What follows belongs to an exercise in optimizing a design on an open flow for small area; a production flow would make more cautious choices.
Where RTL was checked, it was by simulation tests only, not by an equivalence proof against the original.
Not every run is shown, and edits may drop behaviour that the tests do not exercise.
Only the layout flow was run in run 7; the RTL was not checked for function there.

==> design.v <==
`timescale 1ns / 1ps
module SR_Control #(
    parameter DATA_WIDTH=170,
    parameter CNT_WIDTH=8
   ) (
    input [DATA_WIDTH-1:0] din,
    input clk,
    input rst,
    input start,
    output reg data_out,
    output reg load_sr,
    output reg clk_sr_en
    );
reg [CNT_WIDTH-1:0] count;
reg post;                                    
wire busy   = (count != 0);
wire last   = (count == DATA_WIDTH);
wire idle   = !busy && !load_sr && !post;
wire run    = (idle && start) || (busy && !last);
always @(posedge clk)
  clk_sr_en <= run && !rst;
always @(posedge clk or posedge rst)
  if (rst) begin
    count    <= 0;
    data_out <= 1'b0;
    load_sr  <= 1'b0;
    post     <= 1'b0;
  end else begin
    count    <= run ? count + 1'b1 : {CNT_WIDTH{1'b0}};
    data_out <= run & din[DATA_WIDTH-1-count];
    load_sr  <= busy && last;
    post     <= load_sr;
  end
endmodule
`timescale 1ns / 1ps
module Receive_Data #(parameter DATA_WIDTH=170,
                      parameter CNT_WIDTH=8
   ) (
    input data_in,
    input clk,
    input rst,
    input start,
    output reg [DATA_WIDTH-1:0] dout,
    output reg valid
    );
reg [CNT_WIDTH-1:0] cnt;
reg dly;                                     
reg [DATA_WIDTH:0] sr;
wire busy = (cnt != 0);
wire last = (cnt == DATA_WIDTH);
always @(posedge clk or posedge rst)
  if (rst) begin
    cnt   <= 0;
    dly   <= 1'b0;
    valid <= 1'b0;
  end else begin
    cnt   <= (dly || (busy && !last)) ? cnt + 1'b1 : {CNT_WIDTH{1'b0}};
    dly   <= !busy && !dly && start;
    valid <= last;
  end
always @(posedge clk)
  sr <= {sr[DATA_WIDTH-1:0], data_in};
always @(posedge clk)
  if (valid)
    dout <= sr[DATA_WIDTH:1];
endmodule
`timescale 1ns / 1ps
module Format_Data #(parameter DATA_WIDTH=170,
                     parameter VALID_WIDTH=32,
                     parameter FIFO_WIDTH=36
   ) (
    input clk,
    input rst,
    input start,
    input [DATA_WIDTH-1:0] data_in,
    input fifo_full,
    input valid,
    output reg fifo_wr_en,
    output [FIFO_WIDTH-1:0] data_out
    );
reg arm;                                     
reg hold;                                    
reg [3:0] k;                                 
reg z;                                       
wire idle = !arm && !fifo_wr_en && !hold;
wire go   = (arm && valid && !fifo_full) ||
            (fifo_wr_en && !fifo_full && k != 0) ||
            (hold && !fifo_full);
wire arm_n  = (idle && start) || (arm && !(valid && !fifo_full));
wire hold_n = (fifo_wr_en || hold) && fifo_full;
always @(posedge clk or posedge rst)
  if (rst) begin
    arm        <= 1'b0;
    fifo_wr_en <= 1'b0;
    hold       <= 1'b0;
  end else begin
    arm        <= arm_n;
    fifo_wr_en <= go;
    hold       <= hold_n;
  end
always @(posedge clk)
  if (arm_n) begin
    k <= 4'd6;
    z <= 1'b0;
  end else if (go) begin
    k <= k - 1'b1;
    z <= z || (k == 0);
  end
localparam NW = (DATA_WIDTH + VALID_WIDTH - 1) / VALID_WIDTH;
wire [NW*VALID_WIDTH-1:0] padded = {{(NW*VALID_WIDTH-DATA_WIDTH){1'b0}}, data_in};
reg [VALID_WIDTH-1:0] word;
integer i;
always @* begin
  word = {VALID_WIDTH{1'b0}};
  for (i = 0; i < NW; i = i + 1)
    if (!z && k == i)
      word = word | padded[i*VALID_WIDTH +: VALID_WIDTH];
end
assign data_out = {{(FIFO_WIDTH-VALID_WIDTH){1'b0}}, word};
endmodule
`timescale 1ns / 1ps
module Top_SR #(parameter WIDTH=170,
                parameter CNT_WIDTH=8,
                parameter VALID_WIDTH=32,
                parameter NUM_WIDTH=4,
                parameter FIFO_WIDTH=36,
                parameter SHIFT_DIRECTION=1,
                parameter READ_TRIG_SRC=0,
                parameter READ_DELAY=1
   ) (
    input clk_in,
    input rst,
    input start,
    input [WIDTH-1:0] din,
    input data_in,
    input fifo_full,
    output clk_sr_en,
    output data_out,
    output load_sr,
    output fifo_wr_en,
    output [FIFO_WIDTH-1:0] fifo_din
    );
wire valid;
wire [WIDTH-1:0] data_receive;
SR_Control #(.DATA_WIDTH(WIDTH), .CNT_WIDTH(CNT_WIDTH))
     sr_control_0(
        .din(din),
        .clk(clk_in),
        .rst(rst),
        .start(start),
        .data_out(data_out),
        .load_sr(load_sr),
        .clk_sr_en(clk_sr_en)
        );
Receive_Data #(.DATA_WIDTH(WIDTH), .CNT_WIDTH(CNT_WIDTH))
     receive_data_0(
        .data_in(data_in),
        .clk(clk_in),
        .rst(rst),
        .start(start),
        .valid(valid),
        .dout(data_receive)
        );
Format_Data #(.DATA_WIDTH(WIDTH), .VALID_WIDTH(VALID_WIDTH), .FIFO_WIDTH(FIFO_WIDTH))
     format_data_inst (
        .clk(clk_in),
        .rst(rst),
        .start(start),
        .data_in(data_receive),
        .fifo_full(fifo_full),
        .valid(valid),
        .fifo_wr_en(fifo_wr_en),
        .data_out(fifo_din)
        );
endmodule
==> run.sh <==
#!/bin/bash
# synth_recipe.tcl (not shown) runs the flow's synth.tcl, then flattens the netlist and writes it again
# the make line also repeats each setting of config.mk as NAME=value (left out here)
make -C /OpenROAD-flow-scripts/flow DESIGN_CONFIG=/design/flow/config.mk WORK_HOME=/design/flow/orfs CLKGATE_MAP_FILE= SYNTH_SCRIPT=/design/flow/synth_recipe.tcl finish
==> config.mk <==
export PLATFORM = sky130hd
export DESIGN_NAME = Top_SR
export DESIGN_NICKNAME = Top_SR
export VERILOG_FILES = /design/flow/design.v
export SDC_FILE = /design/flow/constraint.sdc
export NUM_CORES = 4
export LEC_CHECK = 0
export CAP_MARGIN = 20
export CORE_MARGIN = 2
export CORE_UTILIZATION = 40
export PLACE_DENSITY = 0.6
export SLEW_MARGIN = 20
==> constraint.sdc <==
create_clock -name core_clock -period 10.0 [get_ports {clk_in}]
set_input_delay 2.0000 -clock core_clock [delete_from_list [all_inputs] [get_ports {clk_in}]]
set_output_delay 2.0000 -clock core_clock [all_outputs]
set_load 0.01 [all_outputs]
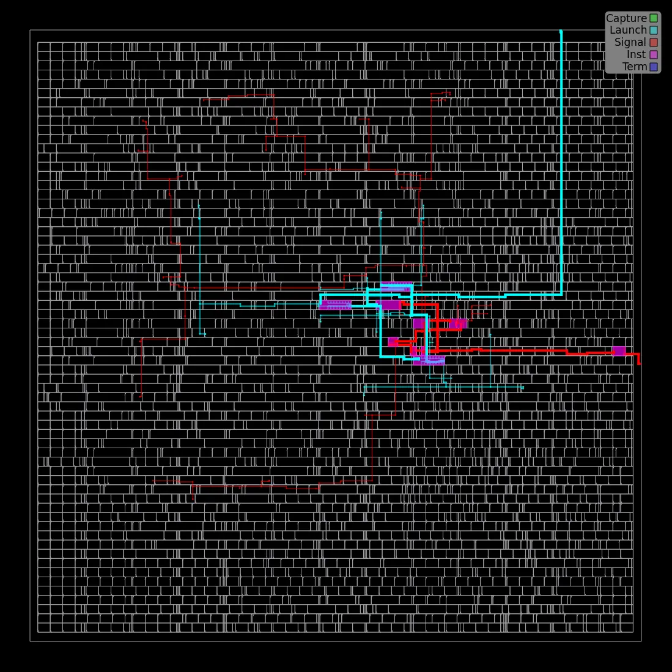
Run 1: worst path highlighted
Final TNS setup: 0 ps
post-layout minimum cycle time: 4700 ps
Non-Filler Instances: 1424
Core Util, Final: 52.7%

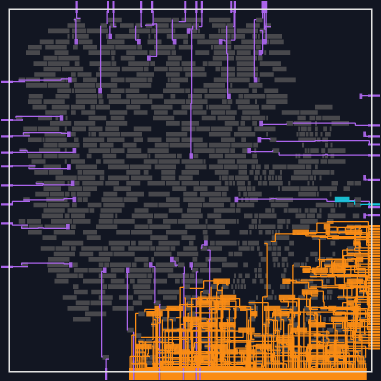
Run 1: wires at chosen ports, followed through buffers
Scale: 2 px per um.
Key: orange = `din` [bits 170, direction input, edge 124 bottom, 46 right, end cells 50, buffers 170, wire 6030 um]; cyan = `clk_sr_en` [bits 1, direction output, edge right, end cells 1, buffers 1, wire 9.30 um]; purple = `fifo_din` [bits 36, direction output, edge 13 top, 9 left, 8 right, 6 bottom, end cells 36, buffers 32, wire 1260 um]
I/O Pins: 215
port bufs: 210

==> results.py, run 1 <==
metrics = {
    "die": {
        "core_area_um2": 30600,
        "die_w_um": 180,
        "die_y_um": 180,
        "start_util_pct": 40.7,
        "dieArea_um2": 32600,
        "rows": 64,
    },
    "status": {
        "status": "timing/DRC/antenna clean",
    },
    "route": {
        "wl_met1_um": 12900,
        "detail-route-antenna-nets": 0,
        "vias_per_cell": 5.02,
        "highest_layer": "met4",
        "wl_per_cell_um": 19.0,
        "dr_wl_met3_um": 1370,
        "drc": 0,
        "wl_met2_um": 12200,
        "drt_iter0_drc": 452,
        "firstDrtPassIters": 5,
    },
    "final_layout": {
        "clock_area_share_pct": 7.32,
        "drive_gt1_share_pct": 11.5,
        "buf_share_pct": 13.6,
        "max_flop_register": "receive_data_0.sr",
        "multiInputGateArea_um2": 2960,
        "area_growth_pct": 29.3,
        "nNetsFinal": 1188,
        "largest_class": "registers",
        "reg_top3": "receive_data_0.sr: 171 flops, receive_data_0.dout: 170 flops",
        "num-nonclk-buffers": 221,
        "n_clock_buffer": 47,
        "inv_count": 10,
        "n_sequential_cell": 371,
        "num_antenna_cells": 0,
        "design_area_um2": 16100,
        "final_common_cell": "clkdlybuf4s50_1",
        "nFillCells": 2549,
        "multi_input_area_share_pct": 18.4,
        "layout_common_cells": "clkdlybuf4s50_1 (210), dfxtp_1 (177), edfxtp_1 (170)",
        "largest_register_ffs": 171,
        "multi_input_cells": 359,
    },
    "global_route": {
        "met1_usage_pct": 24.0,
        "track_usage_pct": 16.6,
        "grt_max_degree": 62,
        "grt_overflow": 0,
        "grt_pass1_wl_um": 42800,
        "first_global_vias": 7436,
        "grt.met2_usage_pct": 25.5,
        "antenna_found_initial": 0,
        "globalRoute.busiestLayer": "met2",
    },
    "sta": {
        "timing.final.ws_setup_ps": 5300,
        "skew_ps": 11.7,
        "final.period_utilization_pct": 47.0,
        "rsz0062_at_grt": "no",
        "fin_hold_ws_ps": 334,
        "finalSetupViolations": 0,
        "finalMaxSlewViolations": 0,
        "tightest_slew_ps": 968,
        "final-hold-violation-count": 0,
        "max_freq_ghz": 0.213,
        "slew_headroom_pct": 35.3,
    },
    "yosys": {
        "yosysMostFrequentCell": "dfxtp_1",
        "seq_area_frac_synth_pct": 74.3,
        "synth.area.top_cells": "edfxtp_1 (41%), dfxtp_1 (28%), mux4_2 (7.2%), dfrtp_1 (4.8%), a22oi_1 (4.5%)",
        "synth-edff-count": 170,
        "ys_warn_count": 3,
        "ys.flop_type": "dfxtp_1",
        "synthTopCellsByCount": "dfxtp_1 (177), edfxtp_1 (170), a22oi_1 (75)",
        "syn_avg_cell_area_um2": 15.9,
        "yosysTopAreaCellShare_pct": 41.0,
        "ys_ff_latch": 371,
        "syn_inst": 783,
        "ys_async_sr_fraction_pct": 6.47,
        "synthDistinctLibCells": 53,
        "syn_area_um2": 12500,
        "synth_top_cell_by_area": "edfxtp_1",
    },
    "clock_tree": {
        "cts-root-buf": "clkbuf_16",
        "postCtsHoldBufs": 0,
        "cts_resized": 0,
        "clkSinkCount": 371,
        "path_clk_slew_ps": 60,
        "cts_max_level": 2,
        "clk_latency_ps": 520,
        "cts_buffer_depth": 3,
        "cts_tree": "yes",
        "cts_buffers": 37,
        "post_cts_buffers": 0,
    },
    "setup_path": {
        "slowest_delay_ps": 550,
        "crit_family": "buffers and inverters",
        "cp_max_fo": 32,
        "cp_num_buf_inv": 3,
        "cp.required_ps": 8000,
        "critPathCaptureType": "primary output",
        "startpoint_type": "register",
        "cp_slowest_cell": "clkdlybuf4s50_1",
        "crit_arrival_ps": 2700,
        "path_cells": "inv_1 > ha_1 > and3_1 > buf_4 > a22oi_1 > nand3_1 > clkdlybuf4s50_1",
        "critical_path_class": "register to primary output",
    },
    "min_path": {
        "hold_path.class": "register to register",
    },
    "run": {
        "drv_cap": 0,
    },
    "place": {
        "dp_hpwl_um": 18000,
        "dp.cells": 1357,
        "place_ws_ps": 5840,
        "globalplace.congestion": 0.903,
        "place_area_um2": 14900,
    },
}
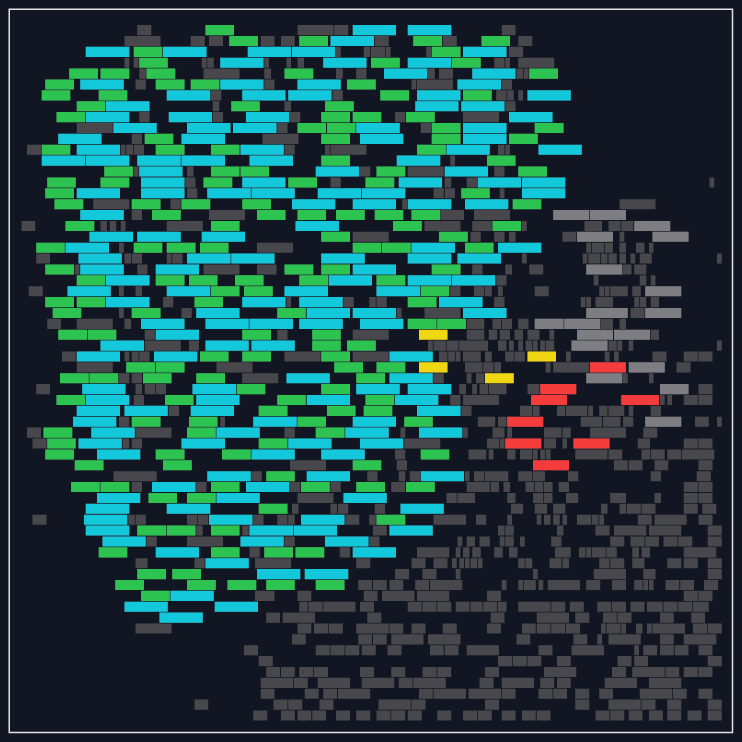
Run 1: register map, names as in the netlist
Scale: 4 px per um.
Key: yellow = `format_data_inst.k` [placed flops 4]; cyan = `receive_data_0.dout` [placed flops 170]; green = `receive_data_0.sr` [placed flops 171]; red = `sr_control_0.count` [placed flops 8, where middle right]
Another 18 sequential cells are not coloured.
sequential share of cell area: 57.4%
Storage cell area: 9250 um2

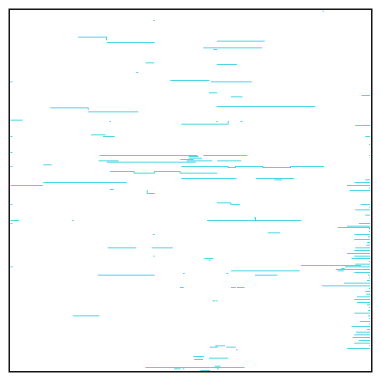
Run 1: the metal 3 layer
Scale: 2 px per um.
The layer holds 5.0% of the routed length. 109 nets have wire on it. The longest straight run is 49.2 um.
Vias: 7147
DRT Wirelength: 27100 um
M3 GR Usage: 3.25%

## run 1: logic make-up after synthesis
logic type | after synthesis | synth area share [%]
muxes | 51 | 8.16
other | 1 | 0.0301
adders and majority gates | 13 | 1.31
xor gates and xnor gates | 19 | 1.40
AOI/OAI and AO/OA | 111 | 6.55
buffers and inverters | 56 | 2.15
DFF | 371 | 74.3
and+or+nand+nor | 161 | 6.16
## run 1: worst paths after layout
path                                                    start                               to  slack [ps]  cells past startpoint
min reg2reg                      receive_data_0.sr[0]$_DFF_P_     receive_data_0.sr[1]$_DFF_P_         330                      0
max                        format_data_inst.k[0]$_SDFFE_PP0P_                      fifo_din[9]        5300                      7
max reg2reg                   sr_control_0.count[1]$_DFF_PP0_  sr_control_0.data_out$_DFF_PP0_        6640                     11
min                              receive_data_0.sr[0]$_DFF_P_     receive_data_0.sr[1]$_DFF_P_         330                      0
min in group asynchronous                                 rst  sr_control_0.count[2]$_DFF_PP0_        2020                      2
max in group asynchronous                                 rst   receive_data_0.valid$_DFF_PP0_        7320                      2
Run 1, wiring by layer:
Scale: 2 px per um. Only two layers are drawn.
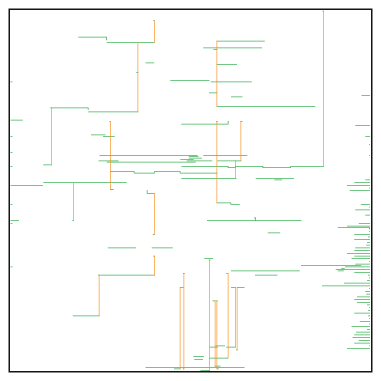

--- run 2 (changed files replaced; the others as in run 1) ---
removed: run.sh
==> design.v <==
`timescale 1ns / 1ps
module SR_Control #(
    parameter DATA_WIDTH=170,
    parameter CNT_WIDTH=8
   ) (
    input [DATA_WIDTH-1:0] din,
    input clk,
    input rst,
    input start,
    output reg data_out,
    output reg load_sr,
    output reg clk_sr_en
    );
reg [CNT_WIDTH-1:0] count;
reg post;                                    
wire busy   = (count != 0);
wire last   = (count == DATA_WIDTH);
wire idle   = !busy && !load_sr && !post;
wire run    = (idle && start) || (busy && !last);
wire [7:0] lo = 8'd1 << count[2:0];
wire [20:0] hi;
wire [20:0] grp;                             
genvar g;
generate for (g = 0; g < 21; g = g + 1) begin : gs
  assign hi[g] = (count[7:3] == g);
  wire [1:0] p;
  SR_Aoi222 a0 (.a1(din[DATA_WIDTH-1-8*g]), .a2(lo[0]), .b1(din[DATA_WIDTH-2-8*g]), .b2(lo[1]),
                .c1(din[DATA_WIDTH-3-8*g]), .c2(lo[2]), .y(p[0]));
  SR_Aoi222 a1 (.a1(din[DATA_WIDTH-4-8*g]), .a2(lo[3]), .b1(din[DATA_WIDTH-5-8*g]), .b2(lo[4]),
                .c1(din[DATA_WIDTH-6-8*g]), .c2(lo[5]), .y(p[1]));
  SR_Tail  a2 (.p0(p[0]), .p1(p[1]), .a1(din[DATA_WIDTH-7-8*g]), .a2(lo[6]), .b1(din[DATA_WIDTH-8-8*g]), .b2(lo[7]),
                .y(grp[g]));
end endgenerate
wire [7:0] part;                             
generate for (g = 0; g < 7; g = g + 1) begin : fs
  SR_Aoi222 f (.a1(grp[3*g]), .a2(hi[3*g]), .b1(grp[3*g+1]), .b2(hi[3*g+1]),
               .c1(grp[3*g+2]), .c2(hi[3*g+2]), .y(part[g]));
end endgenerate
SR_Aoi22 ft (.a1(din[1]), .a2(count == 8'd168), .b1(din[0]), .b2(count == 8'd169), .y(part[7]));
wire sel_bit = !(&part);
always @(posedge clk)
  clk_sr_en <= run && !rst;
always @(posedge clk or posedge rst)
  if (rst) begin
    count    <= 0;
    data_out <= 1'b0;
    load_sr  <= 1'b0;
    post     <= 1'b0;
  end else begin
    count    <= run ? count + 1'b1 : {CNT_WIDTH{1'b0}};
    data_out <= run & sel_bit;
    load_sr  <= busy && last;
    post     <= load_sr;
  end
endmodule
module SR_Aoi222 (
    input a1, a2, b1, b2, c1, c2,
    output y
    );
assign y = !((a1 & a2) | (b1 & b2) | (c1 & c2));
endmodule
module SR_Tail (
    input p0, p1, a1, a2, b1, b2,
    output y
    );
assign y = !(p0 & p1 & !((a1 & a2) | (b1 & b2)));
endmodule
module SR_Aoi22 (
    input a1, a2, b1, b2,
    output y
    );
assign y = !((a1 & a2) | (b1 & b2));
endmodule
`timescale 1ns / 1ps
module Receive_Data #(parameter DATA_WIDTH=170,
                      parameter TOP_WIDTH=10
   ) (
    input data_in,
    input clk,
    input rst,
    input start,
    output reg [DATA_WIDTH-TOP_WIDTH-1:0] dout,
    output [TOP_WIDTH-1:0] top,
    output reg valid
    );
localparam [7:0] LAST = 8'hB5;
reg [7:0] cnt;
reg dly;                                     
reg [DATA_WIDTH+1:0] sr;
wire busy = (cnt != 0);
wire last = (cnt == LAST);
wire [7:0] cnt_step = {cnt[6:0], ~(cnt[7] ^ cnt[5] ^ cnt[4] ^ cnt[3])};
always @(posedge clk or posedge rst)
  if (rst) begin
    cnt   <= 0;
    dly   <= 1'b0;
    valid <= 1'b0;
  end else begin
    cnt   <= (dly || (busy && !last)) ? cnt_step : 8'd0;
    dly   <= !busy && !dly && start;
    valid <= last;
  end
always @(posedge clk)
  sr <= {sr[DATA_WIDTH:0], data_in};
wire load_n = !valid;
wire [DATA_WIDTH-TOP_WIDTH-1:0] dout_d;
genvar i;
generate for (i = 0; i < DATA_WIDTH-TOP_WIDTH; i = i + 1) begin : h
  RD_Hold m (.s(valid), .sn(load_n), .d1(sr[i+1]), .d0(dout[i]), .y(dout_d[i]));
end endgenerate
always @(posedge clk)
  dout <= dout_d;
assign top = sr[DATA_WIDTH+1:DATA_WIDTH-TOP_WIDTH+2];
endmodule
module RD_Hold (
    input s, sn, d1, d0,
    output y
    );
assign y = (s & d1) | (sn & d0);
endmodule
`timescale 1ns / 1ps
module Format_Data #(parameter DATA_WIDTH=170,
                     parameter VALID_WIDTH=32,
                     parameter FIFO_WIDTH=36
   ) (
    input clk,
    input rst,
    input start,
    input [DATA_WIDTH-11:0] data_in,         
    input [9:0] top,                         
    input fifo_full,
    input valid,
    output reg fifo_wr_en,
    output [FIFO_WIDTH-1:0] data_out
    );
reg arm;                                     
reg hold;                                    
reg [3:0] k;                                 
reg z;                                       
wire idle = !arm && !fifo_wr_en && !hold;
wire go   = (arm && valid && !fifo_full) ||
            (fifo_wr_en && !fifo_full && k != 0) ||
            (hold && !fifo_full);
wire arm_n  = (idle && start) || (arm && !(valid && !fifo_full));
wire hold_n = (fifo_wr_en || hold) && fifo_full;
always @(posedge clk or posedge rst)
  if (rst) begin
    arm        <= 1'b0;
    fifo_wr_en <= 1'b0;
    hold       <= 1'b0;
  end else begin
    arm        <= arm_n;
    fifo_wr_en <= go;
    hold       <= hold_n;
  end
always @(posedge clk)
  if (arm_n) begin
    k <= 4'd6;
    z <= 1'b0;
  end else if (go) begin
    k <= k - 1'b1;
    z <= z || (k == 0);
  end
wire [5:0] e;
genvar i;
generate for (i = 0; i < 6; i = i + 1) begin : es
  assign e[i] = !z && (k == i);
end endgenerate
wire [VALID_WIDTH-1:0] word;
generate for (i = 0; i < VALID_WIDTH; i = i + 1) begin : ws
  wire p0, p1;
  FD_Aoi222 m0 (.a1(data_in[i]), .a2(e[0]), .b1(data_in[VALID_WIDTH+i]), .b2(e[1]),
                .c1(data_in[2*VALID_WIDTH+i]), .c2(e[2]), .y(p0));
  if (i < 10) begin : t
    FD_Aoi222 m1 (.a1(data_in[3*VALID_WIDTH+i]), .a2(e[3]), .b1(data_in[4*VALID_WIDTH+i]), .b2(e[4]),
                  .c1(top[i]), .c2(e[5]), .y(p1));
    assign word[i] = !(p0 & p1);
  end else begin : n
    FD_Tail m1 (.p(p0), .a1(data_in[3*VALID_WIDTH+i]), .a2(e[3]), .b1(data_in[4*VALID_WIDTH+i]), .b2(e[4]),
                 .y(word[i]));
  end
end endgenerate
assign data_out = {{(FIFO_WIDTH-VALID_WIDTH){1'b0}}, word};
endmodule
module FD_Aoi222 (
    input a1, a2, b1, b2, c1, c2,
    output y
    );
assign y = !((a1 & a2) | (b1 & b2) | (c1 & c2));
endmodule
module FD_Tail (
    input p, a1, a2, b1, b2,
    output y
    );
assign y = !(p & !((a1 & a2) | (b1 & b2)));
endmodule
module FD_Aoi22 (
    input a1, a2, b1, b2,
    output y
    );
assign y = !((a1 & a2) | (b1 & b2));
endmodule
`timescale 1ns / 1ps
module Top_SR #(parameter WIDTH=170,
                parameter CNT_WIDTH=8,
                parameter VALID_WIDTH=32,
                parameter NUM_WIDTH=4,
                parameter FIFO_WIDTH=36,
                parameter SHIFT_DIRECTION=1,
                parameter READ_TRIG_SRC=0,
                parameter READ_DELAY=1
   ) (
    input clk_in,
    input rst,
    input start,
    input [WIDTH-1:0] din,
    input data_in,
    input fifo_full,
    output clk_sr_en,
    output data_out,
    output load_sr,
    output fifo_wr_en,
    output [FIFO_WIDTH-1:0] fifo_din
    );
wire valid;
wire [WIDTH-11:0] data_receive;
wire [9:0] data_top;
SR_Control #(.DATA_WIDTH(WIDTH), .CNT_WIDTH(CNT_WIDTH))
     sr_control_0(
        .din(din),
        .clk(clk_in),
        .rst(rst),
        .start(start),
        .data_out(data_out),
        .load_sr(load_sr),
        .clk_sr_en(clk_sr_en)
        );
Receive_Data #(.DATA_WIDTH(WIDTH))
     receive_data_0(
        .data_in(data_in),
        .clk(clk_in),
        .rst(rst),
        .start(start),
        .valid(valid),
        .dout(data_receive),
        .top(data_top)
        );
Format_Data #(.DATA_WIDTH(WIDTH), .VALID_WIDTH(VALID_WIDTH), .FIFO_WIDTH(FIFO_WIDTH))
     format_data_inst (
        .clk(clk_in),
        .rst(rst),
        .start(start),
        .data_in(data_receive),
        .top(data_top),
        .fifo_full(fifo_full),
        .valid(valid),
        .fifo_wr_en(fifo_wr_en),
        .data_out(fifo_din)
        );
endmodule
==> flow/run.sh <==
#!/bin/bash
# The standard layout (standard.sh, all steps), except that the
# port buffers that global placement inserts are buf_1 cells rather than
# the buffer OpenROAD picks by default.
set -euo pipefail
cd "$(dirname "$0")/.."
export BUFFER_PORTS_ARGS="-buffer_cell sky130_fd_sc_hd__buf_1"
bash standard.sh finish > standard.log 2>&1
==> standard.sh <==
#!/bin/bash
# synth_recipe.tcl (not shown) runs the flow's synth.tcl, then flattens the netlist and writes it again
# the make line also repeats each setting of config.mk as NAME=value (left out here)
make -C /OpenROAD-flow-scripts/flow DESIGN_CONFIG=/design/flow/config.mk WORK_HOME=/design/flow/orfs CLKGATE_MAP_FILE= SYNTH_SCRIPT=/design/flow/synth_recipe.tcl "${@:-finish}"
==> config.mk <==
export PLATFORM = sky130hd
export DESIGN_NAME = Top_SR
export DESIGN_NICKNAME = Top_SR
export VERILOG_FILES = /design/flow/design.v
export SDC_FILE = /design/flow/constraint.sdc
export NUM_CORES = 4
export LEC_CHECK = 0
export CAP_MARGIN = 20
export CORE_MARGIN = 2
export CORE_UTILIZATION = 50
export CTS_BUF_LIST = sky130_fd_sc_hd__clkbuf_8
export CTS_CLUSTER_DIAMETER = 40
export CTS_CLUSTER_SIZE = 16
export PLACE_DENSITY = 0.65
export SLEW_MARGIN = 20
export SYNTH_HIERARCHICAL = 1
export SYNTH_MINIMUM_KEEP_SIZE = 0
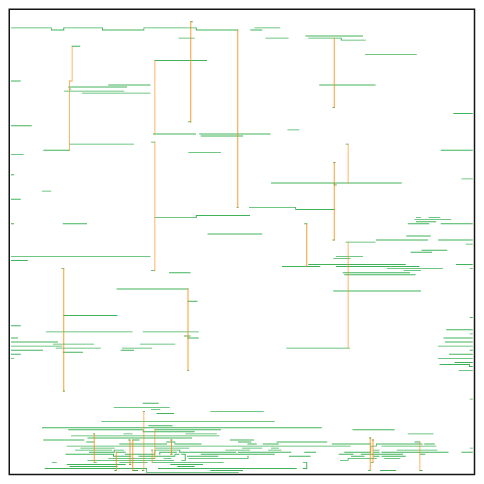
Run 2: wiring by layer
Scale: 3 px per um. Only two layers are drawn.
Key: green = M3 [wire length 2440 um]; orange = M4 [wire length 475 um]
Vias: 8503
DR WL/cell: 19.9 um
total track usage: 23.1%
DRT Wirelength: 28300 um

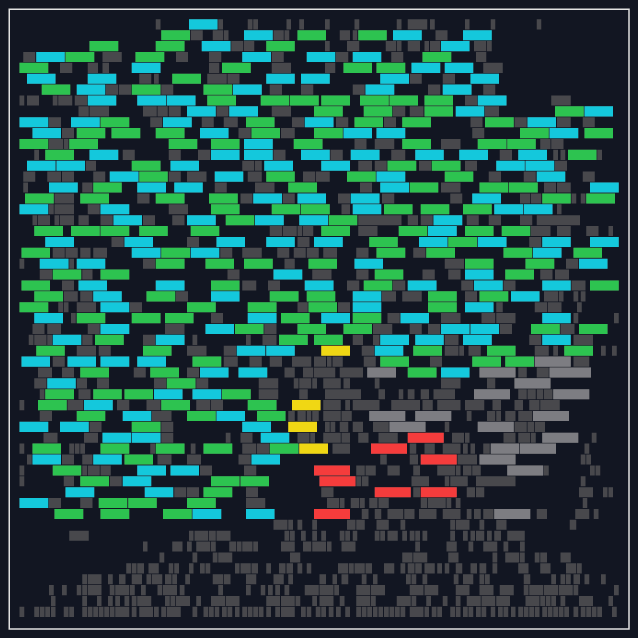
Run 2: register map, names as in the netlist
Scale: 4 px per um.
Key: green = `receive_data_0.sr` [placed flops 172]; red = `sr_control_0.count` [placed flops 8, where bottom centre]; cyan = `receive_data_0.dout` [placed flops 160]; yellow = `format_data_inst.k` [placed flops 4]
Another 18 sequential cells are not coloured.
sequential share of cell area: 55.9%
Core Util, Final: 58.8%

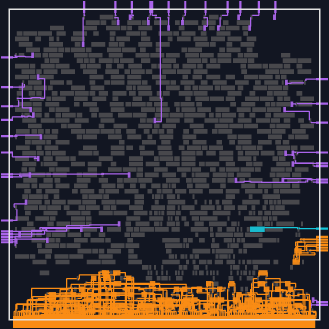
Run 2: wires at chosen ports, followed through buffers
Scale: 2 px per um.
Key: orange = `din` [bits 170, direction input, edge 164 bottom, 6 right, end cells 64, buffers 170, wire 4270 um]; cyan = `clk_sr_en` [bits 1, direction output, edge right, end cells 1, buffers 1, wire 27.2 um]; purple = `fifo_din` [bits 36, direction output, edge 14 left, 12 top, 10 right, end cells 36, buffers 32, wire 696 um]

==> run 2 against run 1 <==
Still clean on timing, DRC and antenna; synthesized cell count up 11%; area after synthesis fell by 9.0%; register-to-register slack better by 280 ps; non-clock buffer count is the same; core utilization increased by 6.1 points; die area decreased by 27%; critical endpoint is now fifo_din[5].
==> results.py, run 2 <==
metrics = {
    "status": {
        "status": "timing/DRC/antenna clean",
    },
    "setup_path": {
        "r2r_end": "sr_control_0.data_out$_DFF_PP0_",
        "critPathCaptureType": "primary output",
        "critical_path_class": "register to primary output",
        "cp-startpoint": "format_data_inst.k[0]$_SDFFE_PP0P_",
        "cp_max_fo": 17,
        "rrSetupSlack_ps": 6920,
        "reg2reg_from": "sr_control_0.count[0]$_DFF_PP0_",
        "startpoint_type": "register",
        "crit_arrival_ps": 3030,
        "cp.required_ps": 8000,
        "crit_end": "fifo_din[5]",
        "r2r_cells": 10,
    },
    "min_path": {
        "hold_depth": 0,
        "min_delay_worst_endpoint": "receive_data_0.sr[162]$_DFF_P_",
        "hold_path.class": "register to register",
        "hp-start": "receive_data_0.sr[161]$_DFF_P_",
    },
    "die": {
        "ios": 215,
        "core_area_um2": 22400,
        "dieArea_um2": 23900,
        "start_util_pct": 50.5,
        "die_w_um": 155,
        "die_y_um": 155,
        "rows": 55,
    },
    "yosys": {
        "synth-edff-count": 0,
        "ys.flop_type": "dfxtp_1",
        "yosysMostFrequentCell": "dfxtp_1",
        "ys_ff_latch": 362,
        "synthTopCellsByCount": "dfxtp_1 (338), a22o_1 (160), a222oi_1 (91)",
        "synthDistinctLibCells": 52,
        "syn_inst": 873,
        "syn_area_um2": 11300,
        "seq_area_frac_synth_pct": 65.0,
        "synth.area.top_cells": "dfxtp_1 (60%), a22o_1 (12%), a222oi_1 (8.0%), dfrtp_1 (5.3%), a22oi_1 (2.8%)",
        "syn_avg_cell_area_um2": 13.0,
        "synth_top_cell_by_area": "dfxtp_1",
        "yosysTopAreaCellShare_pct": 59.7,
        "ys_async_sr_fraction_pct": 6.63,
    },
    "route": {
        "detail-route-antenna-nets": 0,
        "drt_iter0_drc": 1207,
        "vias_per_cell": 5.99,
        "firstDrtPassIters": 14,
    },
    "clock_tree": {
        "post_cts_buffers": 0,
        "cts_buffers": 35,
        "clk_latency_ps": 530,
        "path_clk_slew_ps": 90,
        "cts-root-buf": "clkbuf_8",
        "cts_resized": 0,
        "clkSinkCount": 362,
        "postCtsHoldBufs": 0,
        "cts_tree": "yes",
        "cts_buffer_depth": 3,
    },
    "place": {
        "place_area_um2": 12400,
        "place_ws_ps": 5530,
        "dp_hpwl_um": 18100,
        "globalplace.congestion": 0.937,
        "portBuffers": 210,
        "dp.cells": 1360,
    },
    "run": {
        "drv_cap": 0,
    },
    "final_layout": {
        "final_common_cell": "dfxtp_1",
        "multiInputGateArea_um2": 3790,
        "buf_share_pct": 6.60,
        "nNetsFinal": 1298,
        "n_sequential_cell": 362,
        "largest_register_ffs": 172,
        "seq_area_um2": 7370,
        "max_flop_register": "receive_data_0.sr",
        "multi_input_area_share_pct": 28.8,
        "inv_count": 14,
        "num-nonclk-buffers": 221,
        "design_area_um2": 13200,
        "clock_area_share_pct": 5.65,
        "layout_common_cells": "dfxtp_1 (338), buf_1 (210), a22o_1 (160)",
        "final_cell_count_no_fill": 1420,
        "drive_gt1_share_pct": 7.84,
        "nFillCells": 1894,
        "num_antenna_cells": 0,
        "reg_top3": "receive_data_0.sr: 172 flops, receive_data_0.dout: 160 flops",
        "largest_class": "registers",
        "area_growth_pct": 16.4,
        "n_clock_buffer": 40,
        "multi_input_cells": 478,
    },
    "sta": {
        "max_freq_ghz": 0.199,
        "final.period_utilization_pct": 50.3,
        "finalMaxSlewViolations": 0,
        "rsz0062_at_grt": "no",
        "period_minus_slack_ps": 5030,
        "timing.final.ws_setup_ps": 4970,
        "slew_headroom_pct": 28.8,
        "finalSetupTns_ps": 0,
        "finalSetupViolations": 0,
        "fin_hold_ws_ps": 333,
        "tightest_slew_ps": 1070,
        "final-hold-violation-count": 0,
        "skew_ps": 19.4,
    },
    "global_route": {
        "grt_max_degree": 96,
        "grt_overflow": 0,
        "first_global_vias": 8307,
        "grt_pass1_wl_um": 45000,
        "antenna_found_initial": 0,
    },
}
==> run 2: layer usage <==
layer / track usage, % / vias up / routed length (um)
met4: 5.91 / 0 / 474
li1: - / 3981 / -
met2: 31.5 / 354 / 11600
met5: 0 / - / 0
met3: 6.36 / 53 / 2440
met1: 36.0 / 4115 / 13800
==> run 2: logic make-up after synthesis <==
family / Yosys count / synth area share (%)
compound gates: 309 / 24.5
xor+xnor: 7 / 0.541
fa+ha+maj: 11 / 1.21
buf+inv: 36 / 1.87
flops: 362 / 65.0
mux: 1 / 0.0883
other cells: 1 / 0.0331
simple gates: 146 / 6.71
==> run 2: Yosys stat by module (local to each module, per instance), excerpt <==
module     times used  cells inside
SR_Aoi222          49             1
FD_Tail            22             2
RD_Hold           160             1
FD_Aoi222          42             1
SR_Aoi22            1             1
SR_Tail            21             2
==> run 2: critical path, stage by stage (launching register included) <==
cell and delay, ps:
dfxtp_1 370, inv_1 120, ha_1 200, nor4bb_4 950, buf_4 430, a222oi_1 120
nand2_1 140, buf_1 170
Run 2, the metal 3 layer:
Scale: 3 px per um.
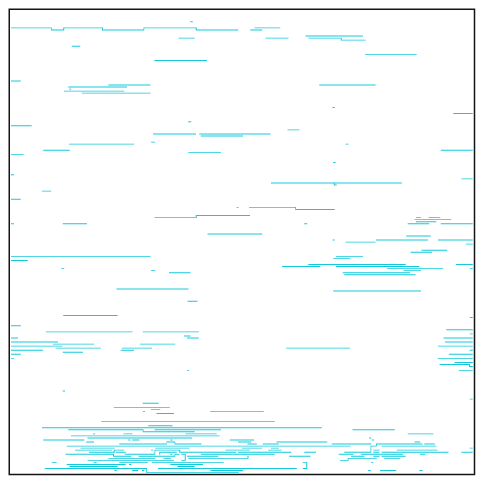

--- run 3 (diff from run 2) ---
==> flow/run.sh (replaced) <==
#!/bin/bash
# The standard layout (standard.sh, all steps), except that
# - the port buffers that global placement inserts are buf_1 cells rather
#   than the buffer OpenROAD picks by default, and
# - clock tree synthesis inserts no dummy loads (CTS_ARGS replaces the
#   arguments cts.tcl builds from the CTS_* settings in config.mk; these are
#   the same settings plus -dont_use_dummy_load).
set -euo pipefail
cd "$(dirname "$0")/.."
export BUFFER_PORTS_ARGS="-buffer_cell sky130_fd_sc_hd__buf_1"
export CTS_ARGS="-sink_clustering_enable -repair_clock_nets -sink_clustering_size 16 -sink_clustering_max_diameter 40 -buf_list sky130_fd_sc_hd__clkbuf_8 -dont_use_dummy_load"
bash standard.sh finish > standard.log 2>&1
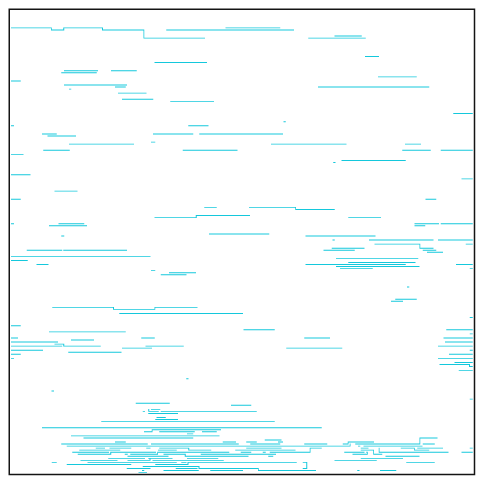
Run 3: the metal 3 layer
Scale: 3 px per um.
The longest straight run is 94.3 um. The layer carries 2620 um of wire. The layer holds 9.4% of the routed length. The wires run mostly horizontal. 139 nets have wire on it.
Vias: 8393
DRT Wirelength: 28100 um
M3 GR Usage: 6.25%

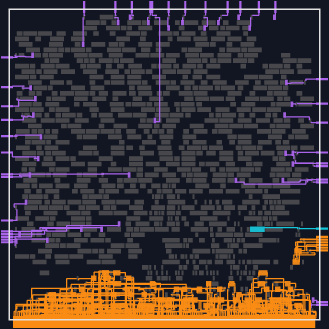
Run 3: wires at chosen ports, followed through buffers
Scale: 2 px per um.
Key: orange = `din` [bits 170, direction input, edge 164 bottom, 6 right, end cells 64, buffers 170, wire 4270 um]; purple = `fifo_din` [bits 36, direction output, edge 14 left, 12 top, 10 right, end cells 36, buffers 32, wire 658 um]; cyan = `clk_sr_en` [bits 1, direction output, edge right, end cells 1, buffers 1, wire 27.2 um]

==> run 3 against run 2 <==
Still clean; synthesized cell count unchanged; critical path type unchanged; area after synthesis unchanged; worst hold slack worse by 22 ps; highest routed layer unchanged; die area unchanged; setup slack better by 24 ps.
==> results.py, run 3 <==
metrics = {
    "final_layout": {
        "layout_common_cells": "dfxtp_1 (338), buf_1 (210), a22o_1 (160)",
        "num_antenna_cells": 0,
        "nNetsFinal": 1298,
        "final_common_cell": "dfxtp_1",
        "utilization_pct": 57.6,
        "drive_gt1_share_pct": 5.95,
    },
    "route": {
        "highest_layer": "met4",
        "drt_iter0_drc": 1216,
        "wl_met1_um": 13800,
    },
    "clock_tree": {
        "postCtsHoldBufs": 0,
        "clk_latency_ps": 530,
        "cts_tree": "yes",
        "clkSinkCount": 362,
    },
    "yosys": {
        "yosysTopAreaCellShare_pct": 59.7,
        "synthTopCellsByCount": "dfxtp_1 (338), a22o_1 (160), a222oi_1 (91)",
        "synthDistinctLibCells": 52,
        "ys.flop_type": "dfxtp_1",
        "syn_avg_cell_area_um2": 13.0,
        "synth_top_cell_by_area": "dfxtp_1",
        "synth-edff-count": 0,
        "yosysMostFrequentCell": "dfxtp_1",
        "syn_area_um2": 11300,
    },
    "place": {
        "portBuffers": 210,
        "place_area_um2": 12400,
    },
    "status": {
        "status": "timing/DRC/antenna clean",
    },
    "sta": {
        "fin_hold_ws_ps": 310,
        "finalSetupViolations": 0,
        "final-hold-violation-count": 0,
        "final.period_utilization_pct": 50.1,
        "slew_headroom_pct": 28.9,
    },
    "global_route": {
        "grt_pass1_wl_um": 44800,
        "met1_usage_pct": 36.2,
        "grt.met2_usage_pct": 31.1,
        "antenna_found_initial": 0,
    },
    "setup_path": {
        "critical_path_class": "register to primary output",
        "startpoint_type": "register",
        "reg2reg_from": "sr_control_0.count[0]$_DFF_PP0_",
        "cp.required_ps": 8000,
    },
    "die": {
        "die_w_um": 155,
        "rows": 55,
        "ios": 215,
    },
    "min_path": {
        "hold_path.class": "register to register",
        "hold_depth": 0,
    },
}
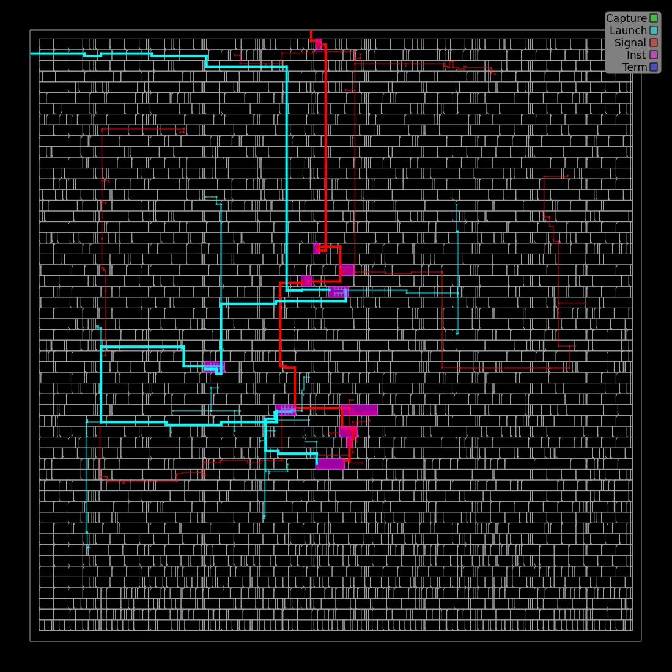
Run 3: worst path highlighted
post-layout minimum cycle time: 5010 ps
Worst Slack Setup Final: 4990 ps
Non-Filler Instances: 1395

## run 3: logic make-up (layout without fill, tap and decap cells)
kind of cell	Yosys count	count (layout)	share of synthesized area, %
DFF	362	362	65.0
AOI/OAI and AO/OA	309	309	24.5
and+or+nand+nor	146	146	6.71
buffers and inverters	36	270	1.87
adders and majority gates	11	11	1.21
xor gates and xnor gates	7	7	0.541
other	1	4	0.0331
muxes	1	1	0.0883
## run 3: layout make-up
cell class                      count  share of cell area [%]
Tap cell                          285                    2.76
Multi-Input combinational cell    478                    29.3
Timing Repair Buffer              221                    6.74
Clock buffer                       35                    3.73
Inverter                           14                   0.426
Sequential cell                   362                    57.0
## run 3: critical path, cell delays in order, from the launching register on
cell,delay [ps]
dfxtp_1,370
inv_1,120
ha_1,200
nor4bb_4,950
buf_4,420
a222oi_1,120
nand2_1,140
buf_1,160
Run 3, register map, names as in the netlist:
Scale: 4 px per um.
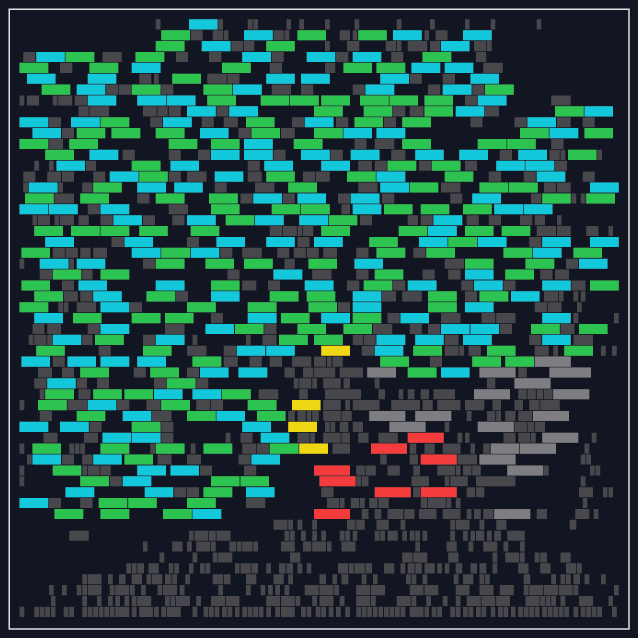

--- run 4 (diff from run 3) ---
--- a/design.v
+++ b/design.v
@@ -13,9 +13,9 @@
     );
 reg [CNT_WIDTH-1:0] count;
-reg post;                                    
-wire busy   = (count != 0);
-wire last   = (count == DATA_WIDTH);
-wire idle   = !busy && !load_sr && !post;
-wire run    = (idle && start) || (busy && !last);
+wire idle   = (count == 0);
+wire run    = idle ? start : (count < DATA_WIDTH);
+wire step   = idle ? start : (count != DATA_WIDTH + 2);
+always @*
+  load_sr = (count == DATA_WIDTH + 1);
 wire [7:0] lo = 8'd1 << count[2:0];
 wire [20:0] hi;
@@ -45,11 +45,7 @@
     count    <= 0;
     data_out <= 1'b0;
-    load_sr  <= 1'b0;
-    post     <= 1'b0;
   end else begin
-    count    <= run ? count + 1'b1 : {CNT_WIDTH{1'b0}};
+    count    <= step ? count + 1'b1 : {CNT_WIDTH{1'b0}};
     data_out <= run & sel_bit;
-    load_sr  <= busy && last;
-    post     <= load_sr;
   end
 endmodule
@@ -84,21 +80,18 @@
     output reg valid
     );
-localparam [7:0] LAST = 8'hB5;
+localparam [7:0] S1   = 8'h01;
+localparam [7:0] S172 = 8'hD5;
 reg [7:0] cnt;
-reg dly;                                     
 reg [DATA_WIDTH+1:0] sr;
-wire busy = (cnt != 0);
-wire last = (cnt == LAST);
 wire [7:0] cnt_step = {cnt[6:0], ~(cnt[7] ^ cnt[5] ^ cnt[4] ^ cnt[3])};
+wire done = (cnt == S172);
+wire idle = (cnt == 8'd0) || done;
 always @(posedge clk or posedge rst)
-  if (rst) begin
-    cnt   <= 0;
-    dly   <= 1'b0;
-    valid <= 1'b0;
-  end else begin
-    cnt   <= (dly || (busy && !last)) ? cnt_step : 8'd0;
-    dly   <= !busy && !dly && start;
-    valid <= last;
-  end
+  if (rst)
+    cnt <= 8'd0;
+  else
+    cnt <= idle ? (start ? S1 : 8'd0) : cnt_step;
+always @*
+  valid = done;
 always @(posedge clk)
   sr <= {sr[DATA_WIDTH:0], data_in};
@@ -134,24 +127,23 @@
     output [FIFO_WIDTH-1:0] data_out
     );
-reg arm;                                     
-reg hold;                                    
+reg [1:0] st;
 reg [3:0] k;                                 
 reg z;                                       
-wire idle = !arm && !fifo_wr_en && !hold;
+wire arm  = (st == 2'b01);
+wire wr   = (st == 2'b11);
+wire hold = (st == 2'b10);
+wire idle = (st == 2'b00);
 wire go   = (arm && valid && !fifo_full) ||
-            (fifo_wr_en && !fifo_full && k != 0) ||
+            (wr && !fifo_full && k != 0) ||
             (hold && !fifo_full);
 wire arm_n  = (idle && start) || (arm && !(valid && !fifo_full));
-wire hold_n = (fifo_wr_en || hold) && fifo_full;
+wire hold_n = (wr || hold) && fifo_full;
 always @(posedge clk or posedge rst)
-  if (rst) begin
-    arm        <= 1'b0;
-    fifo_wr_en <= 1'b0;
-    hold       <= 1'b0;
-  end else begin
-    arm        <= arm_n;
-    fifo_wr_en <= go;
-    hold       <= hold_n;
-  end
+  if (rst)
+    st <= 2'b00;
+  else
+    st <= {go || hold_n, go || arm_n};
+always @*
+  fifo_wr_en = wr;
 always @(posedge clk)
   if (arm_n) begin
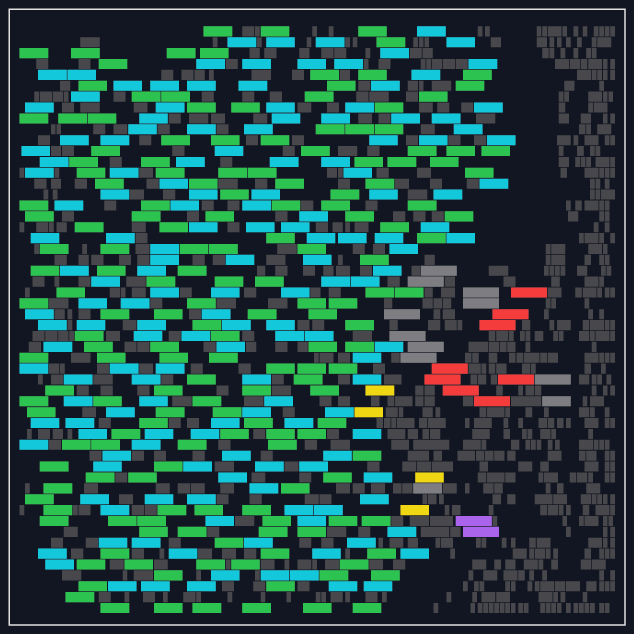
Run 4: register map, names as in the netlist
Scale: 4 px per um.
Key: cyan = `receive_data_0.dout` [placed flops 160]; red = `sr_control_0.count` [placed flops 8, where middle right]; green = `receive_data_0.sr` [placed flops 172]; yellow = `format_data_inst.k` [placed flops 4]; purple = `format_data_inst.st` [placed flops 2]
Storage cell area: 7240 um2
Core Util, Final: 58.1%
sequential share of cell area: 56.9%

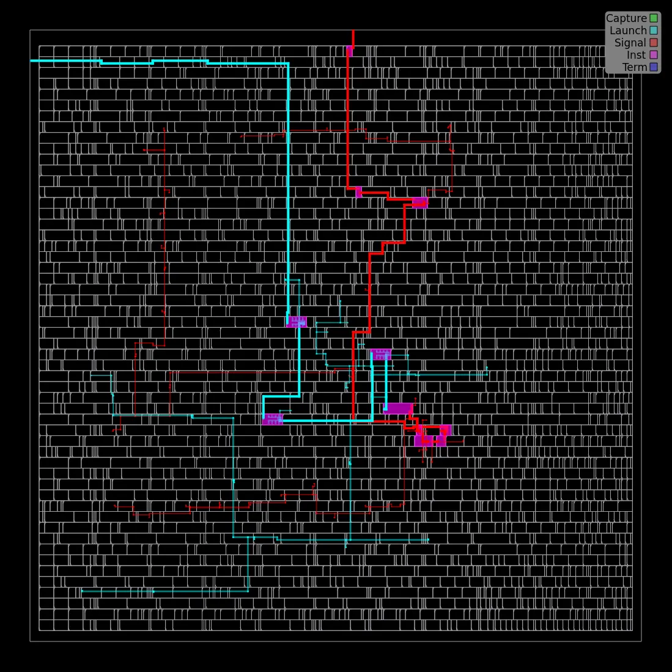
Run 4: worst path highlighted
Non-Filler Instances: 1382
post-layout minimum cycle time: 4410 ps
Worst Slack Setup Final: 5590 ps

==> run 4 against run 3 <==
Still clean on timing, DRC and antenna; worst hold slack better by 15 ps; die area fell by 1.2%; sequential cell count is 5 lower; register-to-register slack worse by 140 ps; critical path depth unchanged; setup slack gained 600 ps; clock skew shrank 12 ps; first-iteration DRC count down 26%.
==> results.py, run 4 <==
metrics = {
    "status": {
        "status": "timing/DRC/antenna clean",
    },
    "yosys": {
        "synthDistinctLibCells": 47,
        "synthMuxAreaShare_pct": 0.268,
        "syn_avg_cell_area_um2": 12.9,
        "synth-simple-area-share_pct": 6.60,
        "yosysTopAreaCellShare_pct": 60.5,
        "syn_area_um2": 11200,
        "synth-edff-count": 0,
        "synthAdderAreaFrac_pct": 1.23,
        "yosysMostFrequentCell": "dfxtp_1",
    },
    "setup_path": {
        "slowest_delay_ps": 430,
        "crit_family": "buffers and inverters",
        "cp_num_buf_inv": 3,
        "cp.required_ps": 8000,
    },
    "route": {
        "drt_iter0_drc": 902,
        "highest_layer": "met4",
    },
    "global_route": {
        "use_met3_pct": 3.18,
        "met1_usage_pct": 28.2,
        "antenna_found_initial": 0,
        "grt.met2_usage_pct": 34.9,
        "grt_pass1_wl_um": 41200,
    },
    "final_layout": {
        "drive_gt1_share_pct": 4.90,
        "n_sequential_cell": 357,
        "buf_share_pct": 6.84,
        "nNetsFinal": 1290,
        "largest_class": "registers",
        "n_clock_buffer": 31,
        "multi_input_area_share_pct": 29.7,
        "num_antenna_cells": 0,
        "layout_common_cells": "dfxtp_1 (338), buf_1 (210), a22o_1 (160)",
    },
    "sta": {
        "finalSetupViolations": 0,
        "final-hold-violation-count": 0,
    },
    "clock_tree": {
        "clk_latency_ps": 570,
        "postCtsHoldBufs": 0,
        "cts_tree": "yes",
        "clkSinkCount": 357,
    },
    "die": {
        "ios": 215,
        "die_w_um": 154,
        "tap_cells": 280,
    },
    "min_path": {
        "hold_depth": 0,
        "hold_path.class": "register to register",
    },
    "place": {
        "portBuffers": 210,
    },
}
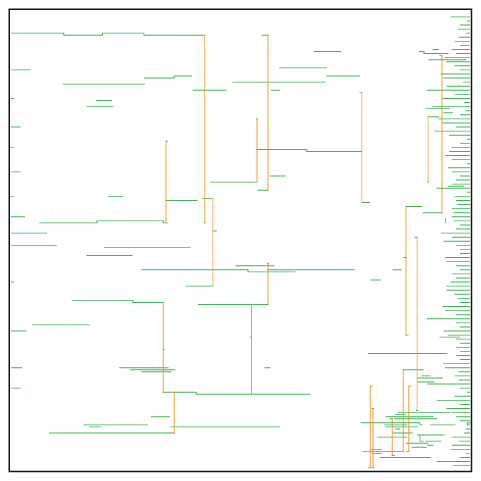
Run 4: wiring by layer
Scale: 3 px per um. Only two layers are drawn.
Key: orange = M4 [wire length 598 um]; green = M3 [wire length 1720 um]
DRT Wirelength: 26000 um
total track usage: 20.8%
DR WL/cell: 18.8 um

==> run 4: changes by cell type in the layout (fill, tap and decap cells not counted), sizes merged, moves of 2 or more <==
cell | before | now
nor4 | 3 | 1
mux2i | 1 | 3
a31oi | 0 | 3
nor3 | 8 | 12
and2 | 10 | 14
dfrtp | 24 | 19
clkbuf | 35 | 31
nor2 | 34 | 26
==> run 4: through the flow <==
step / hold slack [ps] / setup slack (ps) / std cells / cell area, um2
6_report: 325 / 5590 / 1382 / 12700
5_1_grt: 327 / 5350 / 1382 / 12700
4_1_cts: 320 / 5560 / 1382 / 12700
3_5_place_dp: 320 / 6170 / 1351 / 12300
3_3_place_gp: 312 / 6240 / 1351 / 12300
2_1_floorplan: 310 / 961 / 872 / 11200
==> run 4: Yosys stat by module (local to each module, per instance), a selection <==
module | times used | flops+latches
FD_Aoi222 | 42 | 0
FD_Tail | 22 | 0
RD_Hold | 160 | 0
SR_Aoi22 | 1 | 0
SR_Aoi222 | 49 | 0
SR_Tail | 21 | 0
Run 4, the metal 3 layer:
Scale: 3 px per um.
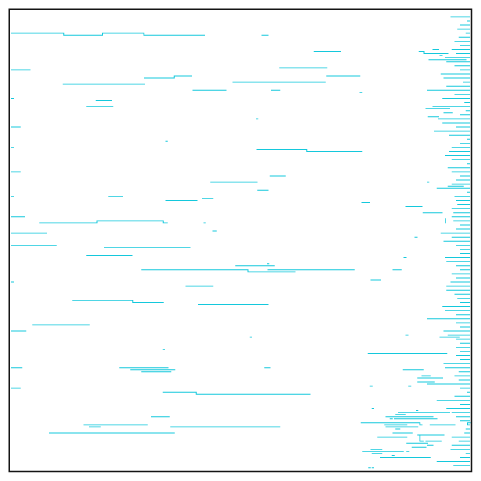

--- run 5 (diff from run 4) ---
--- a/design.v
+++ b/design.v
@@ -16,6 +16,4 @@
 wire run    = idle ? start : (count < DATA_WIDTH);
 wire step   = idle ? start : (count != DATA_WIDTH + 2);
-always @*
-  load_sr = (count == DATA_WIDTH + 1);
 wire [7:0] lo = 8'd1 << count[2:0];
 wire [20:0] hi;
@@ -45,7 +43,9 @@
     count    <= 0;
     data_out <= 1'b0;
+    load_sr  <= 1'b0;
   end else begin
     count    <= step ? count + 1'b1 : {CNT_WIDTH{1'b0}};
     data_out <= run & sel_bit;
+    load_sr  <= (count == DATA_WIDTH);
   end
 endmodule
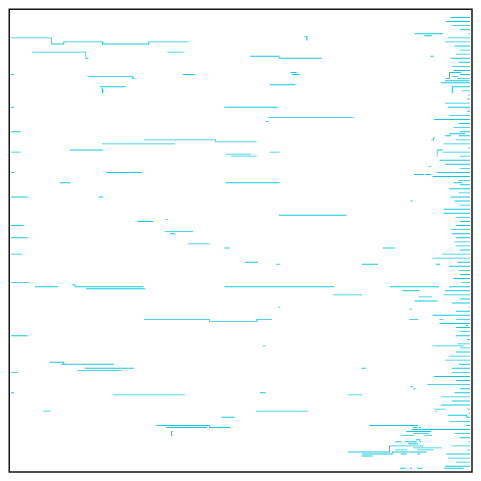
Run 5: the metal 3 layer
Scale: 3 px per um.
The longest straight run is 36.3 um. 184 nets have wire on it.
Vias: 8323
DRT Wirelength: 26200 um
M3 GR Usage: 3.75%

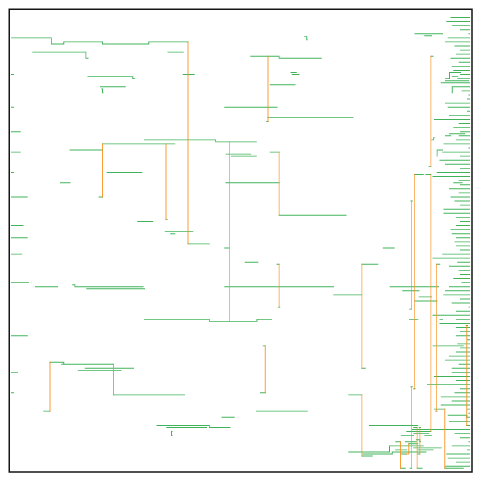
Run 5: wiring by layer
Scale: 3 px per um. Only two layers are drawn.
Key: green = M3 [wire length 1560 um]; orange = M4 [wire length 719 um]
total track usage: 21.0%
DR WL/cell: 18.8 um

==> run 5 against run 4 <==
Wire length grew 0.53%; sequential share of layout area shrank 0.28 points; worst hold slack lost 11 ps; critical endpoint unchanged; via count grew 1.4%; area after synthesis grew 0.26%; clock-buffer cell count grew 5.
==> results.py, run 5 <==
metrics = {
    "status": {
        "status": "timing/DRC/antenna clean",
    },
    "sta": {
        "finalSetupViolations": 0,
        "final-hold-violation-count": 0,
        "fin_hold_ws_ps": 315,
    },
    "global_route": {
        "grt_pass1_wl_um": 41200,
        "grt.met2_usage_pct": 36.4,
        "antenna_found_initial": 0,
    },
    "final_layout": {
        "utilization_pct": 58.6,
        "largest_class": "registers",
        "n_clock_buffer": 36,
        "nNetsFinal": 1298,
        "drive_gt1_share_pct": 5.86,
        "design_area_um2": 12800,
        "final_cell_count_no_fill": 1390,
        "num_antenna_cells": 0,
        "buf_share_pct": 6.96,
        "layout_common_cells": "dfxtp_1 (338), buf_1 (210), a22o_1 (160)",
    },
    "place": {
        "place_ws_ps": 6140,
        "dp.cells": 1354,
    },
    "yosys": {
        "yosysMostFrequentCell": "dfxtp_1",
        "syn_area_um2": 11200,
        "synthTopCellsByCount": "dfxtp_1 (338), a22o_1 (160), a222oi_1 (91)",
        "synth-edff-count": 0,
        "synthDistinctLibCells": 47,
        "syn_avg_cell_area_um2": 12.9,
        "ys.flop_type": "dfxtp_1",
    },
    "min_path": {
        "hold_path.class": "register to register",
        "hold_depth": 0,
    },
    "clock_tree": {
        "path_clk_slew_ps": 100,
        "postCtsHoldBufs": 0,
        "clkSinkCount": 358,
        "cts_tree": "yes",
        "clk_latency_ps": 550,
    },
    "route": {
        "highest_layer": "met4",
    },
    "setup_path": {
        "cp_num_buf_inv": 3,
        "cp.required_ps": 8000,
        "crit_family": "buffers and inverters",
        "slowest_delay_ps": 420,
    },
    "die": {
        "ios": 215,
    },
}
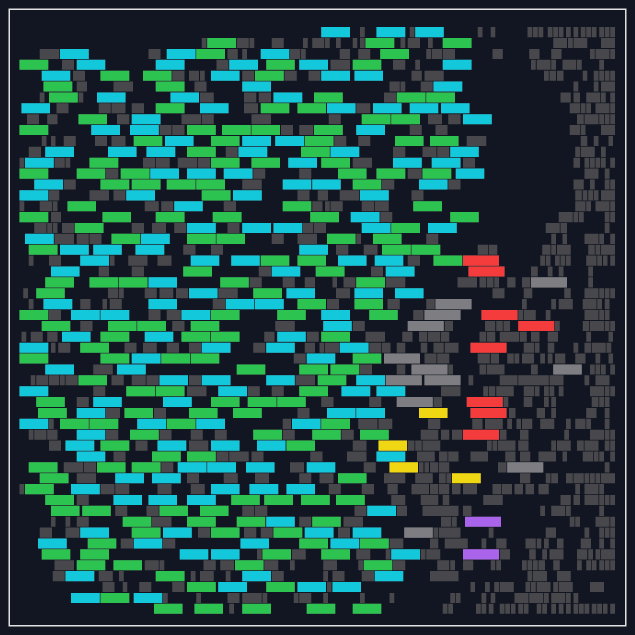
Run 5: register map, names as in the netlist
Scale: 4 px per um.
Key: red = `sr_control_0.count` [placed flops 8, where middle right]; cyan = `receive_data_0.dout` [placed flops 160]; yellow = `format_data_inst.k` [placed flops 4]; purple = `format_data_inst.st` [placed flops 2]; green = `receive_data_0.sr` [placed flops 172]
Another 12 sequential cells are not coloured.
sequential share of cell area: 56.6%

==> run 5: per-module statistics from Yosys (local to each module, per instance), excerpt <==
module	cells inside	times used	cell area, um2	flip-flops and latches
SR_Aoi22	1	1	12.5	0
SR_Tail	2	21	12.5	0
FD_Tail	2	22	11.3	0
FD_Aoi222	1	42	10.0	0
SR_Aoi222	1	49	10.0	0
RD_Hold	1	160	8.76	0
==> run 5: cell families (layout without fill, tap and decap cells) <==
family                     Yosys count  in the layout  synth area share [%]
xor gates and xnor gates             7              7                 0.547
buffers and inverters               38            275                  1.90
and+or+nand+nor                    142            142                  6.49
other                                1              4                0.0334
muxes                                3              3                 0.268
AOI/OAI and AO/OA                  310            310                  24.8
adders and majority gates           11             11                  1.23
DFF                                358            358                  64.8
==> run 5: path summary, 6_finish.rpt <==
check / to / slack [ps]
setup / recovery: fifo_din[13] / 5660
hold / removal: receive_data_0.sr[116]$_DFF_P_ / 310
setup reg to reg: receive_data_0.dout[118]$_DFF_P_ / 6870
hold reg to reg: receive_data_0.sr[116]$_DFF_P_ / 310
max in group asynchronous: sr_control_0.count[6]$_DFF_PP0_ / 8130
min in group asynchronous: format_data_inst.st[1]$_DFF_PP0_ / 1450
Run 5, worst path highlighted:
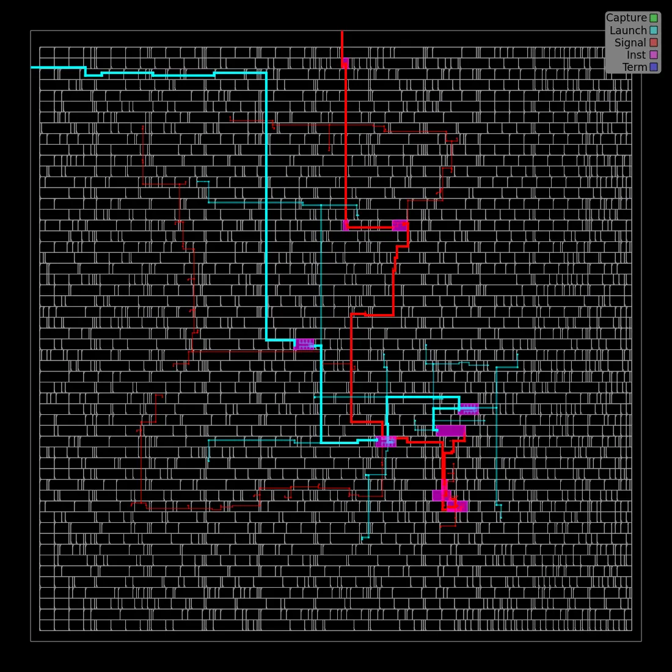

--- run 6 (diff from run 5) ---
--- a/design.v
+++ b/design.v
@@ -16,4 +16,6 @@
 wire run    = idle ? start : (count < DATA_WIDTH);
 wire step   = idle ? start : (count != DATA_WIDTH + 2);
+always @*
+  load_sr = (count == DATA_WIDTH + 1);
 wire [7:0] lo = 8'd1 << count[2:0];
 wire [20:0] hi;
@@ -43,9 +45,7 @@
     count    <= 0;
     data_out <= 1'b0;
-    load_sr  <= 1'b0;
   end else begin
     count    <= step ? count + 1'b1 : {CNT_WIDTH{1'b0}};
     data_out <= run & sel_bit;
-    load_sr  <= (count == DATA_WIDTH);
   end
 endmodule
--- a/flow/run.sh
+++ b/flow/run.sh
@@ -9,4 +9,4 @@
 cd "$(dirname "$0")/.."
 export BUFFER_PORTS_ARGS="-buffer_cell sky130_fd_sc_hd__buf_1"
-export CTS_ARGS="-sink_clustering_enable -repair_clock_nets -sink_clustering_size 16 -sink_clustering_max_diameter 40 -buf_list sky130_fd_sc_hd__clkbuf_8 -dont_use_dummy_load"
+export CTS_ARGS="-sink_clustering_enable -repair_clock_nets -sink_clustering_size 20 -sink_clustering_max_diameter 45 -buf_list sky130_fd_sc_hd__clkbuf_8 -dont_use_dummy_load"
 bash standard.sh finish > standard.log 2>&1
--- a/config.mk
+++ b/config.mk
@@ -7,10 +7,12 @@
 export LEC_CHECK = 0
 export CAP_MARGIN = 20
+export CELL_PAD_IN_SITES_DETAIL_PLACEMENT = 1
+export CELL_PAD_IN_SITES_GLOBAL_PLACEMENT = 1
 export CORE_MARGIN = 2
-export CORE_UTILIZATION = 50
+export CORE_UTILIZATION = 45
 export CTS_BUF_LIST = sky130_fd_sc_hd__clkbuf_8
-export CTS_CLUSTER_DIAMETER = 40
-export CTS_CLUSTER_SIZE = 16
-export PLACE_DENSITY = 0.65
+export CTS_CLUSTER_DIAMETER = 45
+export CTS_CLUSTER_SIZE = 20
+export PLACE_DENSITY = 0.6
 export SLEW_MARGIN = 20
 export SYNTH_HIERARCHICAL = 1
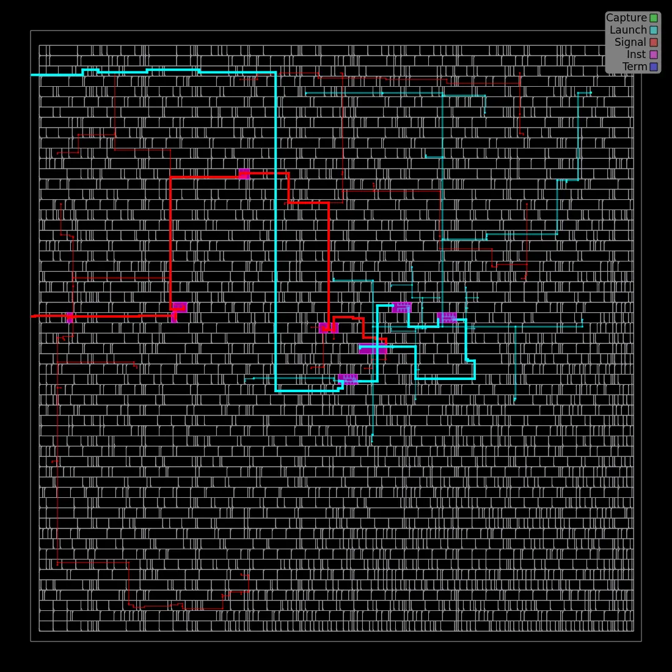
Run 6: worst path highlighted
Non-Filler Instances: 1426
Core Util, Final: 52.5%

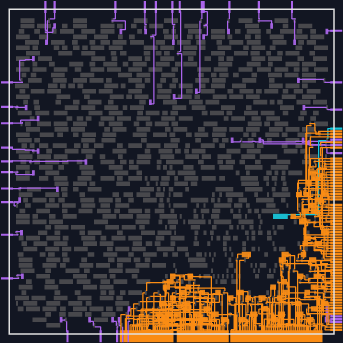
Run 6: wires at chosen ports, followed through buffers
Scale: 2 px per um.
Key: orange = `din` [bits 170, direction input, edge 105 bottom, 65 right, end cells 64, buffers 170, wire 4140 um]; purple = `fifo_din` [bits 36, direction output, edge 12 top, 10 left, 9 right, 5 bottom, end cells 36, buffers 32, wire 652 um]; cyan = `clk_sr_en` [bits 1, direction output, edge right, end cells 1, buffers 1, wire 63.8 um]

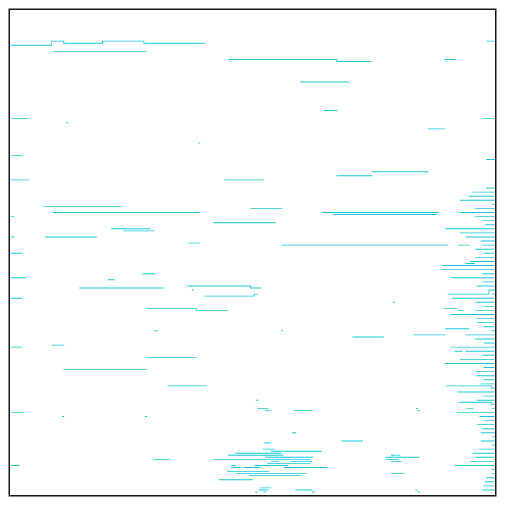
Run 6: the metal 3 layer
Scale: 3 px per um.
The wires run mostly horizontal. The layer holds 5.3% of the routed length. 142 nets have wire on it.
DRT Wirelength: 29600 um
Vias: 8478
M3 GR Usage: 3.65%

==> run 6 against run 5 <==
Setup slack got worse by 560 ps; area after synthesis decreased by 0.26%; critical path depth decreased by 1; register-to-register slack got worse by 350 ps; via count increased by 1.9%; synthesized cell count decreased by 0.11%; clock skew increased by 28 ps; global-route usage increased by 0.97 points; worst hold slack got worse by 7.0 ps; critical path type unchanged; critical endpoint is now fifo_din[6].
==> results.py, run 6 <==
metrics = {
    "sta": {
        "tightest_slew_ps": 1010,
        "final-hold-violation-count": 0,
        "fin_hold_ws_ps": 308,
        "timing.final.ws_setup_ps": 5100,
        "finalSetupTns_ps": 0,
        "slew_headroom_pct": 32.6,
        "max_freq_ghz": 0.204,
        "finalSetupViolations": 0,
    },
    "global_route": {
        "track_usage_pct": 22.0,
        "antenna_found_initial": 0,
        "grt_overflow": 0,
        "grt_max_degree": 166,
        "grt_pass1_wl_um": 47100,
    },
    "min_path": {
        "min_delay_worst_endpoint": "receive_data_0.sr[99]$_DFF_P_",
        "hold_path.class": "register to register",
        "hold_depth": 0,
    },
    "setup_path": {
        "rrSetupSlack_ps": 6520,
        "crit_end": "fifo_din[6]",
        "crit_family": "simple AND/OR/NAND/NOR gates",
        "r2r_end": "receive_data_0.dout[77]$_DFF_P_",
        "path_cells": "nor3_1 > and2_1 > buf_4 > a222oi_1 > nand2_1 > buf_1",
        "cp_num_buf_inv": 2,
        "slowest_delay_ps": 720,
        "cp_max_fo": 17,
        "cp.required_ps": 8000,
    },
    "place": {
        "dp_hpwl_um": 18900,
        "dp.cells": 1395,
        "globalplace.congestion": 0.849,
        "place_ws_ps": 5470,
    },
    "clock_tree": {
        "cts_buffer_depth": 3,
        "cts_tree": "yes",
        "postCtsHoldBufs": 0,
        "path_clk_slew_ps": 100,
        "clk_latency_ps": 600,
        "cts_max_level": 1,
        "clkSinkCount": 357,
    },
    "final_layout": {
        "n_sequential_cell": 357,
        "seq_area_um2": 7240,
        "layout_common_cells": "dfxtp_1 (338), buf_1 (210), a22o_1 (160)",
        "n_clock_buffer": 30,
        "buf_share_pct": 6.99,
        "design_area_um2": 12800,
        "seq_share_pct": 56.5,
        "drive_gt1_share_pct": 4.99,
        "num_antenna_cells": 0,
        "nNetsFinal": 1290,
        "final_common_cell": "dfxtp_1",
        "largest_class": "registers",
    },
    "yosys": {
        "synth-simple-area-share_pct": 6.60,
        "synthDistinctLibCells": 47,
        "synth_top_family_by_area": "compound AO/OA/AOI/OAI gates",
        "synth.area.top_cells": "dfxtp_1 (60%), a22o_1 (13%), a222oi_1 (8.1%), dfrtp_1 (4.2%), a22oi_1 (2.9%)",
        "yosysMostFrequentCell": "dfxtp_1",
        "synthTopCellsByCount": "dfxtp_1 (338), a22o_1 (160), a222oi_1 (91)",
        "synth_compound_area_share_pct": 24.8,
        "ys_warn_count": 9,
        "synth_xor_xnor_area_share_pct": 0.548,
        "synthMuxAreaShare_pct": 0.268,
        "syn_avg_cell_area_um2": 12.9,
        "ys.flop_type": "dfxtp_1",
        "synthAdderAreaFrac_pct": 1.23,
        "syn_area_um2": 11200,
        "synth-edff-count": 0,
    },
    "route": {
        "detail-route-antenna-nets": 0,
        "wl_per_cell_um": 20.8,
    },
    "status": {
        "status": "timing/DRC/antenna clean",
    },
    "die": {
        "die_w_um": 162,
        "die_y_um": 162,
        "ios": 215,
    },
    "run": {
        "drv_cap": 0,
    },
}
## run 6: cell count changes after synthesis, moves of 2 or more
cell,previous run,this run
and2_1,9,13
nor2_1,27,25
nor3b_1,4,2
or2_2,2,0
## run 6: per-module statistics from Yosys (local to each module, per instance), a selection
module     flip-flops and latches  cells inside  copies in the design
SR_Aoi22                        0             1                     1
RD_Hold                         0             1                   160
FD_Tail                         0             2                    22
SR_Aoi222                       0             1                    49
FD_Aoi222                       0             1                    42
SR_Tail                         0             2                    21
## run 6: cell families after synthesis
family,after synthesis
simple gates,143
buf+inv,36
fa+ha+maj,11
flops,357
other cells,1
xor+xnor,7
mux,3
compound gates,311
## run 6: metal layers
layer | vias up | track usage (%) | part of all wire (%)
li1 | 3927 | - | -
met1 | 4264 | 30.8 | 47
met2 | 233 | 35.7 | 46
met4 | 0 | 5.75 | 2.3
met5 | - | 0 | 0
met3 | 54 | 3.65 | 5.3
Run 6, wiring by layer:
Scale: 3 px per um. Only two layers are drawn.
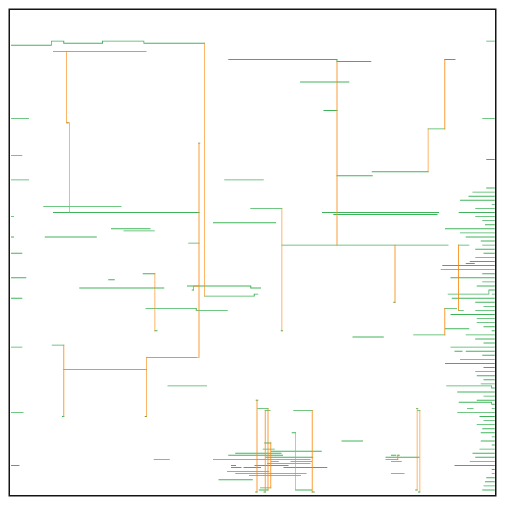

## Run 7: files that changed since run 6, shown whole
removed: flow/run.sh
removed: standard.sh
==> design.v <==
`timescale 1ns / 1ps
module SR_Control #(
    parameter DATA_WIDTH=170,  
    parameter CNT_WIDTH=8,  
    parameter SHIFT_DIRECTION=1  
   ) (
    input [DATA_WIDTH-1:0] din,  
    input clk,  
    input rst,  
    input start,  
    output reg data_out,  
    output reg load_sr,  
    output reg [CNT_WIDTH-1:0] count_delay,  
    output clk_sr_en  
    );
reg [4:0] current_state_out, next_state_out;
reg [CNT_WIDTH-1:0] count;
reg en_clk;
parameter s0=5'b00001;
parameter s1=5'b00010;
parameter s2=5'b00100;
parameter s3=5'b01000;
parameter s4=5'b10000;
assign clk_sr_en=en_clk;
always@(posedge clk or posedge rst)
 begin
  if(rst)
   begin
   current_state_out<=s0;
   end
  else
   begin
   current_state_out<=next_state_out;
   end
 end  
always@(current_state_out or rst or start or count)
 begin
  if(rst)
   begin
    next_state_out=s0;
   end
  else
   begin
    case(current_state_out)
     s0:
       begin
        if(start) begin next_state_out=s1; end
        else begin next_state_out=s0; end
       end
     s1,s2:
       begin
        if(count==DATA_WIDTH) 
         begin
         next_state_out=s3;
         end
        else
         begin
         next_state_out=s2;
         end
       end
     s3:
       begin
       next_state_out=s4;
       end
     s4:
       begin
       next_state_out=s0;
       end
     default: next_state_out=s0;
    endcase
   end
 end
always@(posedge clk)
 begin
  case(next_state_out)
    s1,s2:
      begin
        en_clk <= 1'b1;
      end
    default:
      begin
        en_clk <= 1'b0;
      end
  endcase
 end
always@(posedge clk or posedge rst)
begin
 if(rst)
  begin
  count<=0;
  count_delay<=0;
  data_out<=1'b0;
  load_sr<=1'b0;
  end
 else
  begin
   case(next_state_out)
    s0:
      begin
      count<=0;
      count_delay<=0;
      data_out<=1'b0;
      load_sr<=1'b0;
      end
    s1,s2:
      begin
       count<=count+1'b1;
       count_delay<=count_delay+1'b1;
       if(SHIFT_DIRECTION)
        begin
        data_out<=din[DATA_WIDTH-1-count];
        end
       else
        begin
        data_out<=din[count];
        end
       load_sr<=1'b0;
      end
    s3:
      begin
      count<=0;
      count_delay<=count_delay+1'b1;
      data_out<=1'b0;
      load_sr<=1'b1;
      end
    s4:
      begin
      count<=0;
      count_delay<=0;
      data_out<=1'b0;
      load_sr<=1'b0;
      end
    default:
      begin
      count<=0;
      count_delay<=0;
      data_out<=1'b0;
      load_sr<=1'b0;
      end
   endcase
  end
end
endmodule
`timescale 1ns / 1ps
module Receive_Data #(parameter DATA_WIDTH=170,   
                      parameter CNT_WIDTH=8,  
                      parameter SHIFT_DIRECTION=1,  
                      parameter READ_DELAY=0  
   ) (
    input data_in,  
    input clk,  
    input rst,  
    input start,  
    output reg [DATA_WIDTH-1:0] dout,  
    output reg valid  
    );
reg [2:0] current_state_in, next_state_in;
reg [DATA_WIDTH-1:0] dout_tmp;
reg [CNT_WIDTH:0] cnt;    
parameter s0=3'b001;
parameter s1=3'b010;
parameter s2=3'b100;
parameter s3=3'b000;
always@(posedge clk or posedge rst)
begin
if(rst)
 begin
 current_state_in<=s0;
 end
else
 begin
 current_state_in<=next_state_in;
 end
end
always@(current_state_in or rst or start or cnt)
begin
if(rst)
 begin
 next_state_in=s0;
 end
else
 begin
  case(current_state_in)
    s0: next_state_in=(start == 1'b1 && READ_DELAY == 0)?s2:
                      (start == 1'b1 && READ_DELAY == 1)?s3:
                      (start == 1'b1 && READ_DELAY == 2)?s1:s0; 
    s1: next_state_in=s3; 
    s3: next_state_in=s2;    
    s2: next_state_in=(cnt==DATA_WIDTH)?s0:s2;
    default: next_state_in=s0;
  endcase
 end
end
always@(posedge clk or posedge rst)
begin
 if(rst)
 begin
  cnt<=0;
  dout_tmp<=0;
 end
 else
 begin
  case(next_state_in)
   s0:
     begin
     cnt<=0;
     dout_tmp<=0;
     end
   s1,s3:  
     begin
     cnt<=0;
     dout_tmp<=0;
     end 
   s2:
     begin
     cnt<=cnt+1'b1;
     if(SHIFT_DIRECTION)
      begin
      dout_tmp[DATA_WIDTH-1-cnt]<=data_in;
      end
     else
      begin
      dout_tmp[cnt]<=data_in;
      end
     end
   default:
     begin
     cnt<=0;
     dout_tmp<=0;
     end
   endcase
 end
end
always@(posedge clk or posedge rst)
begin
 if(rst)
  begin
   dout<=0;
   valid<=0;
  end
 else
  begin
   if(cnt==DATA_WIDTH)
    begin
     dout<=dout_tmp;
     valid<=1;
    end
   else
    begin
     dout<=dout;
     valid<=0;
    end
  end
end
endmodule
`timescale 1ns / 1ps
module Format_Data #(parameter DATA_WIDTH=170,  
                     parameter VALID_WIDTH=32,  
                     parameter NUM_WIDTH=4,  
                     parameter FIFO_WIDTH=36,  
                     parameter NUMBER=DATA_WIDTH/VALID_WIDTH+1,  
                     parameter TOTAL_DATA_WIDTH=NUMBER*VALID_WIDTH  
   ) (
   input clk,
   input rst,
   input start,
   input [DATA_WIDTH-1:0] data_in,
   input fifo_full,
   input valid,
   output reg fifo_wr_en,
   output reg [FIFO_WIDTH-1:0] data_out
   );
reg [NUM_WIDTH-1:0] counter;
reg [TOTAL_DATA_WIDTH-1:0] multi;
reg [3:0] current_state, next_state;
parameter s0=4'b0001;
parameter s1=4'b0010;
parameter s2=4'b0100;
parameter s3=4'b1000;
always@(posedge clk or posedge rst)
begin
if(rst)
 begin
 current_state<=s0;
 end
else
 begin
 current_state<=next_state;
 end
end
always@(current_state or rst or valid or counter or start or fifo_full)
begin
 if(rst)
  begin
  next_state=s0;
  end
 else
  begin
   case(current_state)
     s0:next_state=(start==1)?s1:s0;
     s1:next_state=(valid==1&&fifo_full==0)?s2:s1;
     s2:next_state=(fifo_full==1)?s3:
                     (counter==0)?s0:s2;
     s3:next_state=(fifo_full==0)?s2:s3;                
     default:next_state=s0;
    endcase
  end
end
always@(posedge clk or posedge rst)
begin
if(rst)
 begin
 counter <= 0;
 multi <= 0;
 data_out <= 0;
 fifo_wr_en <= 0;
 end
else
 begin
  case(next_state)
   s0:
     begin
     counter <= 0;
     multi <= 0;
     data_out <= 0;
     fifo_wr_en <= 0;
     end
   s1:
     begin
     counter <= NUMBER;
     multi <= {VALID_WIDTH{1'b1}} << TOTAL_DATA_WIDTH-VALID_WIDTH;
     data_out <= 0;
     fifo_wr_en <= 0;
     end
   s2:
     begin
     counter <= counter - 1'b1;    
     data_out <= (data_in & multi)>> (counter-1'b1)*VALID_WIDTH;
     multi <= multi >> VALID_WIDTH;
     fifo_wr_en <= 1;
     end
   s3:
     begin
     counter <= counter;
     multi <= multi;
     data_out <= data_out;
     fifo_wr_en <= 0;
     end
   default:
     begin
     counter <= 0;
     multi <= 0;
     data_out <= 0;
     fifo_wr_en <= 0;
     end
  endcase
 end
end
endmodule
`timescale 1ns / 1ps
module Top_SR #(parameter WIDTH=170,  
                parameter CNT_WIDTH=8,  
                parameter VALID_WIDTH=32,  
                parameter NUM_WIDTH=4,  
                parameter FIFO_WIDTH=36,  
                parameter SHIFT_DIRECTION=1,  
                parameter READ_TRIG_SRC=0,  
                parameter READ_DELAY=1  
   ) (
    input clk_in,  
    input rst,  
    input start,  
    input [WIDTH-1:0] din,  
    input data_in,  
    input fifo_full,  
    output clk_sr_en,  
    output data_out,  
    output load_sr,  
    output fifo_wr_en,  
    output [FIFO_WIDTH-1:0] fifo_din  
    );
wire trig;
wire valid;
wire [CNT_WIDTH-1:0] count_delay;
wire [WIDTH-1:0] data_receive;
SR_Control #(.DATA_WIDTH(WIDTH), .CNT_WIDTH(CNT_WIDTH), .SHIFT_DIRECTION(SHIFT_DIRECTION))
     sr_control_0(
        .din(din),
        .clk(clk_in),
        .rst(rst),
        .start(start),
        .data_out(data_out),
        .load_sr(load_sr),
        .count_delay(count_delay),
        .clk_sr_en(clk_sr_en)
        );
assign trig= (READ_TRIG_SRC==1)? load_sr: start;
Receive_Data #(.DATA_WIDTH(WIDTH), .CNT_WIDTH(CNT_WIDTH), .SHIFT_DIRECTION(SHIFT_DIRECTION), .READ_DELAY(READ_DELAY))
     receive_data_0(
        .data_in(data_in),
        .clk(clk_in),
        .rst(rst),
        .start(trig),
        .valid(valid),
        .dout(data_receive)
        );
Format_Data #(.DATA_WIDTH(WIDTH), .VALID_WIDTH(VALID_WIDTH), .NUM_WIDTH(NUM_WIDTH), .FIFO_WIDTH(FIFO_WIDTH))
     format_data_inst (
        .clk(clk_in),
        .rst(rst),
        .start(start),
        .data_in(data_receive),
        .fifo_full(fifo_full),
        .valid(valid),
        .fifo_wr_en(fifo_wr_en),
        .data_out(fifo_din)
        );
endmodule
==> run.sh <==
#!/bin/bash
# synth_recipe.tcl (not shown) runs the flow's synth.tcl, then flattens the netlist and writes it again
# the make line also repeats each setting of config.mk as NAME=value (left out here)
make -C /OpenROAD-flow-scripts/flow DESIGN_CONFIG=/design/flow/config.mk WORK_HOME=/design/flow/orfs CLKGATE_MAP_FILE= SYNTH_SCRIPT=/design/flow/synth_recipe.tcl finish
==> config.mk <==
export PLATFORM = sky130hd
export DESIGN_NAME = Top_SR
export DESIGN_NICKNAME = Top_SR
export VERILOG_FILES = /design/flow/design.v
export SDC_FILE = /design/flow/constraint.sdc
export NUM_CORES = 4
export LEC_CHECK = 0
export CAP_MARGIN = 20
export CORE_MARGIN = 2
export CORE_UTILIZATION = 40
export PLACE_DENSITY = 0.6
export SLEW_MARGIN = 20
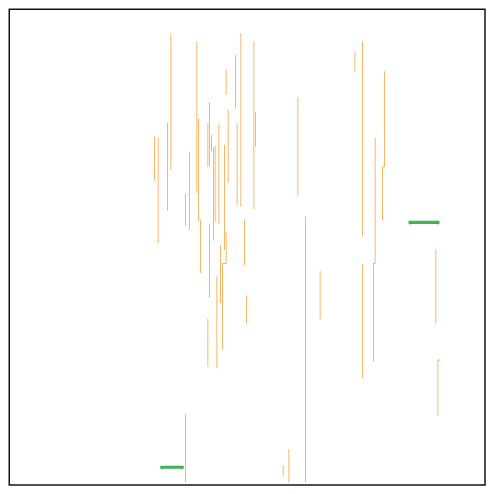
Run 7: wiring by layer
Scale: 2 px per um. Only two layers are drawn.
Key: orange = M4 [wire length 1850 um]; green = M5 [wire length 23.9 um]
DR WL/cell: 25.3 um
Vias: 18.1k

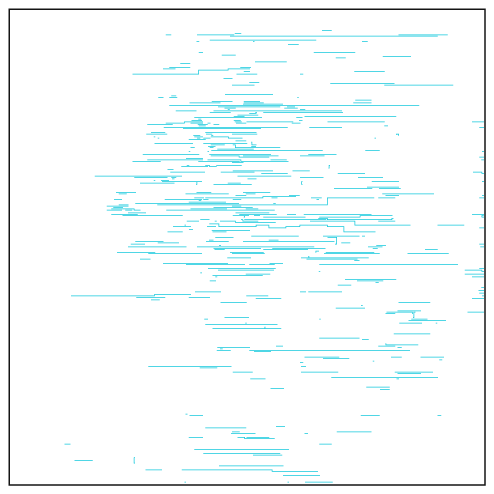
Run 7: the metal 3 layer
Scale: 2 px per um.
The wires run mostly horizontal. The longest straight run is 125 um. The layer holds 7.2% of the routed length.
M3 GR Usage: 4.54%
DRT Wirelength: 73500 um

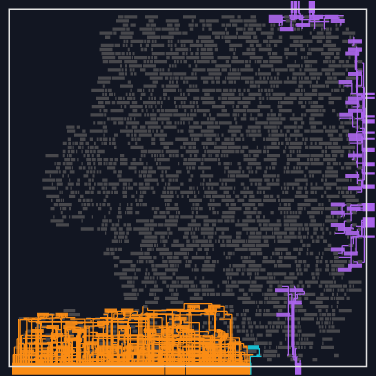
Run 7: wires at chosen ports, followed through buffers
Scale: 1.5 px per um.
Key: purple = `fifo_din` [bits 36, direction output, edge 24 right, 8 top, 4 bottom, end cells 36, buffers 36, wire 1160 um]; cyan = `clk_sr_en` [bits 1, direction output, edge bottom, end cells 1, buffers 1, wire 20.0 um]; orange = `din` [bits 170, direction input, edge bottom, end cells 45, buffers 170, wire 6900 um]
port bufs: 214

==> run 7 against run 6 <==
Still clean; clock skew shrank 58 ps; design area grew 100%; wire length grew 150%; first-iteration DRC count grew 90%; non-clock buffer count grew 33; synthesized cell count grew 130%; final cell count grew 100%.
==> results.py, run 7 <==
metrics = {
    "route": {
        "wl_met1_um": 33700,
        "highest_layer": "met5",
        "dr_wl_met3_um": 5280,
        "wl_met2_um": 32600,
        "detail-route-antenna-nets": 0,
    },
    "final_layout": {
        "layout_common_cells": "dfrtp_1 (413), clkdlybuf4s50_1 (213), mux2_2 (170)",
        "n_clock_buffer": 74,
        "buf_share_pct": 9.42,
        "seq_share_pct": 40.0,
        "drive_gt1_share_pct": 17.8,
        "final_cell_count_no_fill": 2901,
        "nNetsFinal": 2359,
        "num-nonclk-buffers": 255,
        "n_sequential_cell": 419,
        "design_area_um2": 26200,
        "seq_area_um2": 10500,
        "utilization_pct": 48.7,
        "largest_class": "multi-input gates",
        "final_common_cell": "dfrtp_1",
        "num_antenna_cells": 0,
    },
    "yosys": {
        "ys.flop_type": "dfrtp_1",
        "synth-edff-count": 0,
        "syn_area_um2": 21700,
        "synth_compound_area_share_pct": 16.0,
        "synth.area.top_cells": "dfrtp_1 (48%), mux2_2 (8.8%), mux4_2 (5.0%), o21ai_0 (3.1%), mux2i_1 (2.9%)",
        "synth_xor_xnor_area_share_pct": 1.40,
        "yosysMostFrequentCell": "dfrtp_1",
        "syn_avg_cell_area_um2": 10.8,
        "synth_top_family_by_area": "multiplexers",
        "ys_warn_count": 3,
        "synthTopCellsByCount": "dfrtp_1 (415), mux2_2 (170), nand2_1 (152)",
        "synthAdderAreaFrac_pct": 1.09,
        "synthMuxAreaShare_pct": 16.7,
        "synthDistinctLibCells": 87,
    },
    "run": {
        "drv_cap": 0,
    },
    "clock_tree": {
        "clk_latency_ps": 600,
        "postCtsHoldBufs": 0,
        "cts_tree": "yes",
        "path_clk_slew_ps": 60,
        "cts_max_level": 2,
        "cts_buffer_depth": 3,
    },
    "place": {
        "globalplace.congestion": 0.907,
        "dp_hpwl_um": 49400,
        "dp.cells": 2811,
    },
    "global_route": {
        "grt_max_degree": 174,
        "grt_overflow": 0,
        "globalRoute.busiestLayer": "met2",
        "grt_pass1_wl_um": 114000,
        "antenna_found_initial": 2,
        "grt.met2_usage_pct": 39.0,
        "met1_usage_pct": 39.0,
        "track_usage_pct": 26.2,
    },
    "setup_path": {
        "slowest_delay_ps": 990,
        "rrSetupSlack_ps": 4070,
        "path_cells": "inv_1 > ha_1 > or4b_1 > nor3_2 > o31ai_1 > buf_4 > or3_1 > ha_1 > or3_1 > nor4_1 > o211ai_1 > nor3_2 > buf_4 > nand4_1 > mux2i_1",
        "crit_family": "simple AND/OR/NAND/NOR gates",
        "cp_num_buf_inv": 3,
        "cp.required_ps": 10460,
        "cp_max_fo": 16,
    },
    "die": {
        "ios": 215,
        "die_y_um": 237,
        "core_area_um2": 53800,
        "die_w_um": 237,
    },
    "sta": {
        "fin_hold_ws_ps": 474,
        "slew_headroom_pct": 16.5,
        "final-hold-violation-count": 0,
        "max_freq_ghz": 0.169,
        "tightest_slew_ps": 1230,
        "finalSetupViolations": 0,
    },
    "status": {
        "status": "timing/DRC/antenna clean",
    },
    "min_path": {
        "hold_path.class": "register to register",
    },
}
[run 7: final timing paths]
path	startpoint	end	depth (start not counted)
worst max-delay path	receive_data_0.cnt[1]$_DFF_PP0_	receive_data_0.dout_tmp[158]$_DFF_PP0_	15
worst min-delay path	format_data_inst.data_out[29]$_DFFE_PP0P_	format_data_inst.data_out[29]$_DFFE_PP0P_	2
worst max register to register	receive_data_0.cnt[1]$_DFF_PP0_	receive_data_0.dout_tmp[158]$_DFF_PP0_	15
worst min register to register	format_data_inst.data_out[29]$_DFFE_PP0P_	format_data_inst.data_out[29]$_DFFE_PP0P_	2
max in group asynchronous	rst	receive_data_0.dout_tmp[109]$_DFF_PP0_	4
min in group asynchronous	rst	sr_control_0.current_state_out[3]$_DFF_PP0_	2

## re-timing with driven ports
The results above use ideal ports. As a check the final layouts listed here were re-extracted and re-timed, cells and wires unchanged.
Step 1 (the two cells are an assumption about what drives the block):
set clk [get_ports {clk_in}]
set_driving_cell -lib_cell sky130_fd_sc_hd__clkbuf_16 $clk
set_driving_cell -lib_cell sky130_fd_sc_hd__buf_2 [delete_from_list [all_inputs] $clk]
Step 2, shift: input delay + t, output delay - t, t = (earliest + latest rising clock arrival at the registers) / 2. This alone moves slack from input paths to output paths.
Three values: ideal ports, drivers, drivers and shift; two values: the first two.
| run | shift t [ns] | setup slack, ns | slew at the worst register clock pin (ns) |
|---|---|---|---|
| run 1 | 0.561 | 5.300 / 5.252 / 5.814 | 0.07 / 0.07 |
| run 2 | 0.565 | 4.966 / 4.925 / 5.489 | 0.09 / 0.09 |
| run 3 | 0.542 | 4.990 / 4.951 / 5.493 | 0.09 / 0.09 |
| run 4 | 0.587 | 5.591 / 5.553 / 6.139 | 0.10 / 0.10 |
| run 5 | 0.553 | 5.657 / 5.616 / 6.169 | 0.10 / 0.10 |
| run 6 | 0.603 | 5.096 / 5.048 / 5.651 | 0.11 / 0.11 |
| run 7 | 0.641 | 4.075 / 4.075 / 4.075 | 0.06 / 0.06 |
After both steps setup and hold are still met in every run listed.
